Source: an optimization exercise on an open RTL-to-GDS flow (aim: a short achievable clock period and few clock cycles per item). Production flows keep margins and buffers that such runs may drop. At most, simulation tests tie the RTL to the original design; equivalence was not proved. The series may have gaps, and a smaller design here may also do less where the tests do not look. Only the layout flow was run in runs 2 and 5 to 8; the RTL was not checked for function there. Power figures rest on the tool's default switching activity, not on a simulated workload.

[flow/design.v]
`timescale 1ns / 1ps
module regfile(
	input clk,
	input rst,
	input [2:0] address_a,
	input [2:0] address_b,
	input wire write_enable,
	input signed [15:0] write_data,
	output reg signed [15:0] data_a,
	output reg signed [15:0] data_b
	);
	reg signed [15:0] regs [7:0];
	integer i;
	always @ (posedge clk) begin
		if (rst) begin
			for (i = 0; i < 8; i = i + 1)
				regs[i] <= 0;
		end else if (write_enable == 1) begin
			regs[address_a] <= write_data;
		end
		data_a <= regs[address_a];
		data_b <= regs[address_b];
	end
endmodule
`timescale 1ns / 1ps
module alu(
	input clk,
	input [3:0] opcode,
	input signed [15:0] a,
	input signed [15:0] b,
	input signed [15:0] immediate,
	output reg zero,
	output reg signed [15:0] alu_result
   );
	reg signed [15:0] result_next;
	reg zero_next;
	always @ (posedge clk) begin
		zero_next = 0;
		result_next = alu_result;
		case (opcode) 
			4'b0010:begin
						result_next = a + b; 
					end
			4'b0011:begin
						result_next = a + (-b); 
						if (result_next == 0) begin
							zero_next = 1;
						end
					end
			4'b1010:begin
						result_next = a + immediate; 
					end
			4'b1011:begin
						result_next = a + (-immediate); 
						if (result_next == 0) begin
							zero_next = 1;
						end
					end
		endcase
		zero <= zero_next;
		alu_result <= result_next;
	end
endmodule
`timescale 1ns / 1ps
module processor(
	input clk,
	input rst,
	input [15:0] instruction,
	output reg [3:0] address,
	output reg [15:0] result,
	output reg retire
	);
	parameter rom_size = 16;
	parameter step_cycles = 4;
	reg [31:0] timer;
	reg zero;
	wire [3:0] opcode = instruction[15:12];
	wire [2:0] reg_a = instruction[11:9];
	wire [2:0] reg_b = instruction[8:6];
	wire signed [7:0] immediate = instruction[7:0];
	wire [3:0] jmp_addr = instruction[11:8];
	reg write_enable;
	reg signed [15:0] write_data;
	wire signed [15:0] data_a;
	wire signed [15:0] data_b;
	wire signed [15:0] alu_result;
	wire alu_zero;
	reg [31:0] timer_next;
	reg [3:0] address_next;
	reg zero_next;
	regfile _regfile(
		.clk(clk),
		.rst(rst),
		.address_a(reg_a),
		.address_b(reg_b),
		.write_enable(write_enable),
		.write_data(write_data),
		.data_a(data_a),
		.data_b(data_b)
	);
	alu _alu(
		.clk(clk),
		.opcode(opcode),
		.a(data_a),
		.b(data_b),
		.immediate(immediate),
		.zero(alu_zero),
		.alu_result(alu_result)
	);
	always @ (posedge clk) begin
		if (rst) begin
			timer <= 0;
			address <= 0;
			zero <= 0;
			write_enable <= 0;
			write_data <= 0;
			result <= 0;
			retire <= 0;
		end else begin
			timer_next = timer + 1;
			timer <= timer_next;
			retire <= 0;
			if (timer_next % step_cycles == 0) begin
				address_next = (address + 1) % rom_size;
				zero_next = zero;
				case (opcode) 
					4'b0001:begin
								write_data <= immediate;
								write_enable <= 1;
							end
					4'b0010:begin
								write_data <= alu_result; 
								write_enable <= 1;
							end
					4'b1010:begin
								write_data <= alu_result; 
								write_enable <= 1;
							end
					4'b0011:begin
								write_data <= alu_result;
								zero_next = alu_zero;
								write_enable <= 1;
							end
					4'b1011:begin
								write_data <= alu_result;
								zero_next = alu_zero;
								write_enable <= 1;
							end
					4'b1000:begin
								address_next = jmp_addr % rom_size;
							end
					4'b1100:begin
								if (zero == 1) begin
									address_next = jmp_addr % rom_size;
								end
							end
					4'b1110:begin
								write_data <= data_b;
								write_enable <= 1;
							end
					4'b1111:begin
							end
					default:begin
							end
				endcase
				address <= address_next;
				zero <= zero_next;
				result <= {address_next, 3'b000, zero_next, data_a[7:0]};
				retire <= 1;
			end
		end
	end
endmodule
[flow/run.sh]
#!/bin/bash
# synth_recipe.tcl (not shown) runs the flow's synth.tcl, then flattens the netlist and writes it again
# the make line also repeats each setting of config.mk as NAME=value (left out here)
make -C /OpenROAD-flow-scripts/flow DESIGN_CONFIG=/design/flow/config.mk WORK_HOME=/design/flow/orfs CLKGATE_MAP_FILE= SYNTH_SCRIPT=/design/flow/synth_recipe.tcl finish
[flow/config.mk]
export PLATFORM = sky130hd
export DESIGN_NAME = processor
export DESIGN_NICKNAME = processor
export VERILOG_FILES = /design/flow/design.v
export SDC_FILE = /design/flow/constraint.sdc
export NUM_CORES = 4
export LEC_CHECK = 0
export CAP_MARGIN = 20
export CORE_MARGIN = 2
export CORE_UTILIZATION = 40
export SLEW_MARGIN = 20
[flow/constraint.sdc]
create_clock -name core_clock -period 5.5 [get_ports {clk}]
set_input_delay 1.1000 -clock core_clock [delete_from_list [all_inputs] [get_ports {clk}]]
set_output_delay 1.1000 -clock core_clock [all_outputs]
set_load 0.01 [all_outputs]
### Critical path on the layout, run 1

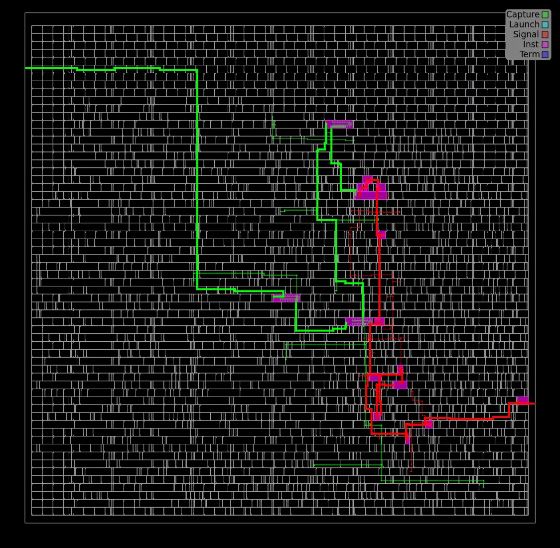
min setup slack post-route: 0.902 ns
Non-Filler Instances: 1501

### Cell classes on the final placement, run 1

Drawn at 3 px/um.
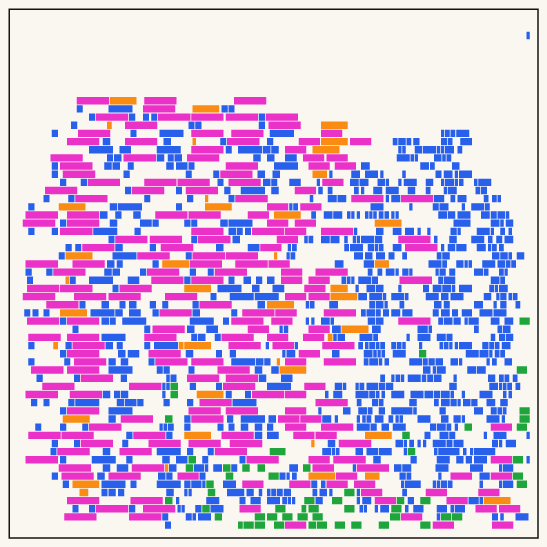
[other buffers and delay cells] green | cells: 57 | share of their area: 4.0%
[clock drivers and dummy loads] orange | cells: 41 | share of their area: 5.8%
[all other logic] blue | cells: 809 | share of their area: 46%
[flip-flops] magenta | cells: 210 | share of their area: 44%

### Cell sizes after repair, run 1

Drawn at 3 px/um.
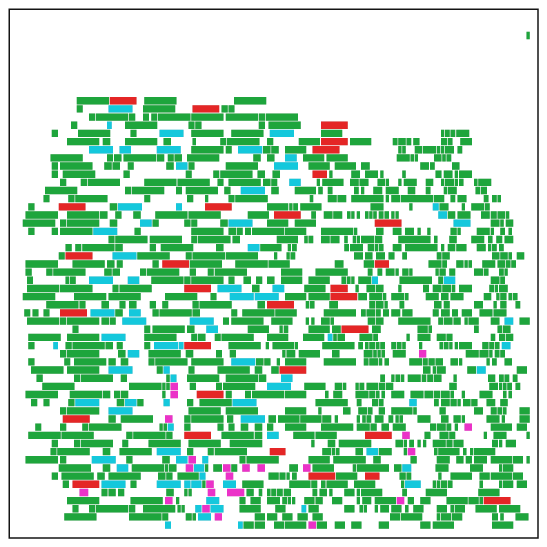
[drive 6 and up] red | cells: 30
[drive 2] cyan | cells: 82
[drive 3 to 4] magenta | cells: 23
[drive 1 or less] green | cells: 982

run 1: final timing paths:
| check | from | to | slack (ns) | cells after the start |
|---|---|---|---|---|
| min reg2reg | timer[0] | timer[0] | 0.42 | 1 |
| min | timer[0] | timer[0] | 0.42 | 1 |
| max | instruction[12] | _alu.alu_result[15] | 0.90 | 13 |
| max reg2reg | _regfile.data_a[1] | _alu.zero | 1.96 | 10 |
run 1: kinds of logic after synthesis:
family / Yosys count / share of synthesized area
adders and majority gates: 52 / 0.0570
other: 1 / 0.000318
and+or+nand+nor: 385 / 0.174
muxes: 65 / 0.0910
DFF: 210 / 0.478
xor gates and xnor gates: 38 / 0.0282
AOI/OAI and AO/OA: 225 / 0.135
buffers and inverters: 104 / 0.0364
run 1: worst reg2reg max path, delay by kind of cell (launching register included):
family | cells | cell delay, ns
xor+xnor | 1 | 0.11
flops | 1 | 0.47
fa+ha+maj | 1 | 0.46
compound gates | 2 | 0.53
buf+inv | 1 | 0.19
simple gates | 5 | 1.66
run 1: routing by layer:
layer / track usage / up-vias
li1: - / 4045
met5: 0 / -
met3: 0.0342 / 55
met2: 0.352 / 285
met4: 0.0592 / 0
met1: 0.300 / 4249
run 1: Yosys cell counts (all sizes together), types with 3 or more instances:
| cell | n | area [sq um] |
|---|---|---|
| a211oi | 14 | 105 |
| a21o | 13 | 98.9 |
| a21oi | 33 | 165 |
| a221oi | 11 | 96.3 |
| a22oi | 74 | 556 |
| a311oi | 8 | 70.1 |
| a31oi | 5 | 31.3 |
| and2 | 134 | 838 |
| and3 | 10 | 63.8 |
| buf | 11 | 71.3 |
| clkbuf | 51 | 193 |
| dfxtp | 66 | 1320 |
| edfxtp | 144 | 4320 |
| fa | 3 | 60.1 |
| ha | 49 | 613 |
| inv | 40 | 150 |
| mux2 | 18 | 203 |
| mux2i | 15 | 150 |
| mux4 | 32 | 721 |
| nand2 | 65 | 244 |
| nand2b | 12 | 75.1 |
| nand3 | 10 | 50.1 |
| nand4 | 20 | 125 |
| nor2 | 69 | 259 |
| nor2b | 11 | 68.8 |
| nor3 | 24 | 120 |
| nor3b | 3 | 22.5 |
| nor4 | 5 | 31.3 |
| o211ai | 3 | 22.5 |
| o21a | 5 | 37.5 |
| o21ai | 32 | 164 |
| o21bai | 8 | 60.1 |
| o31ai | 3 | 22.5 |
| o41ai | 4 | 35.0 |
| or2 | 10 | 62.6 |
| or3 | 3 | 18.8 |
| xnor2 | 24 | 210 |
| xor2 | 14 | 123 |
run 1: state kept, by name, indices dropped and copies added, names as in the netlist:
name	cells
_regfile.data_b	16
_regfile.regs	128
_alu.alu_result	16
address	3
timer	2
_regfile.data_a	16
_alu.zero	1
result	10
write_data	16
write_enable	1
retire	1
run 1: area by class of cell:
cell class,instances,area [sq um],share of cell area
clock buffer,35,693,0.0521
sequential,210,5650,0.424
timing repair buffer,57,513,0.0385
multi-input combinational,768,5790,0.434
clock inverter,6,45.0,0.00338
inverter,41,154,0.0116
tap,384,480,0.0361
run 1: power by group through the flow:
stage	clock network, uW	registers (uW)	logic (uW)
after floorplan	0	1840	585
after global placement	0	1880	767
after detailed placement	0	1880	770
after CTS	1510	1850	777
after global routing	1580	1860	863
final	1490	1850	784
run 1: stage by stage:
stage	utilization	hold WS, ns	setup WS [ns]	power (uW)
final	0.461	0.421	0.902	4130
after global routing	0.461	0.464	0.540	4300
after CTS	0.461	0.425	0.918	4140
after detailed placement	0.435	0.415	0.379	2650
after global placement	0.435	0.407	0.459	2650
after floorplan	-	0.399	1.32	2430
==> impl_metrics.py, run 1 <==
metrics = {
    "worst_setup_path": {
        "cp_data_arrival_time_ns": 4.85,
        "slowest_stage": "clkdlybuf4s50_1",
        "crit_required_ns": 5.75,
        "path_max_fanout": 22,
        "worstSetupEndpointType": "flip-flop",
        "cp-start-kind": "input pin",
    },
    "route": {
        "viasPerCell": 5.75,
        "routed_wirelength_um": 33300,
        "route.detailed.drc": 0,
        "drtIter0Drc": 824,
        "wl_met3_um": 1990,
    },
    "synthesis": {
        "synth-warning-count": 4,
        "synth_cell_type_count": 64,
        "synth_edf_count": 144,
    },
    "flow_run": {
        "drv_cap": 0,
    },
    "sta": {
        "setup_violations": 0,
        "slew_headroom": 0.309,
        "fmax_mhz": 218,
        "tightest_slew_ns": 1.04,
    },
    "placed_design": {
        "port_buffers": 35,
    },
    "power_and_ir_drop": {
        "switching_share": 0.279,
        "p_int_uw": 2980,
    },
    "floorplan": {
        "io_pins": 39,
        "initial_core_util": 0.409,
        "die_w_um": 176,
    },
    "cts": {
        "clockBufferDepth": 3,
        "cts-hold-fix-buffers": 0,
        "cts_tree": "yes",
    },
    "outcome": {
        "status": "no timing/DRC/antenna violations",
    },
}
Testbench counts for the RTL of run 1, summed over its fixed seeds: cycles 76,896, instrs 19,200.
### Where the registers sit, run 1

Drawn at 3 px/um.
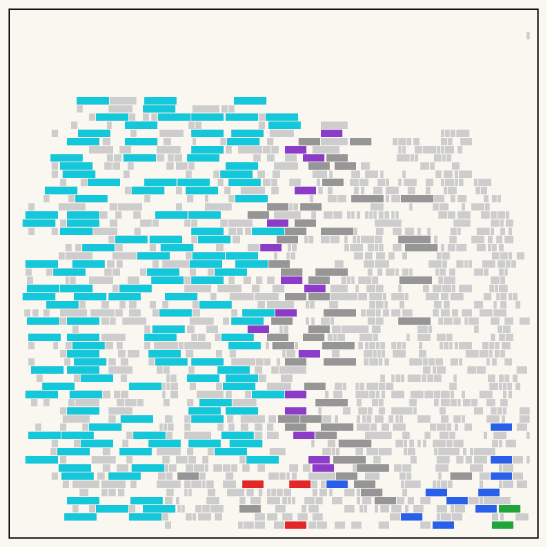

==> inputs of run 2 (changes only) <==
==> flow/design.v (replaced) <==
`timescale 1ns / 1ps
module regfile(
	input clk,
	input rst,
	input [2:0] waddr,
	input [15:0] wdata,
	input [2:0] raddr,
	output [15:0] rdata
	);
	reg [15:0] regs [7:0];
	integer i;
	always @ (posedge clk) begin
		if (rst) begin
			for (i = 0; i < 8; i = i + 1)
				regs[i] <= 0;
		end else begin
			regs[waddr] <= wdata;
		end
	end
	assign rdata = regs[raddr];
endmodule
`timescale 1ns / 1ps
module alu(
	input [15:0] wd,
	input [15:0] x,
	input cin,
	input [15:0] k,
	input s_sum,
	input s_shl,
	input s_k,
	input s_hold,
	input z,
	input z_cmp,
	input z_one,
	output [15:0] wd_next,
	output z_next
	);
	wire [15:0] sum = wd + x + {15'd0, cin};
	wire eq = &(wd ^ x);
	assign wd_next = ({16{s_sum}} & sum) |
	                 ({16{s_shl}} & {wd[14:0], 1'b0}) |
	                 ({16{s_k}} & k) |
	                 ({16{s_hold}} & wd);
	assign z_next = z_one | (z_cmp & eq) | (~z_one & ~z_cmp & z);
endmodule
`timescale 1ns / 1ps
module processor(
	input clk,
	input rst,
	input [15:0] instruction,
	output reg [3:0] address,
	output reg [15:0] result,
	output reg retire
	);
	wire [3:0] opcode = instruction[15:12];
	wire [2:0] reg_a = instruction[11:9];
	wire [2:0] reg_b = instruction[8:6];
	wire [15:0] immediate = {{8{instruction[7]}}, instruction[7:0]};
	wire [3:0] jmp_addr = instruction[11:8];
	reg [15:0] wd;
	reg zero;
	reg e_valid;
	reg [15:0] e_x;
	reg e_cin;
	reg [15:0] e_k;
	reg e_sum, e_shl, e_k_sel, e_hold;
	reg e_zcmp, e_zone;
	wire [15:0] wd_next;
	wire zero_next;
	wire [15:0] data_b;
	regfile _regfile(
		.clk(clk),
		.rst(rst),
		.waddr(reg_a),
		.wdata(wd_next),
		.raddr(reg_b),
		.rdata(data_b)
	);
	alu _alu(
		.wd(wd),
		.x(e_x),
		.cin(e_cin),
		.k(e_k),
		.s_sum(e_sum),
		.s_shl(e_shl),
		.s_k(e_k_sel),
		.s_hold(e_hold),
		.z(zero),
		.z_cmp(e_zcmp),
		.z_one(e_zone),
		.wd_next(wd_next),
		.z_next(zero_next)
	);
	wire same = (reg_a == reg_b);
	reg [15:0] d_x;
	reg d_cin;
	reg [15:0] d_k;
	reg d_sum, d_shl, d_k_sel, d_hold;
	reg d_zcmp, d_zone;
	reg d_jump;
	always @(*) begin
		d_x = data_b;
		d_cin = 0;
		d_k = immediate;
		d_sum = 0;
		d_shl = 0;
		d_k_sel = 0;
		d_hold = 0;
		d_zcmp = 0;
		d_zone = 0;
		d_jump = 0;
		case (opcode)
			4'b0001: d_k_sel = 1;
			4'b0010: begin
				if (same) d_shl = 1;
				else d_sum = 1;
			end
			4'b1010: begin
				d_x = immediate;
				d_sum = 1;
			end
			4'b0011: begin
				d_x = ~data_b;
				d_cin = 1;
				if (same) begin
					d_k = 0;
					d_k_sel = 1;
					d_zone = 1;
				end else begin
					d_sum = 1;
					d_zcmp = 1;
				end
			end
			4'b1011: begin
				d_x = ~immediate;
				d_cin = 1;
				d_sum = 1;
				d_zcmp = 1;
			end
			4'b1000: begin
				d_hold = 1;
				d_jump = 1;
			end
			4'b1100: begin
				d_hold = 1;
				d_jump = zero_next;
			end
			4'b1110: begin
				d_k = data_b;
				if (same) d_hold = 1;
				else d_k_sel = 1;
			end
			default: d_hold = 1;
		endcase
	end
	always @(posedge clk) begin
		if (rst) begin
			address <= 0;
			wd <= 0;
			zero <= 0;
			e_valid <= 0;
			e_x <= 0;
			e_cin <= 0;
			e_k <= 0;
			e_sum <= 0;
			e_shl <= 0;
			e_k_sel <= 0;
			e_hold <= 1;
			e_zcmp <= 0;
			e_zone <= 0;
			result <= 0;
			retire <= 0;
		end else begin
			address <= d_jump ? jmp_addr : address + 4'd1;
			wd <= wd_next;
			zero <= zero_next;
			e_valid <= 1;
			e_x <= d_x;
			e_cin <= d_cin;
			e_k <= d_k;
			e_sum <= d_sum;
			e_shl <= d_shl;
			e_k_sel <= d_k_sel;
			e_hold <= d_hold;
			e_zcmp <= d_zcmp;
			e_zone <= d_zone;
			result <= {address, 3'b000, zero_next, wd[7:0]};
			retire <= e_valid;
		end
	end
endmodule
--- a/flow/config.mk
+++ b/flow/config.mk
@@ -7,2 +7,3 @@
 export LEC_CHECK = 0
+export ABC_CLOCK_PERIOD_IN_PS = 1800
 export CAP_MARGIN = 20
@@ -10,2 +11,3 @@
 export CORE_UTILIZATION = 40
+export SETUP_SLACK_MARGIN = 3.6
 export SLEW_MARGIN = 20
### Where the registers sit, run 2

Drawn at 3 px/um.
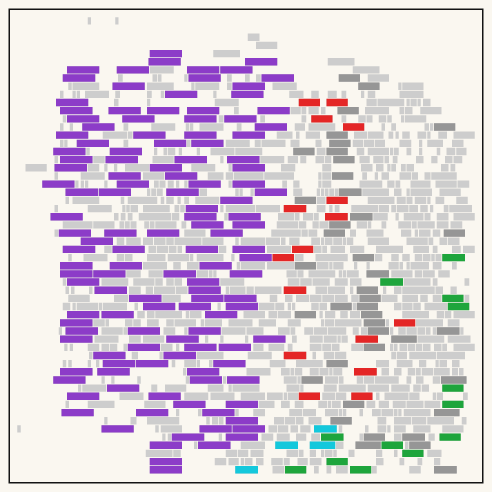
[`e_x`] red | sequential cells: 16
[`_regfile.regs`] purple | sequential cells: 128
[`address`] cyan | sequential cells: 4
[`result`] green | sequential cells: 13
not colored: 41

### Gate families picked out, run 2

Drawn at 4 px/um.
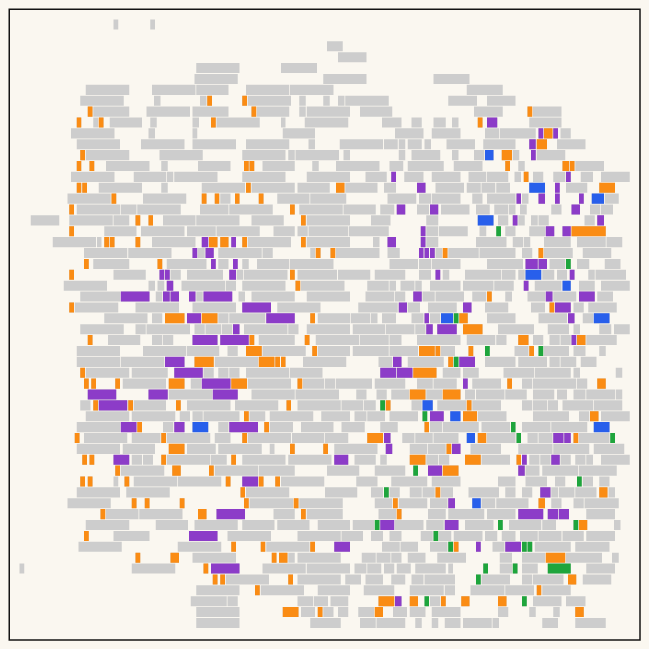
[AND and OR gates] blue | cells: 14 | where: right middle
[inverters] green | cells: 27
[NAND gates] purple | cells: 105
[NOR gates] orange | cells: 170 | where: widely spread

==> impl_metrics.py, run 2 <==
metrics = {
    "cts": {
        "clockBufferDepth": 3,
        "cts_tree": "yes",
        "cts.clk_slew.worst_paths_ns": 0.06,
    },
    "synthesis": {
        "synth-seq-area-share": 0.566,
        "synth.area.top_cells": "edfxtp_1 41%, dfxtp_1 16%, mux4_2 7.7%",
        "async_flop_share": 0,
        "yosysTopAreaCellShare": 0.409,
        "synthTopCellsByCount": "139 x nor2_1, 128 x edfxtp_1, 74 x dfxtp_1, 63 x a21oi_1, 48 x nand2_1",
        "syn_area_sq_um": 9400,
        "synth_edf_count": 128,
        "yosysMostFrequentCell": "nor2_1",
        "synth_top_cell_by_area": "edfxtp_1",
        "synth-warning-count": 2,
        "synth_cell_type_count": 63,
        "synth_cells": 810,
    },
    "route": {
        "drtIter0Drc": 642,
        "routed_wirelength_um": 27600,
        "vias": 7062,
        "viasPerCell": 5.55,
        "drt_first_pass_iters": 5,
        "route.detailed.drc": 0,
    },
    "global_routing": {
        "grt.overflow.total": 0,
        "antenna_found_initial": 0,
        "grt_pass1_wl_um": 40900,
    },
    "sta": {
        "fmax_mhz": 387,
        "min_period_over_period": 0.470,
        "finClkSkew_ns": 0.0308,
        "hold_viol_final": 0,
        "setup_violations": 0,
        "slew_headroom": 0.449,
        "tightest_slew_ns": 0.825,
    },
    "cells_and_area": {
        "regMostFlops": "_regfile.regs",
        "ff_latch_area_sq_um": 5370,
        "fin_util": 0.572,
        "fin_cells": 1272,
        "multi_input_area_sq_um": 5030,
        "largest_reg_flops": 128,
    },
    "worst_setup_path": {
        "cp_data_arrival_time_ns": 2.88,
        "worstSetupEndpointType": "flip-flop",
        "crit_required_ns": 5.80,
        "path_max_fanout": 4,
        "slowest_stage": "fa_2",
        "cp-start-kind": "flip-flop",
        "path_class": "reg2reg",
    },
    "floorplan": {
        "die-area_sq_um": 24700,
        "die_w_um": 157,
        "io_pins": 39,
        "rows": 56,
        "initial_core_util": 0.404,
        "die_y_um": 157,
    },
    "placed_design": {
        "port_buffers": 35,
    },
    "flow_run": {
        "drv_cap": 0,
    },
    "power_and_ir_drop": {
        "p_leak_uw": 0.00499,
    },
    "hold_path": {
        "hp-class": "reg2reg",
    },
    "outcome": {
        "status": "no timing/DRC/antenna violations",
    },
}
### The clock network, run 2

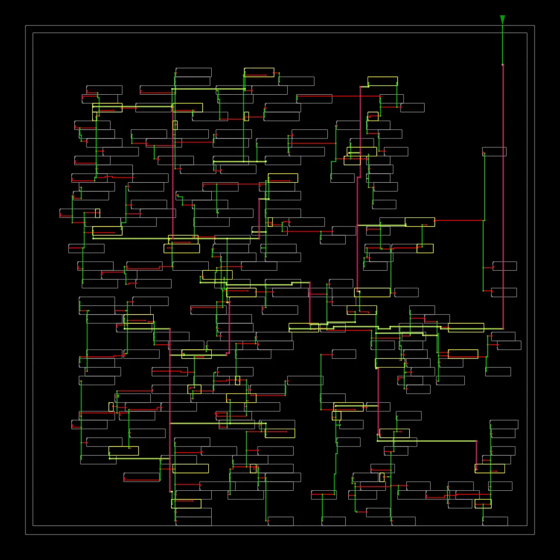
clock buf count: 34
P_clk: 1630 uW
clk latency of the worst-skew pair: 0.54 ns
sequential cells: 202

### Cell sizes after repair, run 2

Drawn at 3 px/um.
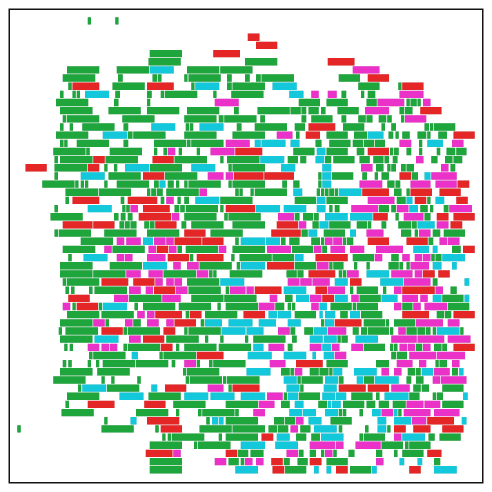
[drive 1 or less] green | cells: 546
[drive 2] cyan | cells: 143
[drive 6 and up] red | cells: 101
[drive 3 to 4] magenta | cells: 163

run 2: cell types whose count changed after synthesis, moves of 18 or more:
cell | previous run | this run
clkbuf_1 | 50 | 32
nor2_1 | 69 | 139
and2_1 | 134 | 3
nor3_1 | 24 | 4
a22oi_1 | 74 | 15
o21ai_0 | 31 | 13
xnor2_1 | 24 | 5
ha_1 | 49 | 16
a21oi_1 | 33 | 63
run 2: per-layer routing:
| layer | GRT usage | routed length [um] | up-vias |
|---|---|---|---|
| met5 | 0 | 0 | - |
| met4 | 0.0619 | 559 | 0 |
| met3 | 0.0344 | 1830 | 40 |
| met2 | 0.356 | 13100 | 255 |
| met1 | 0.308 | 12100 | 3537 |
| li1 | - | - | 3230 |
run 2: final cells by class:
cell class	count	share of cell area
flip-flops and latches	202	0.404
multi-input cells	539	0.378
repair buffers	142	0.118
clock buffers	34	0.0503
well taps	319	0.0300
clock inverters	9	0.0118
inverters	27	0.00856
run 2: final timing paths:
kind | start | end | slack [ns] | cells after the start
worst min-delay path | e_valid | retire | 0.44 | 1
worst max register to register | e_x[0] | _regfile.regs[3][8] | 2.91 | 12
worst min register to register | e_valid | retire | 0.44 | 1
worst max-delay path | e_x[0] | _regfile.regs[3][8] | 2.91 | 12
run 2: what timing repair did:
item,in CTS,in global routing
hold endpoints to repair,0,0
gates resized for setup,244,83
pin swaps,47,41
gates cloned,11,4
setup buffers,62,33
hold buffers,0,0
setup endpoints to repair,343,241
run 2: critical path: cells and delay by family, from the launching register on:
kind	cells	cell delay, ns
AO/OA/AOI/OAI	3	0.72
adder cells (fa/ha/maj)	2	0.63
buffers and inverters	4	0.52
flip-flops	1	0.33
AND/OR/NAND/NOR	3	0.14
run 2: cell families after synthesis:
group	Yosys count	synth area share
other	1	0.000399
AO/OA/AOI/OAI	151	0.111
flip-flops	202	0.566
adder cells (fa/ha/maj)	18	0.0255
buffers and inverters	80	0.0362
XOR/XNOR	17	0.0158
multiplexers	60	0.109
AND/OR/NAND/NOR	281	0.136
run 2: metrics by stage:
stage | hold slack (ns) | instance area, sq um | total power, uW | setup slack, ns
final | 0.438 | 13300 | 3930 | 2.91
after global routing | 0.449 | 13300 | 4050 | 2.84
after CTS | 0.445 | 12600 | 3890 | 2.99
after detailed placement | 0.446 | 10500 | 2150 | 1.80
after global placement | 0.419 | 10500 | 2150 | 1.77
after floorplan | 0.414 | 10200 | 2050 | 3.02
run 2: power breakdown:
part / switching (uW) / internal (uW)
combinational: 305 / 266
clock: 639 / 996
sequential: 39.9 / 1690
total: 984 / 2950
### Cell classes on the final placement, run 2

Drawn at 3 px/um.
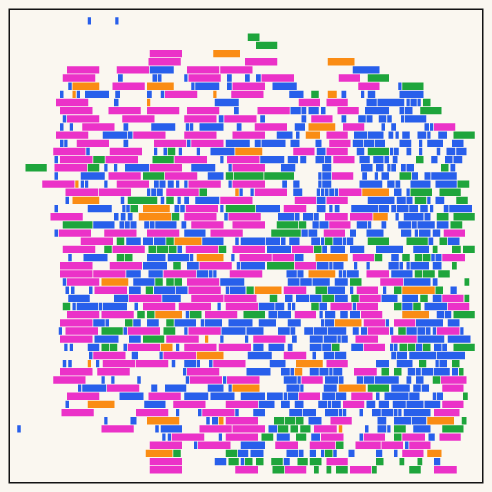

==> inputs of run 3 (changes only) <==
--- a/flow/design.v
+++ b/flow/design.v
@@ -37,4 +37,25 @@
 	);
-	wire [15:0] sum = wd + x + {15'd0, cin};
-	wire eq = &(wd ^ x);
+	wire [15:0] p = wd ^ x;
+	reg [16:0] g_l, p_l;
+	reg [16:0] g_n, p_n;
+	integer i, d;
+	always @(*) begin
+		g_l = {wd & x, cin};
+		p_l = {p, 1'b0};
+		for (d = 1; d < 17; d = d * 2) begin
+			for (i = 0; i < 17; i = i + 1) begin
+				if (i >= d) begin
+					g_n[i] = g_l[i] | (p_l[i] & g_l[i - d]);
+					p_n[i] = p_l[i] & p_l[i - d];
+				end else begin
+					g_n[i] = g_l[i];
+					p_n[i] = p_l[i];
+				end
+			end
+			g_l = g_n;
+			p_l = p_n;
+		end
+	end
+	wire [15:0] sum = p ^ g_l[15:0];
+	wire eq = &p;
 	assign wd_next = ({16{s_sum}} & sum) |
@@ -69,3 +90,4 @@
 	wire zero_next;
-	wire [15:0] data_b;
+	wire [15:0] rf_b;
+	reg [2:0] e_ra;
 	regfile _regfile(
@@ -73,6 +95,6 @@
 		.rst(rst),
-		.waddr(reg_a),
-		.wdata(wd_next),
+		.waddr(e_ra),
+		.wdata(wd),
 		.raddr(reg_b),
-		.rdata(data_b)
+		.rdata(rf_b)
 	);
@@ -93,2 +115,3 @@
 	);
+	wire [15:0] data_b = (reg_b == e_ra) ? wd : rf_b;
 	wire same = (reg_a == reg_b);
@@ -161,2 +184,3 @@
 			e_valid <= 0;
+			e_ra <= 0;
 			e_x <= 0;
@@ -177,2 +201,3 @@
 			e_valid <= 1;
+			e_ra <= reg_a;
 			e_x <= d_x;
--- a/flow/config.mk
+++ b/flow/config.mk
@@ -7,3 +7,3 @@
 export LEC_CHECK = 0
-export ABC_CLOCK_PERIOD_IN_PS = 1800
+export ABC_CLOCK_PERIOD_IN_PS = 1000
 export CAP_MARGIN = 20
### Cell classes on the final placement, run 3

Drawn at 3 px/um.
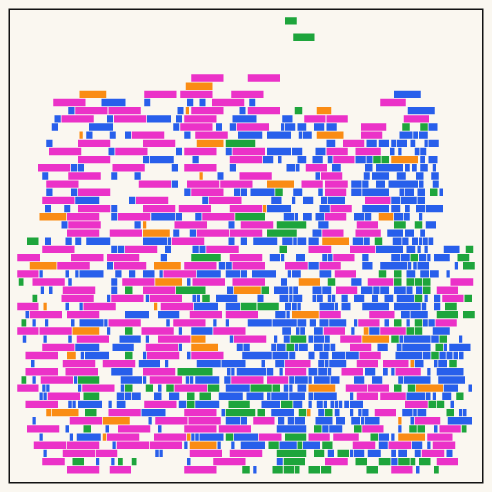
[flip-flops] magenta | cells: 205 | share of their area: 45%
[clock drivers and dummy loads] orange | cells: 42 | share of their area: 5.8%
[other buffers and delay cells] green | cells: 116 | share of their area: 10%
[all other logic] blue | cells: 534 | share of their area: 39%

### Gate families picked out, run 3

Drawn at 4 px/um.
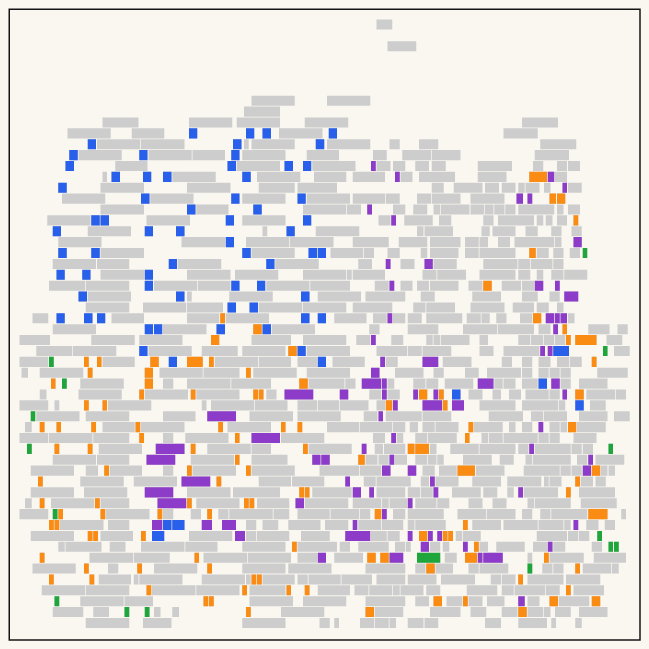
[NOR gates] orange | cells: 120
[NAND gates] purple | cells: 85
[AND and OR gates] blue | cells: 71
[inverters] green | cells: 16

### The clock network, run 3

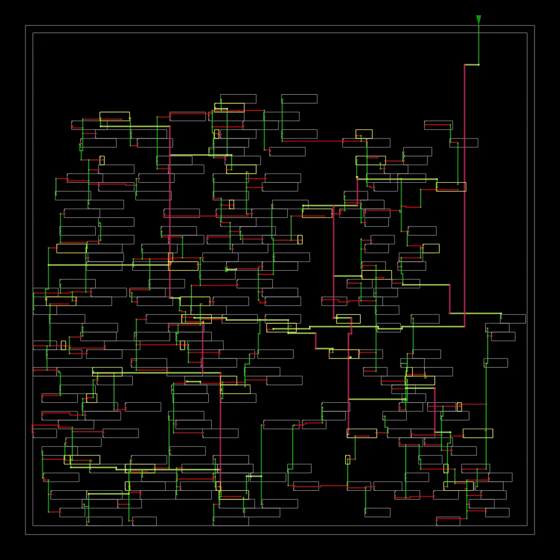
clk_skew: 0.0241 ns
clock buf count: 38
clock tree sinks: 205
clk latency of the worst-skew pair: 0.53 ns

### Cell sizes after repair, run 3

Drawn at 3 px/um.
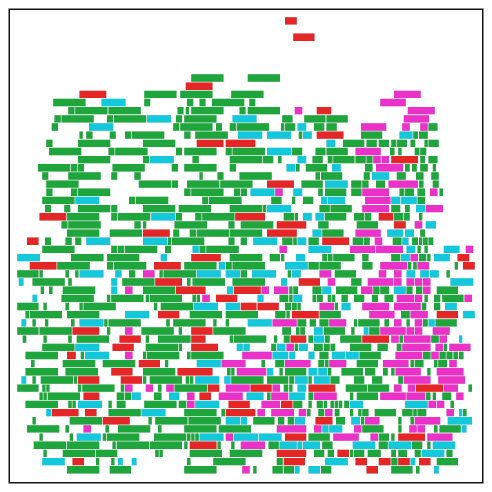
[drive 2] cyan | cells: 142
[drive 3 to 4] magenta | cells: 121
[drive 1 or less] green | cells: 561
[drive 6 and up] red | cells: 73

==> impl_metrics.py, run 3 <==
metrics = {
    "cells_and_area": {
        "regMostFlops": "_regfile.regs",
        "largest_reg_flops": 128,
    },
    "synthesis": {
        "async_flop_share": 0,
        "synth-warning-count": 3,
        "synth_edf_count": 128,
        "yosysTopAreaCellShare": 0.409,
        "synthTopCellsByCount": "128 x edfxtp_1, 95 x nor2_1, 77 x dfxtp_1, 67 x and2_1, 63 x nand2_1",
        "synth_top_cell_by_area": "edfxtp_1",
    },
    "global_routing": {
        "grt.overflow.total": 0,
        "antenna_found_initial": 0,
        "grt_pass1_wl_um": 37400,
    },
    "hold_path": {
        "hold_end": "retire",
        "hp-class": "reg2reg",
        "holdPathStages": 1,
        "min_from": "e_valid",
    },
    "floorplan": {
        "die-area_sq_um": 24700,
        "die_w_um": 157,
        "initial_core_util": 0.404,
    },
    "route": {
        "drt_first_pass_iters": 6,
        "drtIter0Drc": 533,
        "routed_wirelength_um": 23800,
        "route.detailed.drc": 0,
    },
    "worst_setup_path": {
        "r2r_setup_slack_ns": 3.47,
        "rr_startpoint": "e_x[6]",
        "path_class": "reg2out",
        "cp-start-kind": "flip-flop",
        "cp_data_arrival_time_ns": 0.97,
        "path_max_fanout": 3,
    },
    "sta": {
        "timing.final.ws_setup_ns": 3.43,
        "fmax_mhz": 484,
        "setup_violations": 0,
        "min_period_over_period": 0.376,
        "tightest_slew_ns": 0.574,
        "timing.hold.ws_ns": 0.441,
    },
    "cts": {
        "cts.clk_slew.worst_paths_ns": 0.06,
        "cts-hold-fix-buffers": 0,
        "cts_tree": "yes",
        "clockBufferDepth": 3,
    },
    "placed_design": {
        "pre_cts_slack_ns": 1.88,
        "dpl_cell_area_sq_um": 10200,
        "port_buffers": 35,
    },
    "flow_run": {
        "drv_cap": 0,
    },
    "outcome": {
        "status": "no timing/DRC/antenna violations",
    },
    "power_and_ir_drop": {
        "power_uw": 3740,
        "p_leak_uw": 0.00469,
    },
}
Testbench counts for the RTL of run 3, summed over its fixed seeds: cycles 19,392, instrs 19,200.
[run 3: changes by cell type after synthesis, sizes merged, moves of 8 or more]
cell and delta:
nand2 +15, nor2 -46, inv -10, mux2 -9, mux2i +9, a21o -9
xnor2 +13, nand3 -19, o21ai +31, a22oi -14, and2 +64, a21oi -45
o22ai +15, nand2b -8
[run 3: timing repair]
action	in CTS	in global routing
cloned	10	0
pin swaps	44	45
gates resized for setup	248	82
buffers inserted	33	35
endpoints found under the setup margin	306	229
[run 3: per-layer routing]
metal | wire [um] | track usage | up-vias
met5 | 0 | 0 | -
met4 | 338 | 0.0416 | 0
met3 | 1090 | 0.0311 | 29
met2 | 11400 | 0.314 | 165
met1 | 10900 | 0.281 | 3140
li1 | - | - | 3092
[run 3: final cells by class]
| type | instances | area [sq um] |
|---|---|---|
| multi-input cells | 518 | 4660 |
| inverters | 16 | 72.6 |
| well taps | 319 | 399 |
| fillers | 1972 | 10700 |
| clock inverters | 4 | 38.8 |
| clock buffers | 38 | 662 |
| repair buffers | 116 | 1240 |
| flip-flops and latches | 205 | 5470 |
[run 3: worst max-delay path by stage]
stage,start,to,cells after the start
final,address[3],address[3],1
after CTS,address[3],address[3],1
after global routing,wd[6],address[2],7
after floorplan,instruction[6],e_x[2],7
after global placement,instruction[12],e_x[2],5
after detailed placement,instruction[12],e_x[2],5
[run 3: cell families after synthesis]
family,Yosys count,share of synthesized area
xor gates and xnor gates,31,0.0289
AOI/OAI and AO/OA,130,0.0955
adders and majority gates,17,0.0234
DFF,205,0.573
muxes,60,0.106
and+or+nand+nor,275,0.141
buffers and inverters,65,0.0318
other,1,0.000399
[run 3: per-stage QoR]
stage                     utilization  cells
after floorplan                     -    786
final                           0.539   1216
after detailed placement        0.439   1096
after global routing            0.539   1216
after CTS                       0.513   1181
after global placement          0.439   1096
[run 3: report_power, final]
group	switching, uW	leakage (uW)	internal (uW)
Combinational	277	0.00235	258
Sequential	50.8	0.00200	1710
Clock	616	0.000341	827
Total	944	0.00469	2800
==> inputs of run 4 (changes only) <==
--- a/flow/config.mk
+++ b/flow/config.mk
@@ -7,3 +7,3 @@
 export LEC_CHECK = 0
-export ABC_CLOCK_PERIOD_IN_PS = 1000
+export ABC_CLOCK_PERIOD_IN_PS = 1800
 export CAP_MARGIN = 20
### Critical path on the layout, run 4

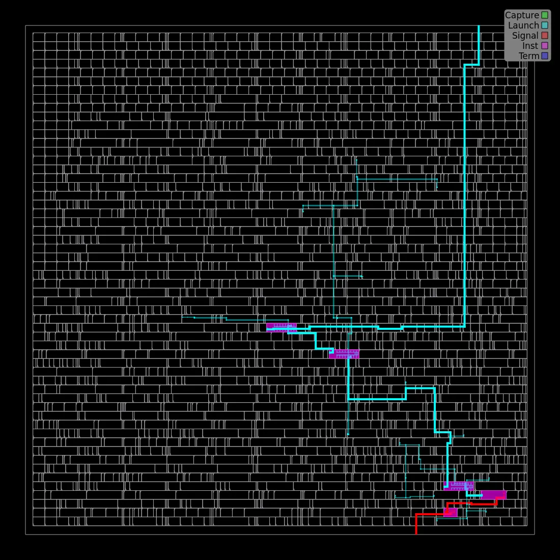
Final TNS setup: 0 ns
final core occ: 0.539
min cycle time layout: 2.07 ns
Non-Filler Instances: 1216
min setup slack post-route: 3.43 ns

==> impl_metrics.py, run 4 <==
metrics = {
    "outcome": {
        "status": "no timing/DRC/antenna violations",
    },
    "floorplan": {
        "die_y_um": 157,
        "initial_core_util": 0.404,
        "rows": 56,
        "io_pins": 39,
        "die_w_um": 157,
        "die-area_sq_um": 24700,
    },
    "worst_setup_path": {
        "slowest_stage": "dfxtp_2",
        "cp_data_arrival_time_ns": 0.97,
        "cp_top_family": "flip-flops",
        "path_max_fanout": 3,
        "cp-start-kind": "flip-flop",
        "critPathBufInv": 1,
        "worstSetupEndpointType": "primary output",
        "path_class": "reg2out",
    },
    "power_and_ir_drop": {
        "p_int_uw": 2800,
        "clkPwrFrac": 0.386,
        "p_sw_uw": 944,
        "switching_share": 0.253,
        "p_leak_uw": 0.00469,
        "power_frac_comb": 0.143,
        "seq_power_share": 0.471,
    },
    "cts": {
        "clock-sinks": 205,
        "cts_tree": "yes",
        "cts.clk_slew.worst_paths_ns": 0.06,
        "clock_latency_ns": 0.53,
        "clockBufferDepth": 3,
    },
    "synthesis": {
        "synth-seq-area-share": 0.573,
        "yosysMostFrequentCell": "edfxtp_1",
        "yosysTopAreaCellShare": 0.409,
        "synthTopCellsByCount": "128 x edfxtp_1, 95 x nor2_1, 77 x dfxtp_1, 67 x and2_1, 63 x nand2_1",
        "synth_cells": 784,
        "synth_cell_type_count": 53,
        "synth_edf_count": 128,
        "synth-warning-count": 3,
    },
    "global_routing": {
        "grt.overflow.total": 0,
        "grt_pass1_wl_um": 37400,
    },
    "cells_and_area": {
        "multi_input_area_sq_um": 4660,
        "largest_reg_flops": 128,
        "ff_latch_area_sq_um": 5470,
        "fill_cells": 1972,
    },
    "sta": {
        "fmax_mhz": 484,
        "slew_headroom": 0.617,
        "finClkSkew_ns": 0.0241,
        "setup_violations": 0,
        "min_period_over_period": 0.376,
        "tightest_slew_ns": 0.574,
        "hold_viol_final": 0,
    },
    "route": {
        "route.detailed.drc": 0,
        "drtIter0Drc": 533,
        "vias": 6426,
        "viasPerCell": 5.28,
    },
    "placed_design": {
        "port_buffers": 35,
    },
    "hold_path": {
        "hp-class": "reg2reg",
    },
}
### Where the registers sit, run 4

Drawn at 3 px/um.
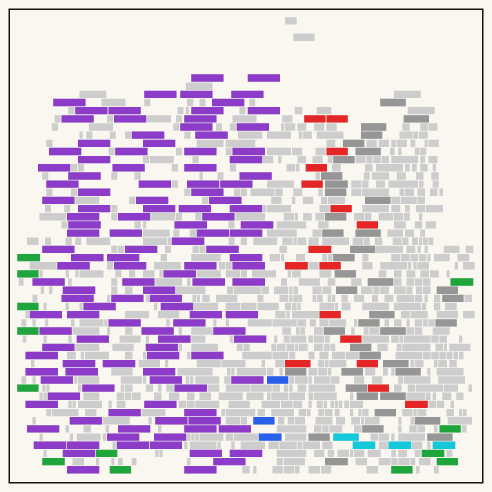
[`result`] green | sequential cells: 13
[`_regfile.regs`] purple | sequential cells: 128
[`e_x`] red | sequential cells: 16
[`address`] cyan | sequential cells: 4 | where: bottom right
[`e_ra`] blue | sequential cells: 3

[run 4: cell counts in the layout (fill, tap and decap cells not counted)]
Identical to the previous run, type by type.
[run 4: metrics by stage]
| stage | cells | worst slack (ns) | hold slack (ns) | instance area (sq um) | total power [uW] |
|---|---|---|---|---|---|
| CTS | 1181 | 3.42 | 0.448 | 11900 | 3700 |
| floorplan | 786 | 3.11 | 0.414 | 9800 | 2070 |
| detailed placement | 1096 | 1.88 | 0.433 | 10200 | 2170 |
| finish | 1216 | 3.43 | 0.441 | 12500 | 3740 |
| global placement | 1096 | 1.82 | 0.430 | 10200 | 2170 |
| global route | 1216 | 3.33 | 0.456 | 12500 | 3870 |
[run 4: power by group through the flow]
stage	clock (uW)	sequential, uW	combinational (uW)
5_1_grt	1520	1770	575
4_1_cts	1460	1760	473
3_5_place_dp	0	1800	370
2_1_floorplan	0	1770	296
6_report	1440	1760	535
3_3_place_gp	0	1800	369
[run 4: final timing paths]
kind,end,slack [ns],cells after the start,start
setup / recovery,address[3],3.43,1,address[3]
hold / removal,retire,0.44,1,e_valid
setup reg to reg,wd[15],3.47,9,e_x[6]
hold reg to reg,retire,0.44,1,e_valid
[run 4: final cells by class]
cell class              count  share of cell area
clock inverters             4             0.00309
well taps                 319              0.0318
inverters                  16             0.00579
clock buffers              38              0.0528
repair buffers            116              0.0987
flip-flops and latches    205               0.436
multi-input cells         518               0.372
[run 4: metal layers]
layer / global-route usage / share of wire
met1: 0.281 / 0.46
met2: 0.314 / 0.48
met3: 0.0311 / 0.046
met4: 0.0416 / 0.014
met5: 0 / 0
[run 4: logic make-up after synthesis]
logic type      count (synthesis)  synth area share
simple gates                  275             0.141
flops                         205             0.573
compound gates                130            0.0955
buf+inv                        65            0.0318
mux                            60             0.106
xor+xnor                       31            0.0289
fa+ha+maj                      17            0.0234
other cells                     1          0.000399
[run 4: timing repair]
item,in CTS,in global routing
pin swaps,44,45
endpoints found under the setup margin,306,229
cloned,10,0
buffers inserted,33,35
hold buffers,0,0
endpoints found under the hold margin,0,0
gates resized for setup,248,82
==> inputs of run 5 (changes only) <==
--- a/flow/design.v
+++ b/flow/design.v
@@ -4,2 +4,3 @@
 	input rst,
+	input write_enable,
 	input [2:0] waddr,
@@ -15,3 +16,3 @@
 				regs[i] <= 0;
-		end else begin
+		end else if (write_enable) begin
 			regs[waddr] <= wdata;
@@ -75,7 +76,10 @@
 	);
-	wire [3:0] opcode = instruction[15:12];
-	wire [2:0] reg_a = instruction[11:9];
-	wire [2:0] reg_b = instruction[8:6];
-	wire [15:0] immediate = {{8{instruction[7]}}, instruction[7:0]};
-	wire [3:0] jmp_addr = instruction[11:8];
+	wire [3:0] f_op = instruction[15:12];
+	wire f_jmp = (f_op == 4'b1000);
+	wire f_br = (f_op == 4'b1100);
+	wire [3:0] f_tgt = instruction[11:8];
+	reg [15:0] ir;
+	reg d_valid;
+	reg d_pend;		 
+	reg [3:0] d_pcn;	 
 	reg [15:0] wd;
@@ -83,2 +87,4 @@
 	reg e_valid;
+	reg [2:0] e_ra;
+	reg [3:0] e_pcn;
 	reg [15:0] e_x;
@@ -90,4 +96,12 @@
 	wire zero_next;
+	wire [3:0] opcode = ir[15:12];
+	wire [2:0] reg_a = ir[11:9];
+	wire [2:0] reg_b = ir[8:6];
+	wire [15:0] immediate = {{8{ir[7]}}, ir[7:0]};
+	wire [3:0] jmp_addr = ir[11:8];
+	wire d_subop = d_valid & ((opcode == 4'b0011) | (opcode == 4'b1011));
+	wire mispredict = d_valid & d_pend & zero_next;
+	wire f_taken = f_jmp | (f_br & ~d_subop & zero_next);
+	wire [3:0] f_next = f_taken ? f_tgt : address + 4'd1;
 	wire [15:0] rf_b;
-	reg [2:0] e_ra;
 	regfile _regfile(
@@ -95,2 +109,3 @@
 		.rst(rst),
+		.write_enable(e_valid),
 		.waddr(e_ra),
@@ -115,3 +130,3 @@
 	);
-	wire [15:0] data_b = (reg_b == e_ra) ? wd : rf_b;
+	wire [15:0] data_b = (e_valid && reg_b == e_ra) ? wd : rf_b;
 	wire same = (reg_a == reg_b);
@@ -122,3 +137,2 @@
 	reg d_zcmp, d_zone;
-	reg d_jump;
 	always @(*) begin
@@ -133,21 +147,30 @@
 		d_zone = 0;
-		d_jump = 0;
-		case (opcode)
-			4'b0001: d_k_sel = 1;
-			4'b0010: begin
-				if (same) d_shl = 1;
-				else d_sum = 1;
-			end
-			4'b1010: begin
-				d_x = immediate;
-				d_sum = 1;
-			end
-			4'b0011: begin
-				d_x = ~data_b;
-				d_cin = 1;
-				if (same) begin
-					d_k = 0;
-					d_k_sel = 1;
-					d_zone = 1;
-				end else begin
+		if (!d_valid) begin
+			d_hold = 1;
+		end else begin
+			case (opcode)
+				4'b0001: d_k_sel = 1;
+				4'b0010: begin
+					if (same) d_shl = 1;
+					else d_sum = 1;
+				end
+				4'b1010: begin
+					d_x = immediate;
+					d_sum = 1;
+				end
+				4'b0011: begin
+					d_x = ~data_b;
+					d_cin = 1;
+					if (same) begin
+						d_k = 0;
+						d_k_sel = 1;
+						d_zone = 1;
+					end else begin
+						d_sum = 1;
+						d_zcmp = 1;
+					end
+				end
+				4'b1011: begin
+					d_x = ~immediate;
+					d_cin = 1;
 					d_sum = 1;
@@ -155,24 +178,10 @@
 				end
-			end
-			4'b1011: begin
-				d_x = ~immediate;
-				d_cin = 1;
-				d_sum = 1;
-				d_zcmp = 1;
-			end
-			4'b1000: begin
-				d_hold = 1;
-				d_jump = 1;
-			end
-			4'b1100: begin
-				d_hold = 1;
-				d_jump = zero_next;
-			end
-			4'b1110: begin
-				d_k = data_b;
-				if (same) d_hold = 1;
-				else d_k_sel = 1;
-			end
-			default: d_hold = 1;
-		endcase
+				4'b1110: begin
+					d_k = data_b;
+					if (same) d_hold = 1;
+					else d_k_sel = 1;
+				end
+				default: d_hold = 1;
+			endcase
+		end
 	end
@@ -181,2 +190,5 @@
 			address <= 0;
+			d_valid <= 0;
+			d_pend <= 0;
+			d_pcn <= 0;
 			wd <= 0;
@@ -185,2 +197,3 @@
 			e_ra <= 0;
+			e_pcn <= 0;
 			e_x <= 0;
@@ -197,7 +210,9 @@
 		end else begin
-			address <= d_jump ? jmp_addr : address + 4'd1;
-			wd <= wd_next;
-			zero <= zero_next;
-			e_valid <= 1;
+			address <= mispredict ? jmp_addr : f_next;
+			d_valid <= ~mispredict;
+			d_pend <= f_br & d_subop;
+			d_pcn <= f_next;
+			e_valid <= d_valid;
 			e_ra <= reg_a;
+			e_pcn <= (d_pend & zero_next) ? jmp_addr : d_pcn;
 			e_x <= d_x;
@@ -211,3 +226,5 @@
 			e_zone <= d_zone;
-			result <= {address, 3'b000, zero_next, wd[7:0]};
+			wd <= wd_next;
+			zero <= zero_next;
+			result <= {e_pcn, 3'b000, zero_next, wd[7:0]};
 			retire <= e_valid;
@@ -215,2 +232,4 @@
 	end
+	always @(posedge clk)
+		ir <= instruction;
 endmodule
### Critical path on the layout, run 5

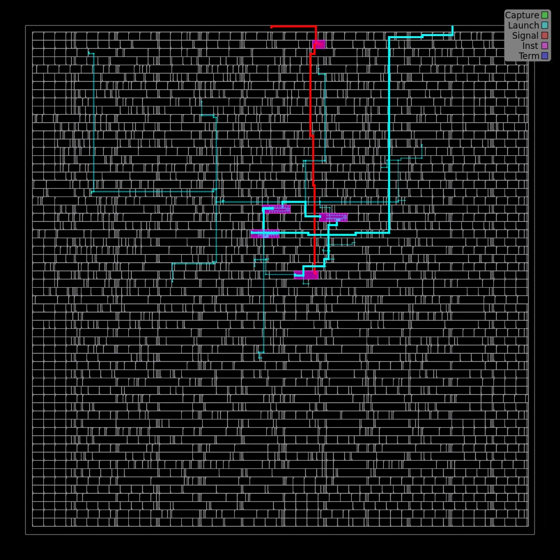
Non-Filler Instances: 1350
final core occ: 0.518
min cycle time layout: 2.09 ns
min setup slack post-route: 3.41 ns

### Cell classes on the final placement, run 5

Drawn at 3 px/um.
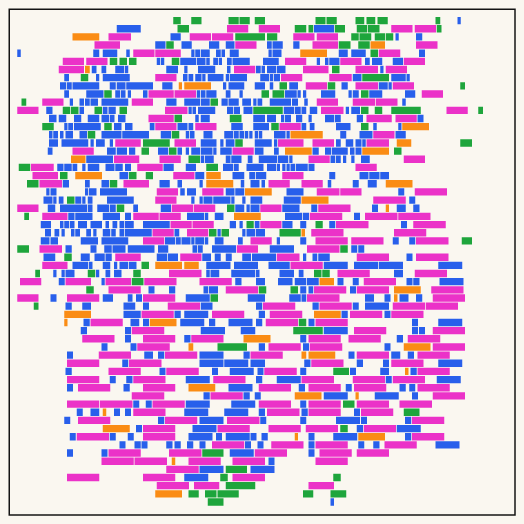
[flip-flops] magenta | cells: 231 | share of their area: 45%
[all other logic] blue | cells: 615 | share of their area: 40%
[clock drivers and dummy loads] orange | cells: 45 | share of their area: 5.9%
[other buffers and delay cells] green | cells: 118 | share of their area: 9.0%

==> impl_metrics.py, run 5 <==
metrics = {
    "synthesis": {
        "yosysMostFrequentCell": "edfxtp_1",
        "synth_cell_type_count": 66,
        "synth_cells": 902,
        "synthTopCellsByCount": "128 x edfxtp_1, 122 x and2_1, 103 x dfxtp_1, 65 x nor2_1, 48 x a21oi_1",
        "synth-seq-area-share": 0.548,
        "syn_area_sq_um": 10800,
        "synth_edf_count": 128,
        "yosysTopAreaCellShare": 0.357,
        "async_flop_share": 0,
        "synth.area.top_cells": "edfxtp_1 36%, dfxtp_1 19%, and2_1 7.1%",
    },
    "sta": {
        "hold_viol_final": 0,
        "fmax_mhz": 478,
        "fin_setup_tns_ns": 0,
        "slew_headroom": 0.516,
        "tightest_slew_ns": 0.726,
        "setup_violations": 0,
    },
    "global_routing": {
        "grt.overflow.total": 0,
        "use_met2": 0.335,
        "grt_pass1_wl_um": 46200,
        "grtUsageMet1": 0.318,
    },
    "worst_setup_path": {
        "path_class": "reg2out",
        "r2r_setup_slack_ns": 3.49,
        "critPathBufInv": 1,
        "rr_startpoint": "ir[6]",
        "worstSetupEndpointType": "primary output",
        "crit_required_ns": 4.40,
        "path_max_fanout": 1,
        "cp_top_family": "flip-flops",
        "slowest_stage": "dfxtp_2",
        "cp-start-kind": "flip-flop",
        "ff2ff_path_depth": 6,
    },
    "cts": {
        "clockBufferDepth": 3,
        "cts_tree": "yes",
        "cts-hold-fix-buffers": 0,
    },
    "route": {
        "drt_first_pass_iters": 6,
        "vias": 7782,
        "drtIter0Drc": 773,
    },
    "placed_design": {
        "port_buffers": 35,
        "pre_cts_slack_ns": 2.16,
    },
    "cells_and_area": {
        "largest_reg_flops": 128,
        "ff_latch_area_sq_um": 6000,
        "fill_cells": 2304,
        "multi_input_area_sq_um": 5360,
    },
    "flow_run": {
        "drv_cap": 0,
    },
    "floorplan": {
        "rows": 60,
        "die-area_sq_um": 28300,
        "initial_core_util": 0.403,
        "io_pins": 39,
        "die_y_um": 168,
    },
    "power_and_ir_drop": {
        "p_leak_uw": 0.00512,
    },
    "outcome": {
        "status": "no timing/DRC/antenna violations",
    },
}
### The clock network, run 5

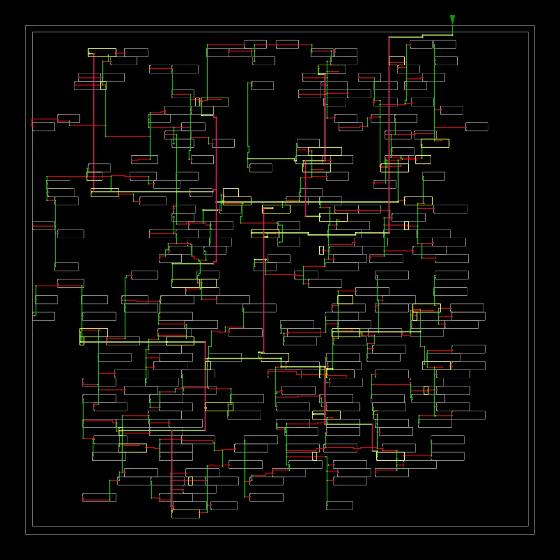
P_clk: 1650 uW
clock buf count: 40
Num CTS Buffers: 25
clk_skew: 0.0171 ns

### Cell sizes after repair, run 5

Drawn at 3 px/um.
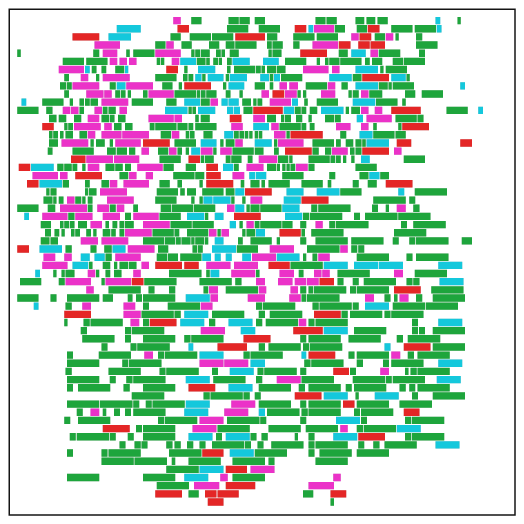
[drive 1 or less] green | cells: 662
[drive 6 and up] red | cells: 68
[drive 3 to 4] magenta | cells: 160
[drive 2] cyan | cells: 119

## run 5: cell count changes in the layout (fill, tap and decap cells not counted), moves of 10 or more
cell      before  now
nor2_4         1   11
dfxtp_1       47   68
o221ai_1       0   10
a21oi_2        5   15
o22ai_1       13    3
and2_1        67  122
or2_4          0   13
nand2b_1       1   11
nor2_1        84   48
o21ai_2       24    0
a21oi_1       12   32
## run 5: worst max path at each step
stage	endpoint	from	slack [ns]	cells after the start
final	retire	retire	3.41	1
after global routing	address[3]	wd[0]	3.38	8
after CTS	retire	retire	3.39	1
after floorplan	_regfile.regs[0][0]	rst	3.31	5
after detailed placement	_regfile.regs[6][12]	rst	2.16	5
after global placement	_regfile.regs[6][9]	rst	2.24	5
## run 5: per-layer routing
metal  up-vias  wire (um)  part of all wire
li1       3515          -                 -
met1      3840      13900              0.43
met5         -          0                 0
met4         0       1020             0.032
met2       360      14700              0.45
met3        67       2740             0.085
## run 5: cell families after synthesis
family | after synthesis | synth area share
other | 1 | 0.000348
xor gates and xnor gates | 20 | 0.0163
DFF | 231 | 0.548
buffers and inverters | 81 | 0.0364
adders and majority gates | 17 | 0.0204
and+or+nand+nor | 327 | 0.165
AOI/OAI and AO/OA | 161 | 0.108
muxes | 64 | 0.105
## run 5: what timing repair did
action / 4_1_cts / 5_1_grt
resized for setup: 245 / 75
endpoints found under the setup margin: 346 / 177
gates cloned: 8 / 9
pin swaps: 45 / 32
setup buffers: 62 / 14
## run 5: power by group
| group | internal, uW | switching [uW] |
|---|---|---|
| clock network | 964 | 686 |
| logic | 211 | 232 |
| registers | 1880 | 64.6 |
## run 5: per-stage QoR
step | instance area (sq um) | cells | utilization
after floorplan | 11000 | 904 | -
after global placement | 11300 | 1212 | 0.424
final | 13800 | 1350 | 0.518
after global routing | 13800 | 1350 | 0.518
after detailed placement | 11300 | 1212 | 0.424
after CTS | 13300 | 1327 | 0.499
## run 5: area by class of cell
class	instances	share of cell area
clock buffers	40	0.0536
clock inverters	5	0.00353
inverters	10	0.00326
multi-input cells	605	0.388
flip-flops and latches	231	0.434
well taps	341	0.0308
repair buffers	118	0.0870
### Gate families picked out, run 5

Drawn at 4 px/um.
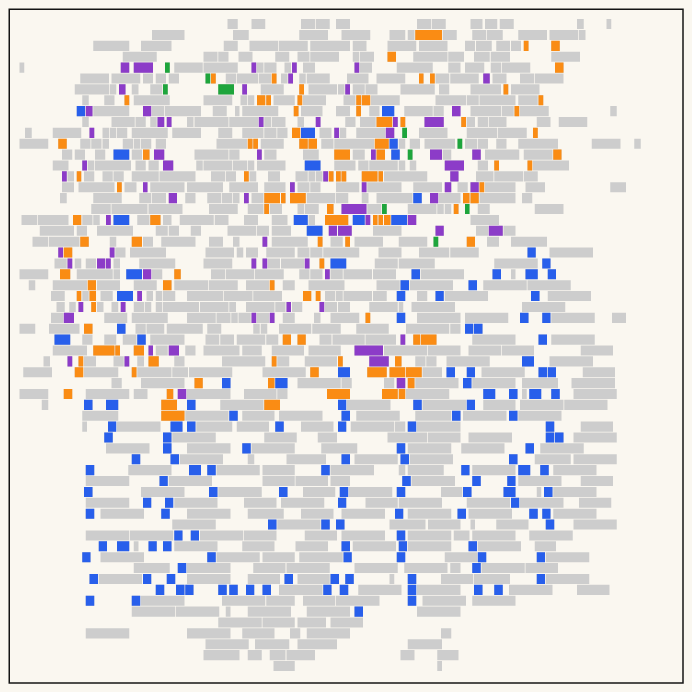

==> inputs of run 6 (changes only) <==
--- a/flow/config.mk
+++ b/flow/config.mk
@@ -10,3 +10,5 @@
 export CORE_MARGIN = 2
-export CORE_UTILIZATION = 40
+export CORE_UTILIZATION = 60
+export CTS_CLUSTER_DIAMETER = 80
+export CTS_CLUSTER_SIZE = 25
 export SETUP_SLACK_MARGIN = 3.6
### Gate families picked out, run 6

Drawn at 4 px/um.
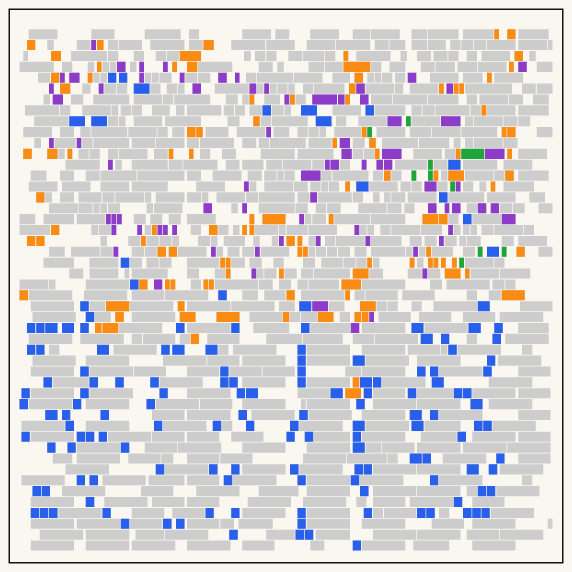
[inverters] green | cells: 10
[NAND gates] purple | cells: 77
[NOR gates] orange | cells: 109
[AND and OR gates] blue | cells: 150

### Cell classes on the final placement, run 6

Drawn at 3 px/um.
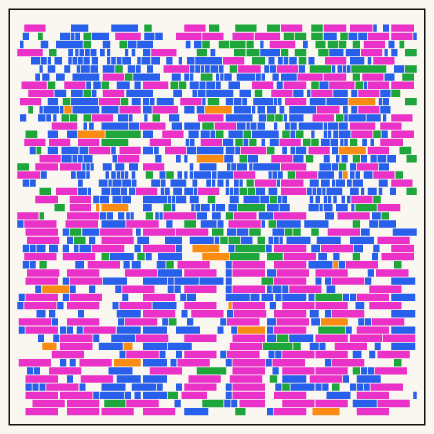
[all other logic] blue | cells: 611 | share of their area: 40%
[other buffers and delay cells] green | cells: 144 | share of their area: 11%
[clock drivers and dummy loads] orange | cells: 20 | share of their area: 2.8%
[flip-flops] magenta | cells: 231 | share of their area: 46%

==> impl_metrics.py, run 6 <==
metrics = {
    "synthesis": {
        "synth_edf_count": 128,
        "async_flop_share": 0,
        "synth-warning-count": 3,
        "synth_top_cell_by_area": "edfxtp_1",
        "yosysMostFrequentCell": "edfxtp_1",
        "yosysTopAreaCellShare": 0.357,
        "syn_area_sq_um": 10800,
        "synth_cell_type_count": 66,
        "synth.area.top_cells": "edfxtp_1 36%, dfxtp_1 19%, and2_1 7.1%",
    },
    "floorplan": {
        "rows": 48,
        "die_w_um": 138,
        "die-area_sq_um": 19000,
    },
    "sta": {
        "hold_viol_final": 0,
        "tightest_slew_ns": 0.726,
        "finClkSkew_ns": 0.0237,
        "fin_setup_tns_ns": 0,
        "setup_violations": 0,
        "period_minus_slack_ns": 2.06,
        "fmax_mhz": 485,
        "timing.final.ws_setup_ns": 3.44,
    },
    "cts": {
        "numCtsBuffers": 13,
        "clock_latency_ns": 0.48,
        "clock-sinks": 231,
        "cts_tree": "yes",
    },
    "flow_run": {
        "drv_cap": 0,
    },
    "worst_setup_path": {
        "path_max_fanout": 2,
        "ff2ff_path_depth": 8,
        "crit_required_ns": 4.40,
        "rr_startpoint": "wd[0]",
        "slowest_stage": "dfxtp_2",
        "r2r_setup_slack_ns": 3.49,
        "path_class": "reg2out",
        "reg2reg_to": "wd[11]",
        "worstSetupEndpointType": "primary output",
        "critPathBufInv": 1,
    },
    "route": {
        "viasPerCell": 6.51,
        "vias": 8017,
        "drtIter0Drc": 1042,
    },
    "placed_design": {
        "port_buffers": 35,
        "pre_cts_slack_ns": 2.23,
    },
    "hold_path": {
        "hold_end": "result[15]",
        "min_from": "e_pcn[3]",
    },
    "outcome": {
        "status": "no timing/DRC/antenna violations",
    },
    "cells_and_area": {
        "ff_latch_area_sq_um": 6010,
        "multi_input_area_sq_um": 5270,
        "fill_cells": 1042,
        "largest_reg_flops": 128,
    },
}
### Cell sizes after repair, run 6

Drawn at 3 px/um.
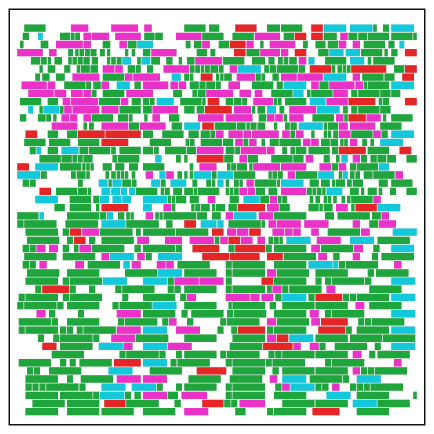
[drive 2] cyan | cells: 99
[drive 1 or less] green | cells: 657
[drive 3 to 4] magenta | cells: 194
[drive 6 and up] red | cells: 56

### Where the registers sit, run 6

Drawn at 3 px/um.
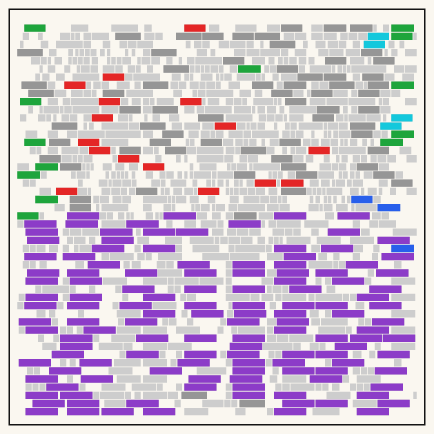
[`result`] green | sequential cells: 13
[`e_pcn`] cyan | sequential cells: 4 | where: top right
[`e_ra`] blue | sequential cells: 3
[`_regfile.regs`] purple | sequential cells: 128
[`e_x`] red | sequential cells: 16

[run 6: cell types whose count changed in the layout (fill, tap and decap cells not counted), moves of 6 or more]
| cell | previous run | this run |
|---|---|---|
| buf_6 | 18 | 24 |
| clkbuf_16 | 27 | 17 |
| and2_4 | 0 | 8 |
| buf_4 | 59 | 82 |
| clkbuf_1 | 9 | 2 |
| and2_1 | 122 | 114 |
[run 6: where the power goes]
part	internal, uW	switching, uW	total [uW]
Clock	456	556	1010
Combinational	221	229	450
Sequential	1880	62.6	1940
Total	2560	848	3410
[run 6: layout make-up]
type | count | share of cell area
Clock inverter | 4 | 0.00195
Clock buffer | 16 | 0.0257
Multi-Input combinational cell | 601 | 0.391
Timing Repair Buffer | 144 | 0.110
Sequential cell | 231 | 0.446
Tap cell | 225 | 0.0209
Inverter | 10 | 0.00372
[run 6: stage by stage]
stage                     total power [uW]  hold WS (ns)  area (sq um)  utilization  cells
after detailed placement              2280         0.425         11200        0.643   1097
after global placement                2270         0.426         11200        0.643   1097
after CTS                             3340         0.446         12800        0.733   1176
final                                 3410         0.444         13500        0.773   1231
after floorplan                       2190         0.414         11000            -    904
after global routing                  3500         0.459         13500        0.773   1231
[run 6: cell families (layout without fill, tap and decap cells)]
logic type      Yosys count  after routing  share of synthesized area
other cells               1              3                   0.000348
xor+xnor                 20             20                     0.0163
simple gates            327            336                      0.165
flops                   231            231                      0.548
mux                      64             64                      0.105
buf+inv                  81            174                     0.0364
fa+ha+maj                17             17                     0.0204
compound gates          161            161                      0.108
[run 6: routing by layer]
metal	global-route usage	up-vias	part of all wire
met5	0	-	0
met4	0.0720	0	0.028
met3	0.0515	69	0.11
met2	0.488	483	0.45
met1	0.483	3954	0.41
li1	-	3511	-
[run 6: worst max-delay path by stage]
stage / from / endpoint / slack (ns) / depth (start not counted)
floorplan: rst / _regfile.regs[0][0] / 3.31 / 5
global placement: rst / _regfile.regs[7][13] / 2.31 / 6
detailed placement: rst / _regfile.regs[7][12] / 2.23 / 6
CTS: result[8] / result[8] / 3.44 / 1
global route: ir[6] / e_x[8] / 3.42 / 7
finish: result[8] / result[8] / 3.44 / 1
[run 6: worst reg2reg max path: stages, from the launching register on]
cell	delay [ns]
dfxtp_4	0.43
clkinv_8	0.06
fa_2	0.35
nand2b_4	0.16
a21oi_4	0.17
o31a_1	0.30
a21oi_2	0.11
nor4b_2	0.25
a211o_1	0.12
[run 6: timing repair]
item	4_1_cts	5_1_grt
setup endpoints to repair	328	245
pin swaps	30	38
resized for setup	245	76
hold buffers	0	0
setup buffers	49	47
gates cloned	10	8
endpoints found under the hold margin	0	0
### Critical path on the layout, run 6

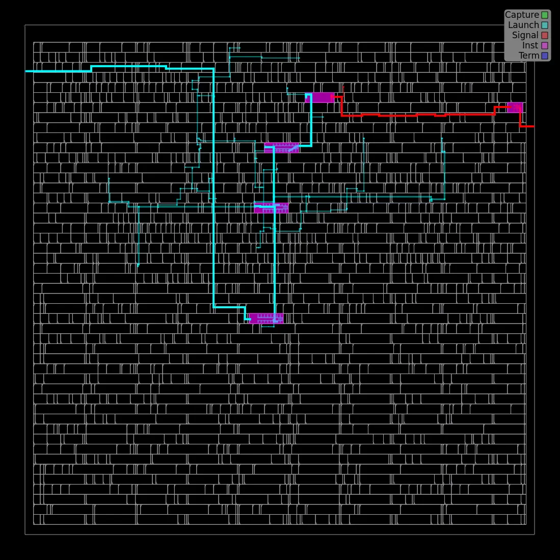

==> inputs of run 7 (changes only) <==
--- a/flow/config.mk
+++ b/flow/config.mk
@@ -10,5 +10,6 @@
 export CORE_MARGIN = 2
-export CORE_UTILIZATION = 60
-export CTS_CLUSTER_DIAMETER = 80
-export CTS_CLUSTER_SIZE = 25
+export CORE_UTILIZATION = 50
+export CTS_BUF_LIST = sky130_fd_sc_hd__clkbuf_16
+export CTS_CLUSTER_DIAMETER = 200
+export CTS_CLUSTER_SIZE = 30
 export SETUP_SLACK_MARGIN = 3.6
### Critical path on the layout, run 7

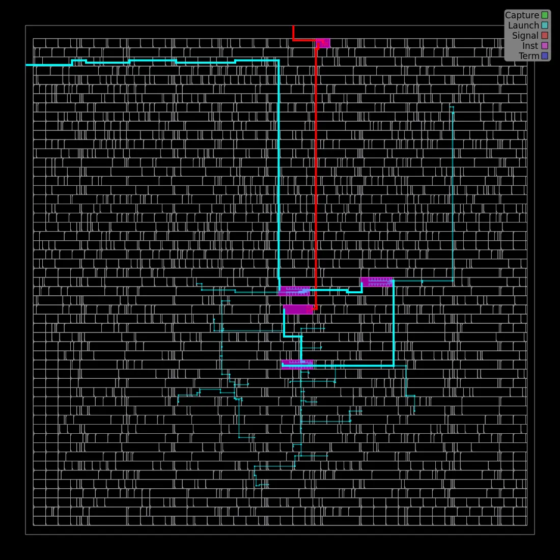
min cycle time layout: 2.08 ns
final core occ: 0.625

### Cell sizes after repair, run 7

Drawn at 3 px/um.
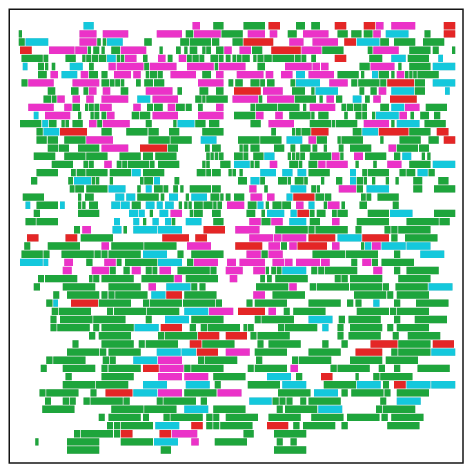
[drive 1 or less] green | cells: 655
[drive 2] cyan | cells: 117
[drive 3 to 4] magenta | cells: 150
[drive 6 and up] red | cells: 49

==> impl_metrics.py, run 7 <==
metrics = {
    "cells_and_area": {
        "design_area_sq_um": 13200,
        "regMostFlops": "_regfile.regs",
        "largest_reg_flops": 128,
    },
    "hold_path": {
        "hp-class": "reg2reg",
    },
    "worst_setup_path": {
        "crit_start": "retire",
        "path_max_fanout": 1,
        "rr_startpoint": "ir[6]",
        "reg2reg_to": "e_x[1]",
        "slowest_stage": "dfxtp_4",
        "r2r_setup_slack_ns": 3.48,
        "worstSetupEndpointType": "primary output",
        "critPathBufInv": 1,
        "crit_required_ns": 4.40,
        "cp_data_arrival_time_ns": 0.98,
        "ff2ff_path_depth": 7,
    },
    "flow_run": {
        "drv_cap": 0,
    },
    "global_routing": {
        "grt_pass1_wl_um": 44300,
        "antenna_found_initial": 0,
    },
    "floorplan": {
        "die-area_sq_um": 22700,
        "initial_core_util": 0.511,
        "die_w_um": 151,
        "rows": 53,
        "io_pins": 39,
    },
    "sta": {
        "finClkSkew_ns": 0.0202,
        "tightest_slew_ns": 0.675,
        "slew_headroom": 0.550,
        "setup_violations": 0,
        "min_period_over_period": 0.377,
        "fmax_mhz": 482,
    },
    "placed_design": {
        "port_buffers": 35,
    },
    "route": {
        "drtIter0Drc": 839,
        "route.detailed.drc": 0,
        "vias": 7527,
        "viasPerCell": 6.04,
        "drt_first_pass_iters": 7,
    },
    "synthesis": {
        "syn_area_sq_um": 10800,
        "synth.area.top_cells": "edfxtp_1 36%, dfxtp_1 19%, and2_1 7.1%",
        "synth-seq-area-share": 0.548,
        "synth_top_cell_by_area": "edfxtp_1",
        "synth-warning-count": 3,
        "synth_edf_count": 128,
        "synth_cells": 902,
    },
    "cts": {
        "clock-sinks": 231,
        "numCtsBuffers": 11,
    },
    "outcome": {
        "status": "no timing/DRC/antenna violations",
    },
    "power_and_ir_drop": {
        "power_uw": 3280,
    },
}
### Where the registers sit, run 7

Drawn at 3 px/um.
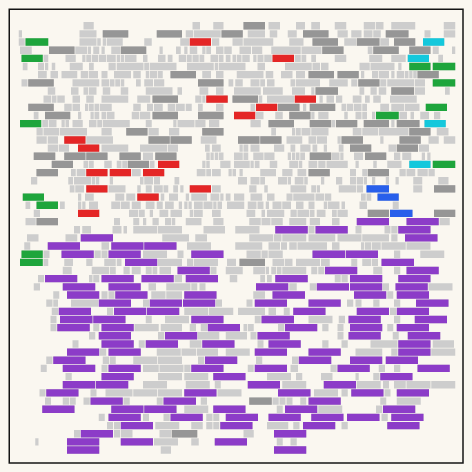
[`e_ra`] blue | sequential cells: 3
[`e_x`] red | sequential cells: 16
[`_regfile.regs`] purple | sequential cells: 128
[`result`] green | sequential cells: 13
[`e_pcn`] cyan | sequential cells: 4 | where: top right
not colored: 67

### Cell classes on the final placement, run 7

Drawn at 3 px/um.
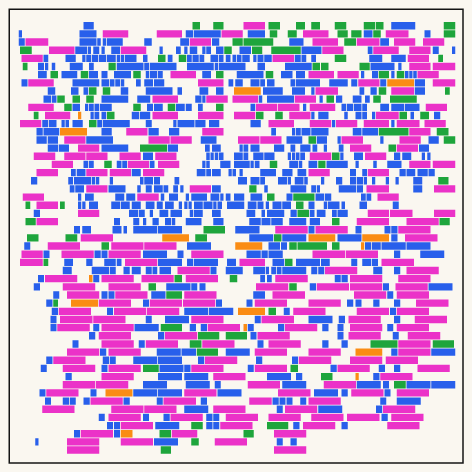
[all other logic] blue | cells: 608 | share of their area: 41%
[clock drivers and dummy loads] orange | cells: 17 | share of their area: 2.4%
[other buffers and delay cells] green | cells: 115 | share of their area: 9.3%
[flip-flops] magenta | cells: 231 | share of their area: 47%

run 7: cell count changes in the layout (fill, tap and decap cells not counted), sizes merged:
cell	before	now
and4	4	5
dlygate4sd2	1	4
inv	9	15
clkinv	4	1
buf	122	96
clkinvlp	1	0
bufbuf	2	0
clkbuf	20	14
or2	17	13
dlymetal6s2s	3	0
run 7: power breakdown:
part | total (uW) | leakage [uW] | switching [uW] | internal, uW
clock | 907 | 0.000168 | 533 | 375
sequential | 1940 | 0.00219 | 58.4 | 1880
combinational | 432 | 0.00250 | 225 | 206
run 7: per-stage QoR:
step	std cells	setup slack (ns)
after floorplan	904	3.31
after global placement	1147	2.22
after detailed placement	1147	2.12
after CTS	1226	3.42
after global routing	1246	3.41
final	1246	3.42
run 7: worst min-delay path by stage:
stage / from / end / depth (start not counted) / slack [ns]
CTS: e_pcn[0] / result[12] / 1 / 0.46
global route: e_pcn[2] / result[14] / 1 / 0.47
global placement: e_pcn[0] / result[12] / 1 / 0.43
floorplan: e_pcn[0] / result[12] / 1 / 0.41
detailed placement: e_pcn[0] / result[12] / 1 / 0.43
finish: e_pcn[0] / result[12] / 1 / 0.45
run 7: routing by layer:
| layer | routed length (um) | up-vias | part of all wire | track usage |
|---|---|---|---|---|
| met5 | 0 | - | 0 | 0 |
| met4 | 727 | 0 | 0.024 | 0.0598 |
| met3 | 1990 | 37 | 0.066 | 0.0433 |
| met2 | 13700 | 245 | 0.46 | 0.408 |
| met1 | 13500 | 3815 | 0.45 | 0.393 |
| li1 | - | 3430 | - | - |
run 7: cell families after synthesis:
kind of cell / share of synthesized area
and+or+nand+nor: 0.165
DFF: 0.548
AOI/OAI and AO/OA: 0.108
buffers and inverters: 0.0364
muxes: 0.105
xor gates and xnor gates: 0.0163
adders and majority gates: 0.0204
other: 0.000348
run 7: area by class of cell:
type	count	area, sq um
tap	275	344
fill	1588	7910
timing repair buffer	115	1200
clock inverter	6	30.0
inverter	10	50.0
clock buffer	11	275
multi-input combinational	598	5270
sequential	231	6010
run 7: what timing repair did:
item | in CTS | in global routing
gates cloned | 7 | 4
buffers inserted | 55 | 16
gates resized for setup | 255 | 68
setup endpoints to repair | 345 | 188
pin swaps | 43 | 18
### The clock network, run 7

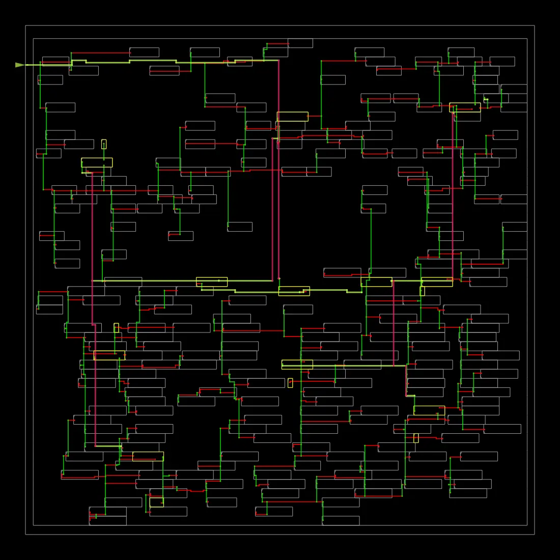

--- run 8 (changed files replaced; the others as in run 7) ---
==> flow/design.v <==
`timescale 1ns / 1ps
module regfile(
	input clk,
	input rst,
	input write_enable,
	input [2:0] waddr,
	input [15:0] wdata,
	input [2:0] raddr,
	output [15:0] rdata,
	output [127:0] all
	);
	reg [15:0] regs [7:0];
	integer i;
	always @ (posedge clk) begin
		if (rst) begin
			for (i = 0; i < 8; i = i + 1)
				regs[i] <= 0;
		end else if (write_enable) begin
			regs[waddr] <= wdata;
		end
	end
	assign rdata = regs[raddr];
	genvar j;
	generate
		for (j = 0; j < 8; j = j + 1) begin : flat
			assign all[16*j +: 16] = regs[j];
		end
	endgenerate
endmodule
`timescale 1ns / 1ps
module alu(
	input [15:0] wd,
	input [15:0] x,
	input [15:0] xn,
	input t0,
	input u0,
	input s_sum,
	input s_shl,
	input s_x,
	input s_hold,
	input z,
	input z_cmp,
	input z_one,
	output [15:0] wd_next,
	output z_next
	);
	wire [15:0] p = wd ^ x;
	reg [15:0] g_l, p_l, g_n, p_n;
	integer i, d;
	always @(*) begin
		g_l = wd & ~xn;
		p_l = wd | ~xn;
		g_l[0] = u0 | (wd[0] & t0);
		p_l[0] = 1'b0;
		for (d = 1; d < 16; d = d * 2) begin
			for (i = 0; i < 16; i = i + 1) begin
				if (i >= d) begin
					g_n[i] = g_l[i] | (p_l[i] & g_l[i - d]);
					p_n[i] = p_l[i] & p_l[i - d];
				end else begin
					g_n[i] = g_l[i];
					p_n[i] = p_l[i];
				end
			end
			g_l = g_n;
			p_l = p_n;
		end
	end
	wire [15:0] c = {g_l[14:0], 1'b0};
	wire [15:0] h = {p[15:1], wd[0] ^ (t0 & ~u0)};
	wire [15:0] sum = h ^ c;
	wire eq = &p;
	wire [15:0] other = ({16{s_shl}} & {wd[14:0], 1'b0}) |
	                    ({16{s_x}} & x) |
	                    ({16{s_hold}} & wd);
	assign wd_next = s_sum ? sum : other;
	assign z_next = z_one | (z_cmp & eq) | (~z_one & ~z_cmp & z);
endmodule
`timescale 1ns / 1ps
module processor(
	input clk,
	input rst,
	input [15:0] instruction,
	output reg [3:0] address,
	output reg [15:0] result,
	output reg retire
	);
	wire [3:0] f_op = instruction[15:12];
	wire f_jmp = (f_op == 4'b1000);
	wire f_br = (f_op == 4'b1100);
	wire [3:0] f_tgt = instruction[11:8];
	reg [15:0] ir;
	reg d_valid;
	reg d_pend;		 
	reg [3:0] d_pcn;	 
	reg [15:0] wd;
	reg zero;
	reg e_valid;
	reg [2:0] e_ra;
	reg [3:0] e_pcn;
	reg [15:0] e_x;
	reg [15:0] e_xn;
	reg e_t0, e_u0;
	reg e_sum, e_shl, e_xsel, e_hold;
	reg e_zcmp, e_zone;
	wire [15:0] wd_next;
	wire zero_next;
	wire [3:0] opcode = ir[15:12];
	wire [2:0] reg_a = ir[11:9];
	wire [2:0] reg_b = ir[8:6];
	wire [15:0] immediate = {{8{ir[7]}}, ir[7:0]};
	wire [3:0] jmp_addr = ir[11:8];
	wire op_load = (opcode == 4'b0001);
	wire op_add = (opcode == 4'b0010);
	wire op_addi = (opcode == 4'b1010);
	wire op_sub = (opcode == 4'b0011);
	wire op_subi = (opcode == 4'b1011);
	wire op_mov = (opcode == 4'b1110);
	wire d_subop = d_valid & (op_sub | op_subi);
	wire mispredict = d_valid & d_pend & zero_next;
	wire f_taken = f_jmp | (f_br & ~d_subop & zero_next);
	wire [3:0] f_next = f_taken ? f_tgt : address + 4'd1;
	wire [15:0] rf_b;
	wire [127:0] rf_all;
	regfile _regfile(
		.clk(clk),
		.rst(rst),
		.write_enable(e_valid),
		.waddr(e_ra),
		.wdata(wd),
		.raddr(reg_b),
		.rdata(rf_b),
		.all(rf_all)
	);
	alu _alu(
		.wd(wd),
		.x(e_x),
		.xn(e_xn),
		.t0(e_t0),
		.u0(e_u0),
		.s_sum(e_sum),
		.s_shl(e_shl),
		.s_x(e_xsel),
		.s_hold(e_hold),
		.z(zero),
		.z_cmp(e_zcmp),
		.z_one(e_zone),
		.wd_next(wd_next),
		.z_next(zero_next)
	);
	wire same = (reg_a == reg_b);
	wire bypass = e_valid & (reg_b == e_ra);
	reg [15:0] data_b;
	integer k;
	always @(*) begin
		data_b = {16{bypass}} & wd;
		for (k = 0; k < 8; k = k + 1)
			data_b = data_b | ({16{~bypass & (reg_b == k)}} & rf_all[16*k +: 16]);
	end
	wire use_b = (op_add | op_mov) & ~same | op_sub & ~same;
	wire use_i = op_load | op_addi | op_subi;
	wire neg = op_sub & ~same | op_subi;
	wire [15:0] d_x = (({16{use_b}} & data_b) | ({16{use_i}} & immediate)) ^ {16{neg}};
	always @(posedge clk) begin
		if (rst) begin
			address <= 0;
			d_valid <= 0;
			d_pend <= 0;
			d_pcn <= 0;
			wd <= 0;
			zero <= 0;
			e_valid <= 0;
			e_ra <= 0;
			e_pcn <= 0;
			e_x <= 0;
			e_xn <= 16'hffff;
			e_t0 <= 0;
			e_u0 <= 0;
			e_sum <= 0;
			e_shl <= 0;
			e_xsel <= 0;
			e_hold <= 1;
			e_zcmp <= 0;
			e_zone <= 0;
			result <= 0;
			retire <= 0;
		end else begin
			address <= mispredict ? jmp_addr : f_next;
			d_valid <= ~mispredict;
			d_pend <= f_br & d_subop;
			d_pcn <= f_next;
			e_valid <= d_valid;
			e_ra <= reg_a;
			e_pcn <= (d_pend & zero_next) ? jmp_addr : d_pcn;
			e_x <= d_x;
			e_xn <= ~d_x;
			e_t0 <= d_x[0] | neg;
			e_u0 <= d_x[0] & neg;
			e_sum <= d_valid & (op_add & ~same | op_addi | op_sub & ~same | op_subi);
			e_shl <= d_valid & op_add & same;
			e_xsel <= d_valid & (op_load | op_mov & ~same | op_sub & same);
			e_hold <= ~d_valid | ~(op_load | op_add | op_addi | op_sub | op_subi | op_mov) | op_mov & same;
			e_zcmp <= d_valid & (op_sub & ~same | op_subi);
			e_zone <= d_valid & op_sub & same;
			wd <= wd_next;
			zero <= zero_next;
			result <= {e_pcn, 3'b000, zero_next, wd[7:0]};
			retire <= e_valid;
		end
	end
	always @(posedge clk)
		ir <= instruction;
endmodule
### The clock network, run 8

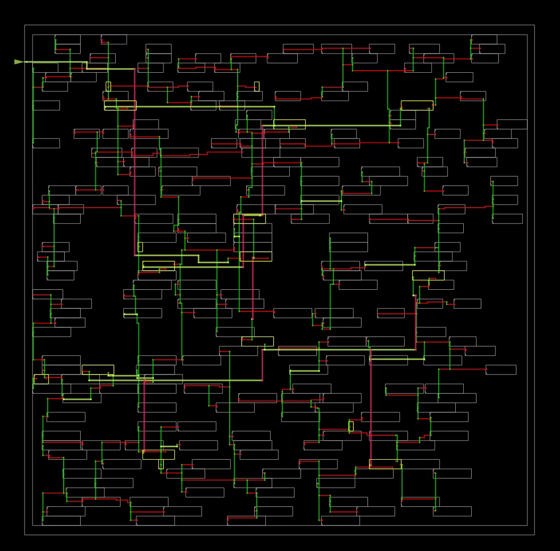
clk latency of the worst-skew pair: 0.48 ns
clock tree sinks: 230

### Cell classes on the final placement, run 8

Drawn at 3 px/um.
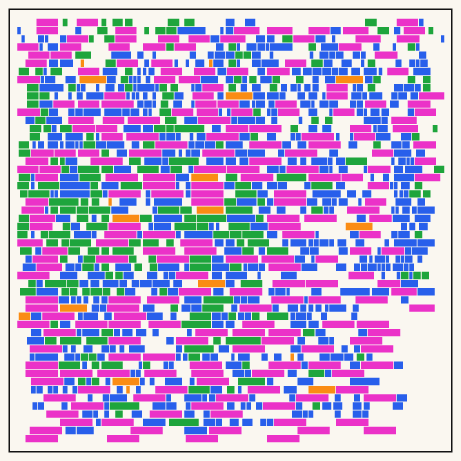
[clock drivers and dummy loads] orange | cells: 17 | share of their area: 2.2%
[other buffers and delay cells] green | cells: 219 | share of their area: 18%
[flip-flops] magenta | cells: 230 | share of their area: 42%
[all other logic] blue | cells: 627 | share of their area: 37%

### Where the registers sit, run 8

Drawn at 3 px/um.
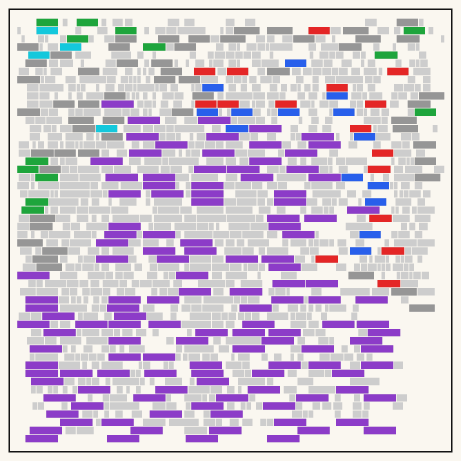
[`_regfile.regs`] purple | sequential cells: 128
[`result`] green | sequential cells: 13
[`e_pcn`] cyan | sequential cells: 4 | where: top left
[`e_x`] red | sequential cells: 16
[`e_xn`] blue | sequential cells: 14
not colored: 55

### Cell sizes after repair, run 8

Drawn at 3 px/um.
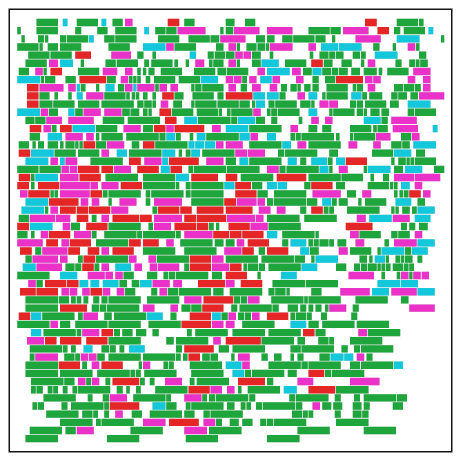
[drive 6 and up] red | cells: 116
[drive 3 to 4] magenta | cells: 207
[drive 2] cyan | cells: 112
[drive 1 or less] green | cells: 658

==> impl_metrics.py, run 8 <==
metrics = {
    "route": {
        "drt_first_pass_iters": 7,
        "route.detailed.drc": 0,
        "viasPerCell": 6.06,
        "drtIter0Drc": 750,
    },
    "sta": {
        "tightest_slew_ns": 0.793,
        "setup_violations": 0,
        "timing.hold.ws_ns": 0.451,
        "hold_viol_final": 0,
        "period_minus_slack_ns": 2.49,
        "min_period_over_period": 0.452,
        "finClkSkew_ns": 0.0166,
        "timing.final.ws_setup_ns": 3.01,
        "slew_headroom": 0.471,
    },
    "cts": {
        "cts.clk_slew.worst_paths_ns": 0.12,
        "clockBufferDepth": 3,
        "cts-hold-fix-buffers": 0,
    },
    "power_and_ir_drop": {
        "seq_power_share": 0.567,
        "p_int_uw": 2510,
        "switching_share": 0.262,
        "power_uw": 3410,
        "clkPwrFrac": 0.273,
    },
    "synthesis": {
        "synthAdderAreaFrac": 0.00918,
        "synth-warning-count": 3,
        "synth_top_cell_by_area": "edfxtp_1",
        "synth_simple_gate_area_frac": 0.172,
        "synth_compound_area_frac": 0.115,
        "synth_cell_type_count": 62,
        "async_flop_share": 0,
        "synthTopCellsByCount": "128 x edfxtp_1, 102 x dfxtp_1, 67 x nor2_1, 66 x nor3_1, 56 x and2_1",
        "synth_edf_count": 128,
        "synth_top_family_by_area": "simple AND/OR/NAND/NOR gates",
        "yosysMostFrequentCell": "edfxtp_1",
        "syn_area_sq_um": 10200,
        "synth_cells": 929,
        "synthMuxAreaShare": 0.0435,
    },
    "hold_path": {
        "holdPathStages": 1,
        "hp-class": "reg2reg",
    },
    "floorplan": {
        "die_w_um": 147,
        "die-area_sq_um": 21600,
    },
    "worst_setup_path": {
        "ff2ff_path_depth": 14,
        "path_max_fanout": 6,
        "cp_data_arrival_time_ns": 2.87,
        "crit_required_ns": 5.88,
        "cp.depth": 14,
        "cp_top_family": "buffers and inverters",
        "critPathBufInv": 5,
        "cp-start-kind": "flip-flop",
        "slowest_stage": "dfxtp_4",
    },
    "placed_design": {
        "port_buffers": 35,
        "pre_cts_slack_ns": 2.00,
    },
    "cells_and_area": {
        "regMostFlops": "_regfile.regs",
        "design_area_sq_um": 14500,
        "largest_reg_flops": 128,
    },
    "global_routing": {
        "grtUsageMet1": 0.378,
        "antenna_found_initial": 0,
        "grt_pass1_wl_um": 46900,
        "grtUsageMet3": 0.0398,
    },
    "outcome": {
        "status": "no timing/DRC/antenna violations",
    },
}
-- run 8: changes by cell type after synthesis, moves of 10 or more --
cell	previous run	this run
and2_1	122	56
nor3_1	15	66
mux4_2	32	0
xnor2_1	10	32
a21oi_1	48	29
nor4_1	3	21
mux2i_1	25	41
nand2_1	47	32
ha_1	16	3
a211oi_1	1	12
o21ai_0	28	39
a221oi_1	0	10
xor2_1	10	20
-- run 8: stage by stage --
stage / utilization / std cells
6_report: 0.717 / 1363
4_1_cts: 0.665 / 1318
3_3_place_gp: 0.546 / 1171
5_1_grt: 0.717 / 1363
3_5_place_dp: 0.546 / 1171
2_1_floorplan: - / 931
-- run 8: cells by family (layout without fill, tap and decap cells) --
family | after synthesis | in the layout
buffers and inverters | 99 | 258
AO/OA/AOI/OAI | 162 | 162
adder cells (fa/ha/maj) | 8 | 8
XOR/XNOR | 52 | 52
AND/OR/NAND/NOR | 333 | 336
other | 1 | 3
multiplexers | 44 | 44
flip-flops | 230 | 230
-- run 8: area by class of cell --
type | count | area, sq um | share of cell area
well taps | 270 | 338 | 0.0234
clock inverters | 6 | 30.0 | 0.00208
multi-input cells | 605 | 5160 | 0.357
repair buffers | 219 | 2570 | 0.178
inverters | 22 | 101 | 0.00701
clock buffers | 11 | 275 | 0.0190
flip-flops and latches | 230 | 5980 | 0.414
-- run 8: power groups by stage --
stage	sequential, uW	combinational, uW	clock [uW]
after detailed placement	1990	301	0
after global placement	1980	296	0
after CTS	1930	470	929
final	1930	545	929
after floorplan	1950	248	0
after global routing	1940	572	991
-- run 8: repair_timing --
| action | CTS | global route |
|---|---|---|
| setup buffers | 117 | 42 |
| resized for setup | 259 | 127 |
| setup endpoints to repair | 329 | 260 |
| cloned | 13 | 3 |
| pin swaps | 73 | 69 |
-- run 8: layer usage --
layer | vias up | part of all wire
li1 | 3692 | -
met2 | 397 | 0.49
met5 | - | 0
met3 | 78 | 0.074
met1 | 4096 | 0.40
met4 | 0 | 0.034
-- run 8: worst paths after layout --
check	startpoint	endpoint	slack, ns
setup / recovery	ir[6]	e_xn[10]	3.01
hold reg to reg	e_pcn[1]	result[13]	0.45
hold / removal	e_pcn[1]	result[13]	0.45
setup reg to reg	ir[6]	e_xn[10]	3.01

==> gallery <==
Gate families picked out.
Drawn at 4 px/um.
image #1
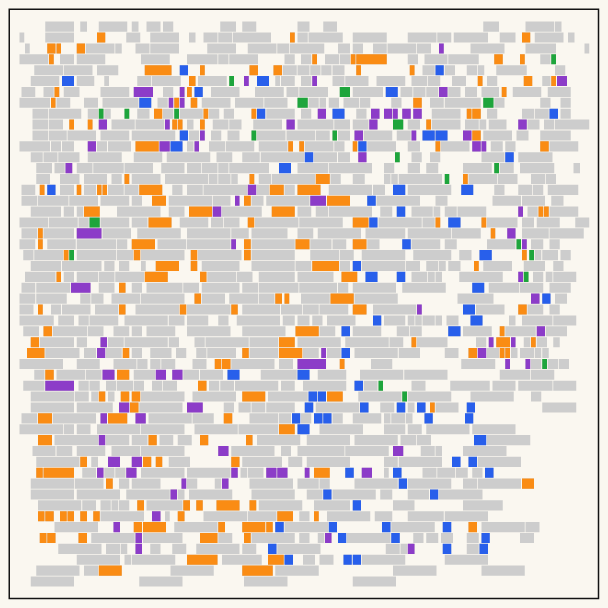
image #2
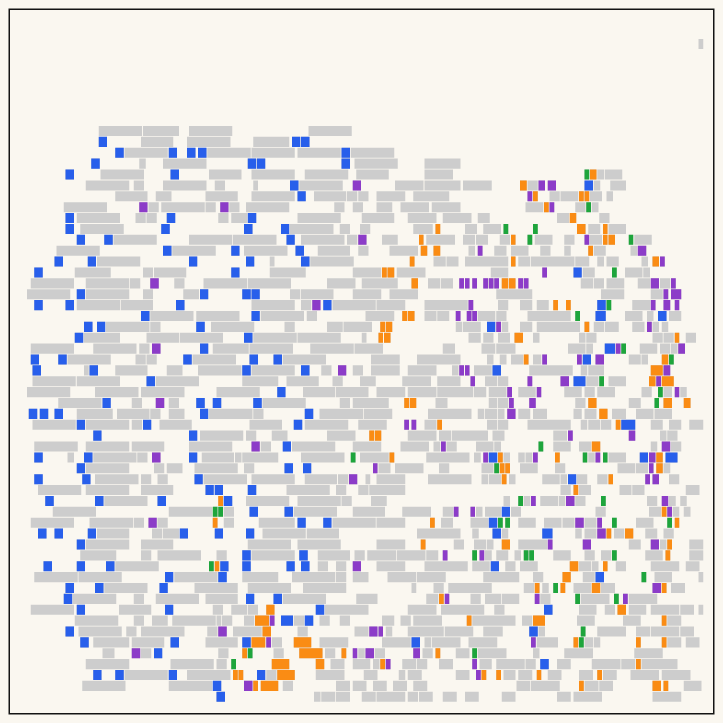
image #3
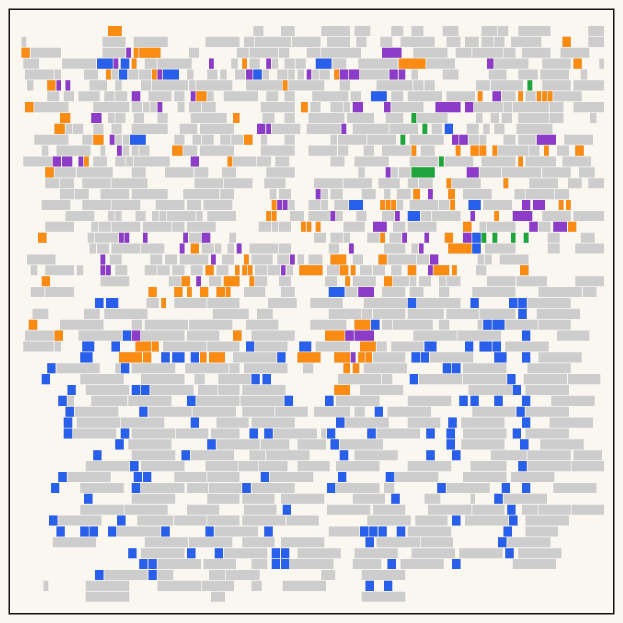
- image #3 = run 7
- image #2 = run 1
- image #1 = run 8
- largest die: image #2

Key to image #2:
[AND and OR gates] blue | cells: 163
[NOR gates] orange | cells: 114
[inverters] green | cells: 41
[NAND gates] purple | cells: 108

## port drivers added, routing unchanged
How much do the figures lean on ideal ports? The routed layouts below were timed once more, with nothing changed but the port constraints. Step 1 assumes that a clkbuf_16 drives the clock port and a buf_2 every other input. Step 2 times the ports against the registers' clock, not the clock port: input delays grow and output delays shrink by t, the midpoint of the rising clock arrivals with the driver on. a / b / c = ideal ports / drivers / drivers and shift; a / b = the first two.
run	shift t [ns]	slack for setup (ns)	pins driven straight from the clock port
run 1	0.570	0.902 / 0.932 / 0.362	1
run 2	0.576	2.913 / 2.913 / 2.611	1
run 3	0.565	3.435 / 3.214 / 2.650	1
run 4	0.565	3.435 / 3.214 / 2.650	1
run 5	0.564	3.409 / 3.362 / 2.986	1
run 6	0.516	3.439 / 3.390 / 2.934	1
run 7	0.520	3.424 / 3.375 / 3.074	1
run 8	0.518	3.015 / 3.015 / 2.776	1
After both steps every run listed still meets setup and hold.
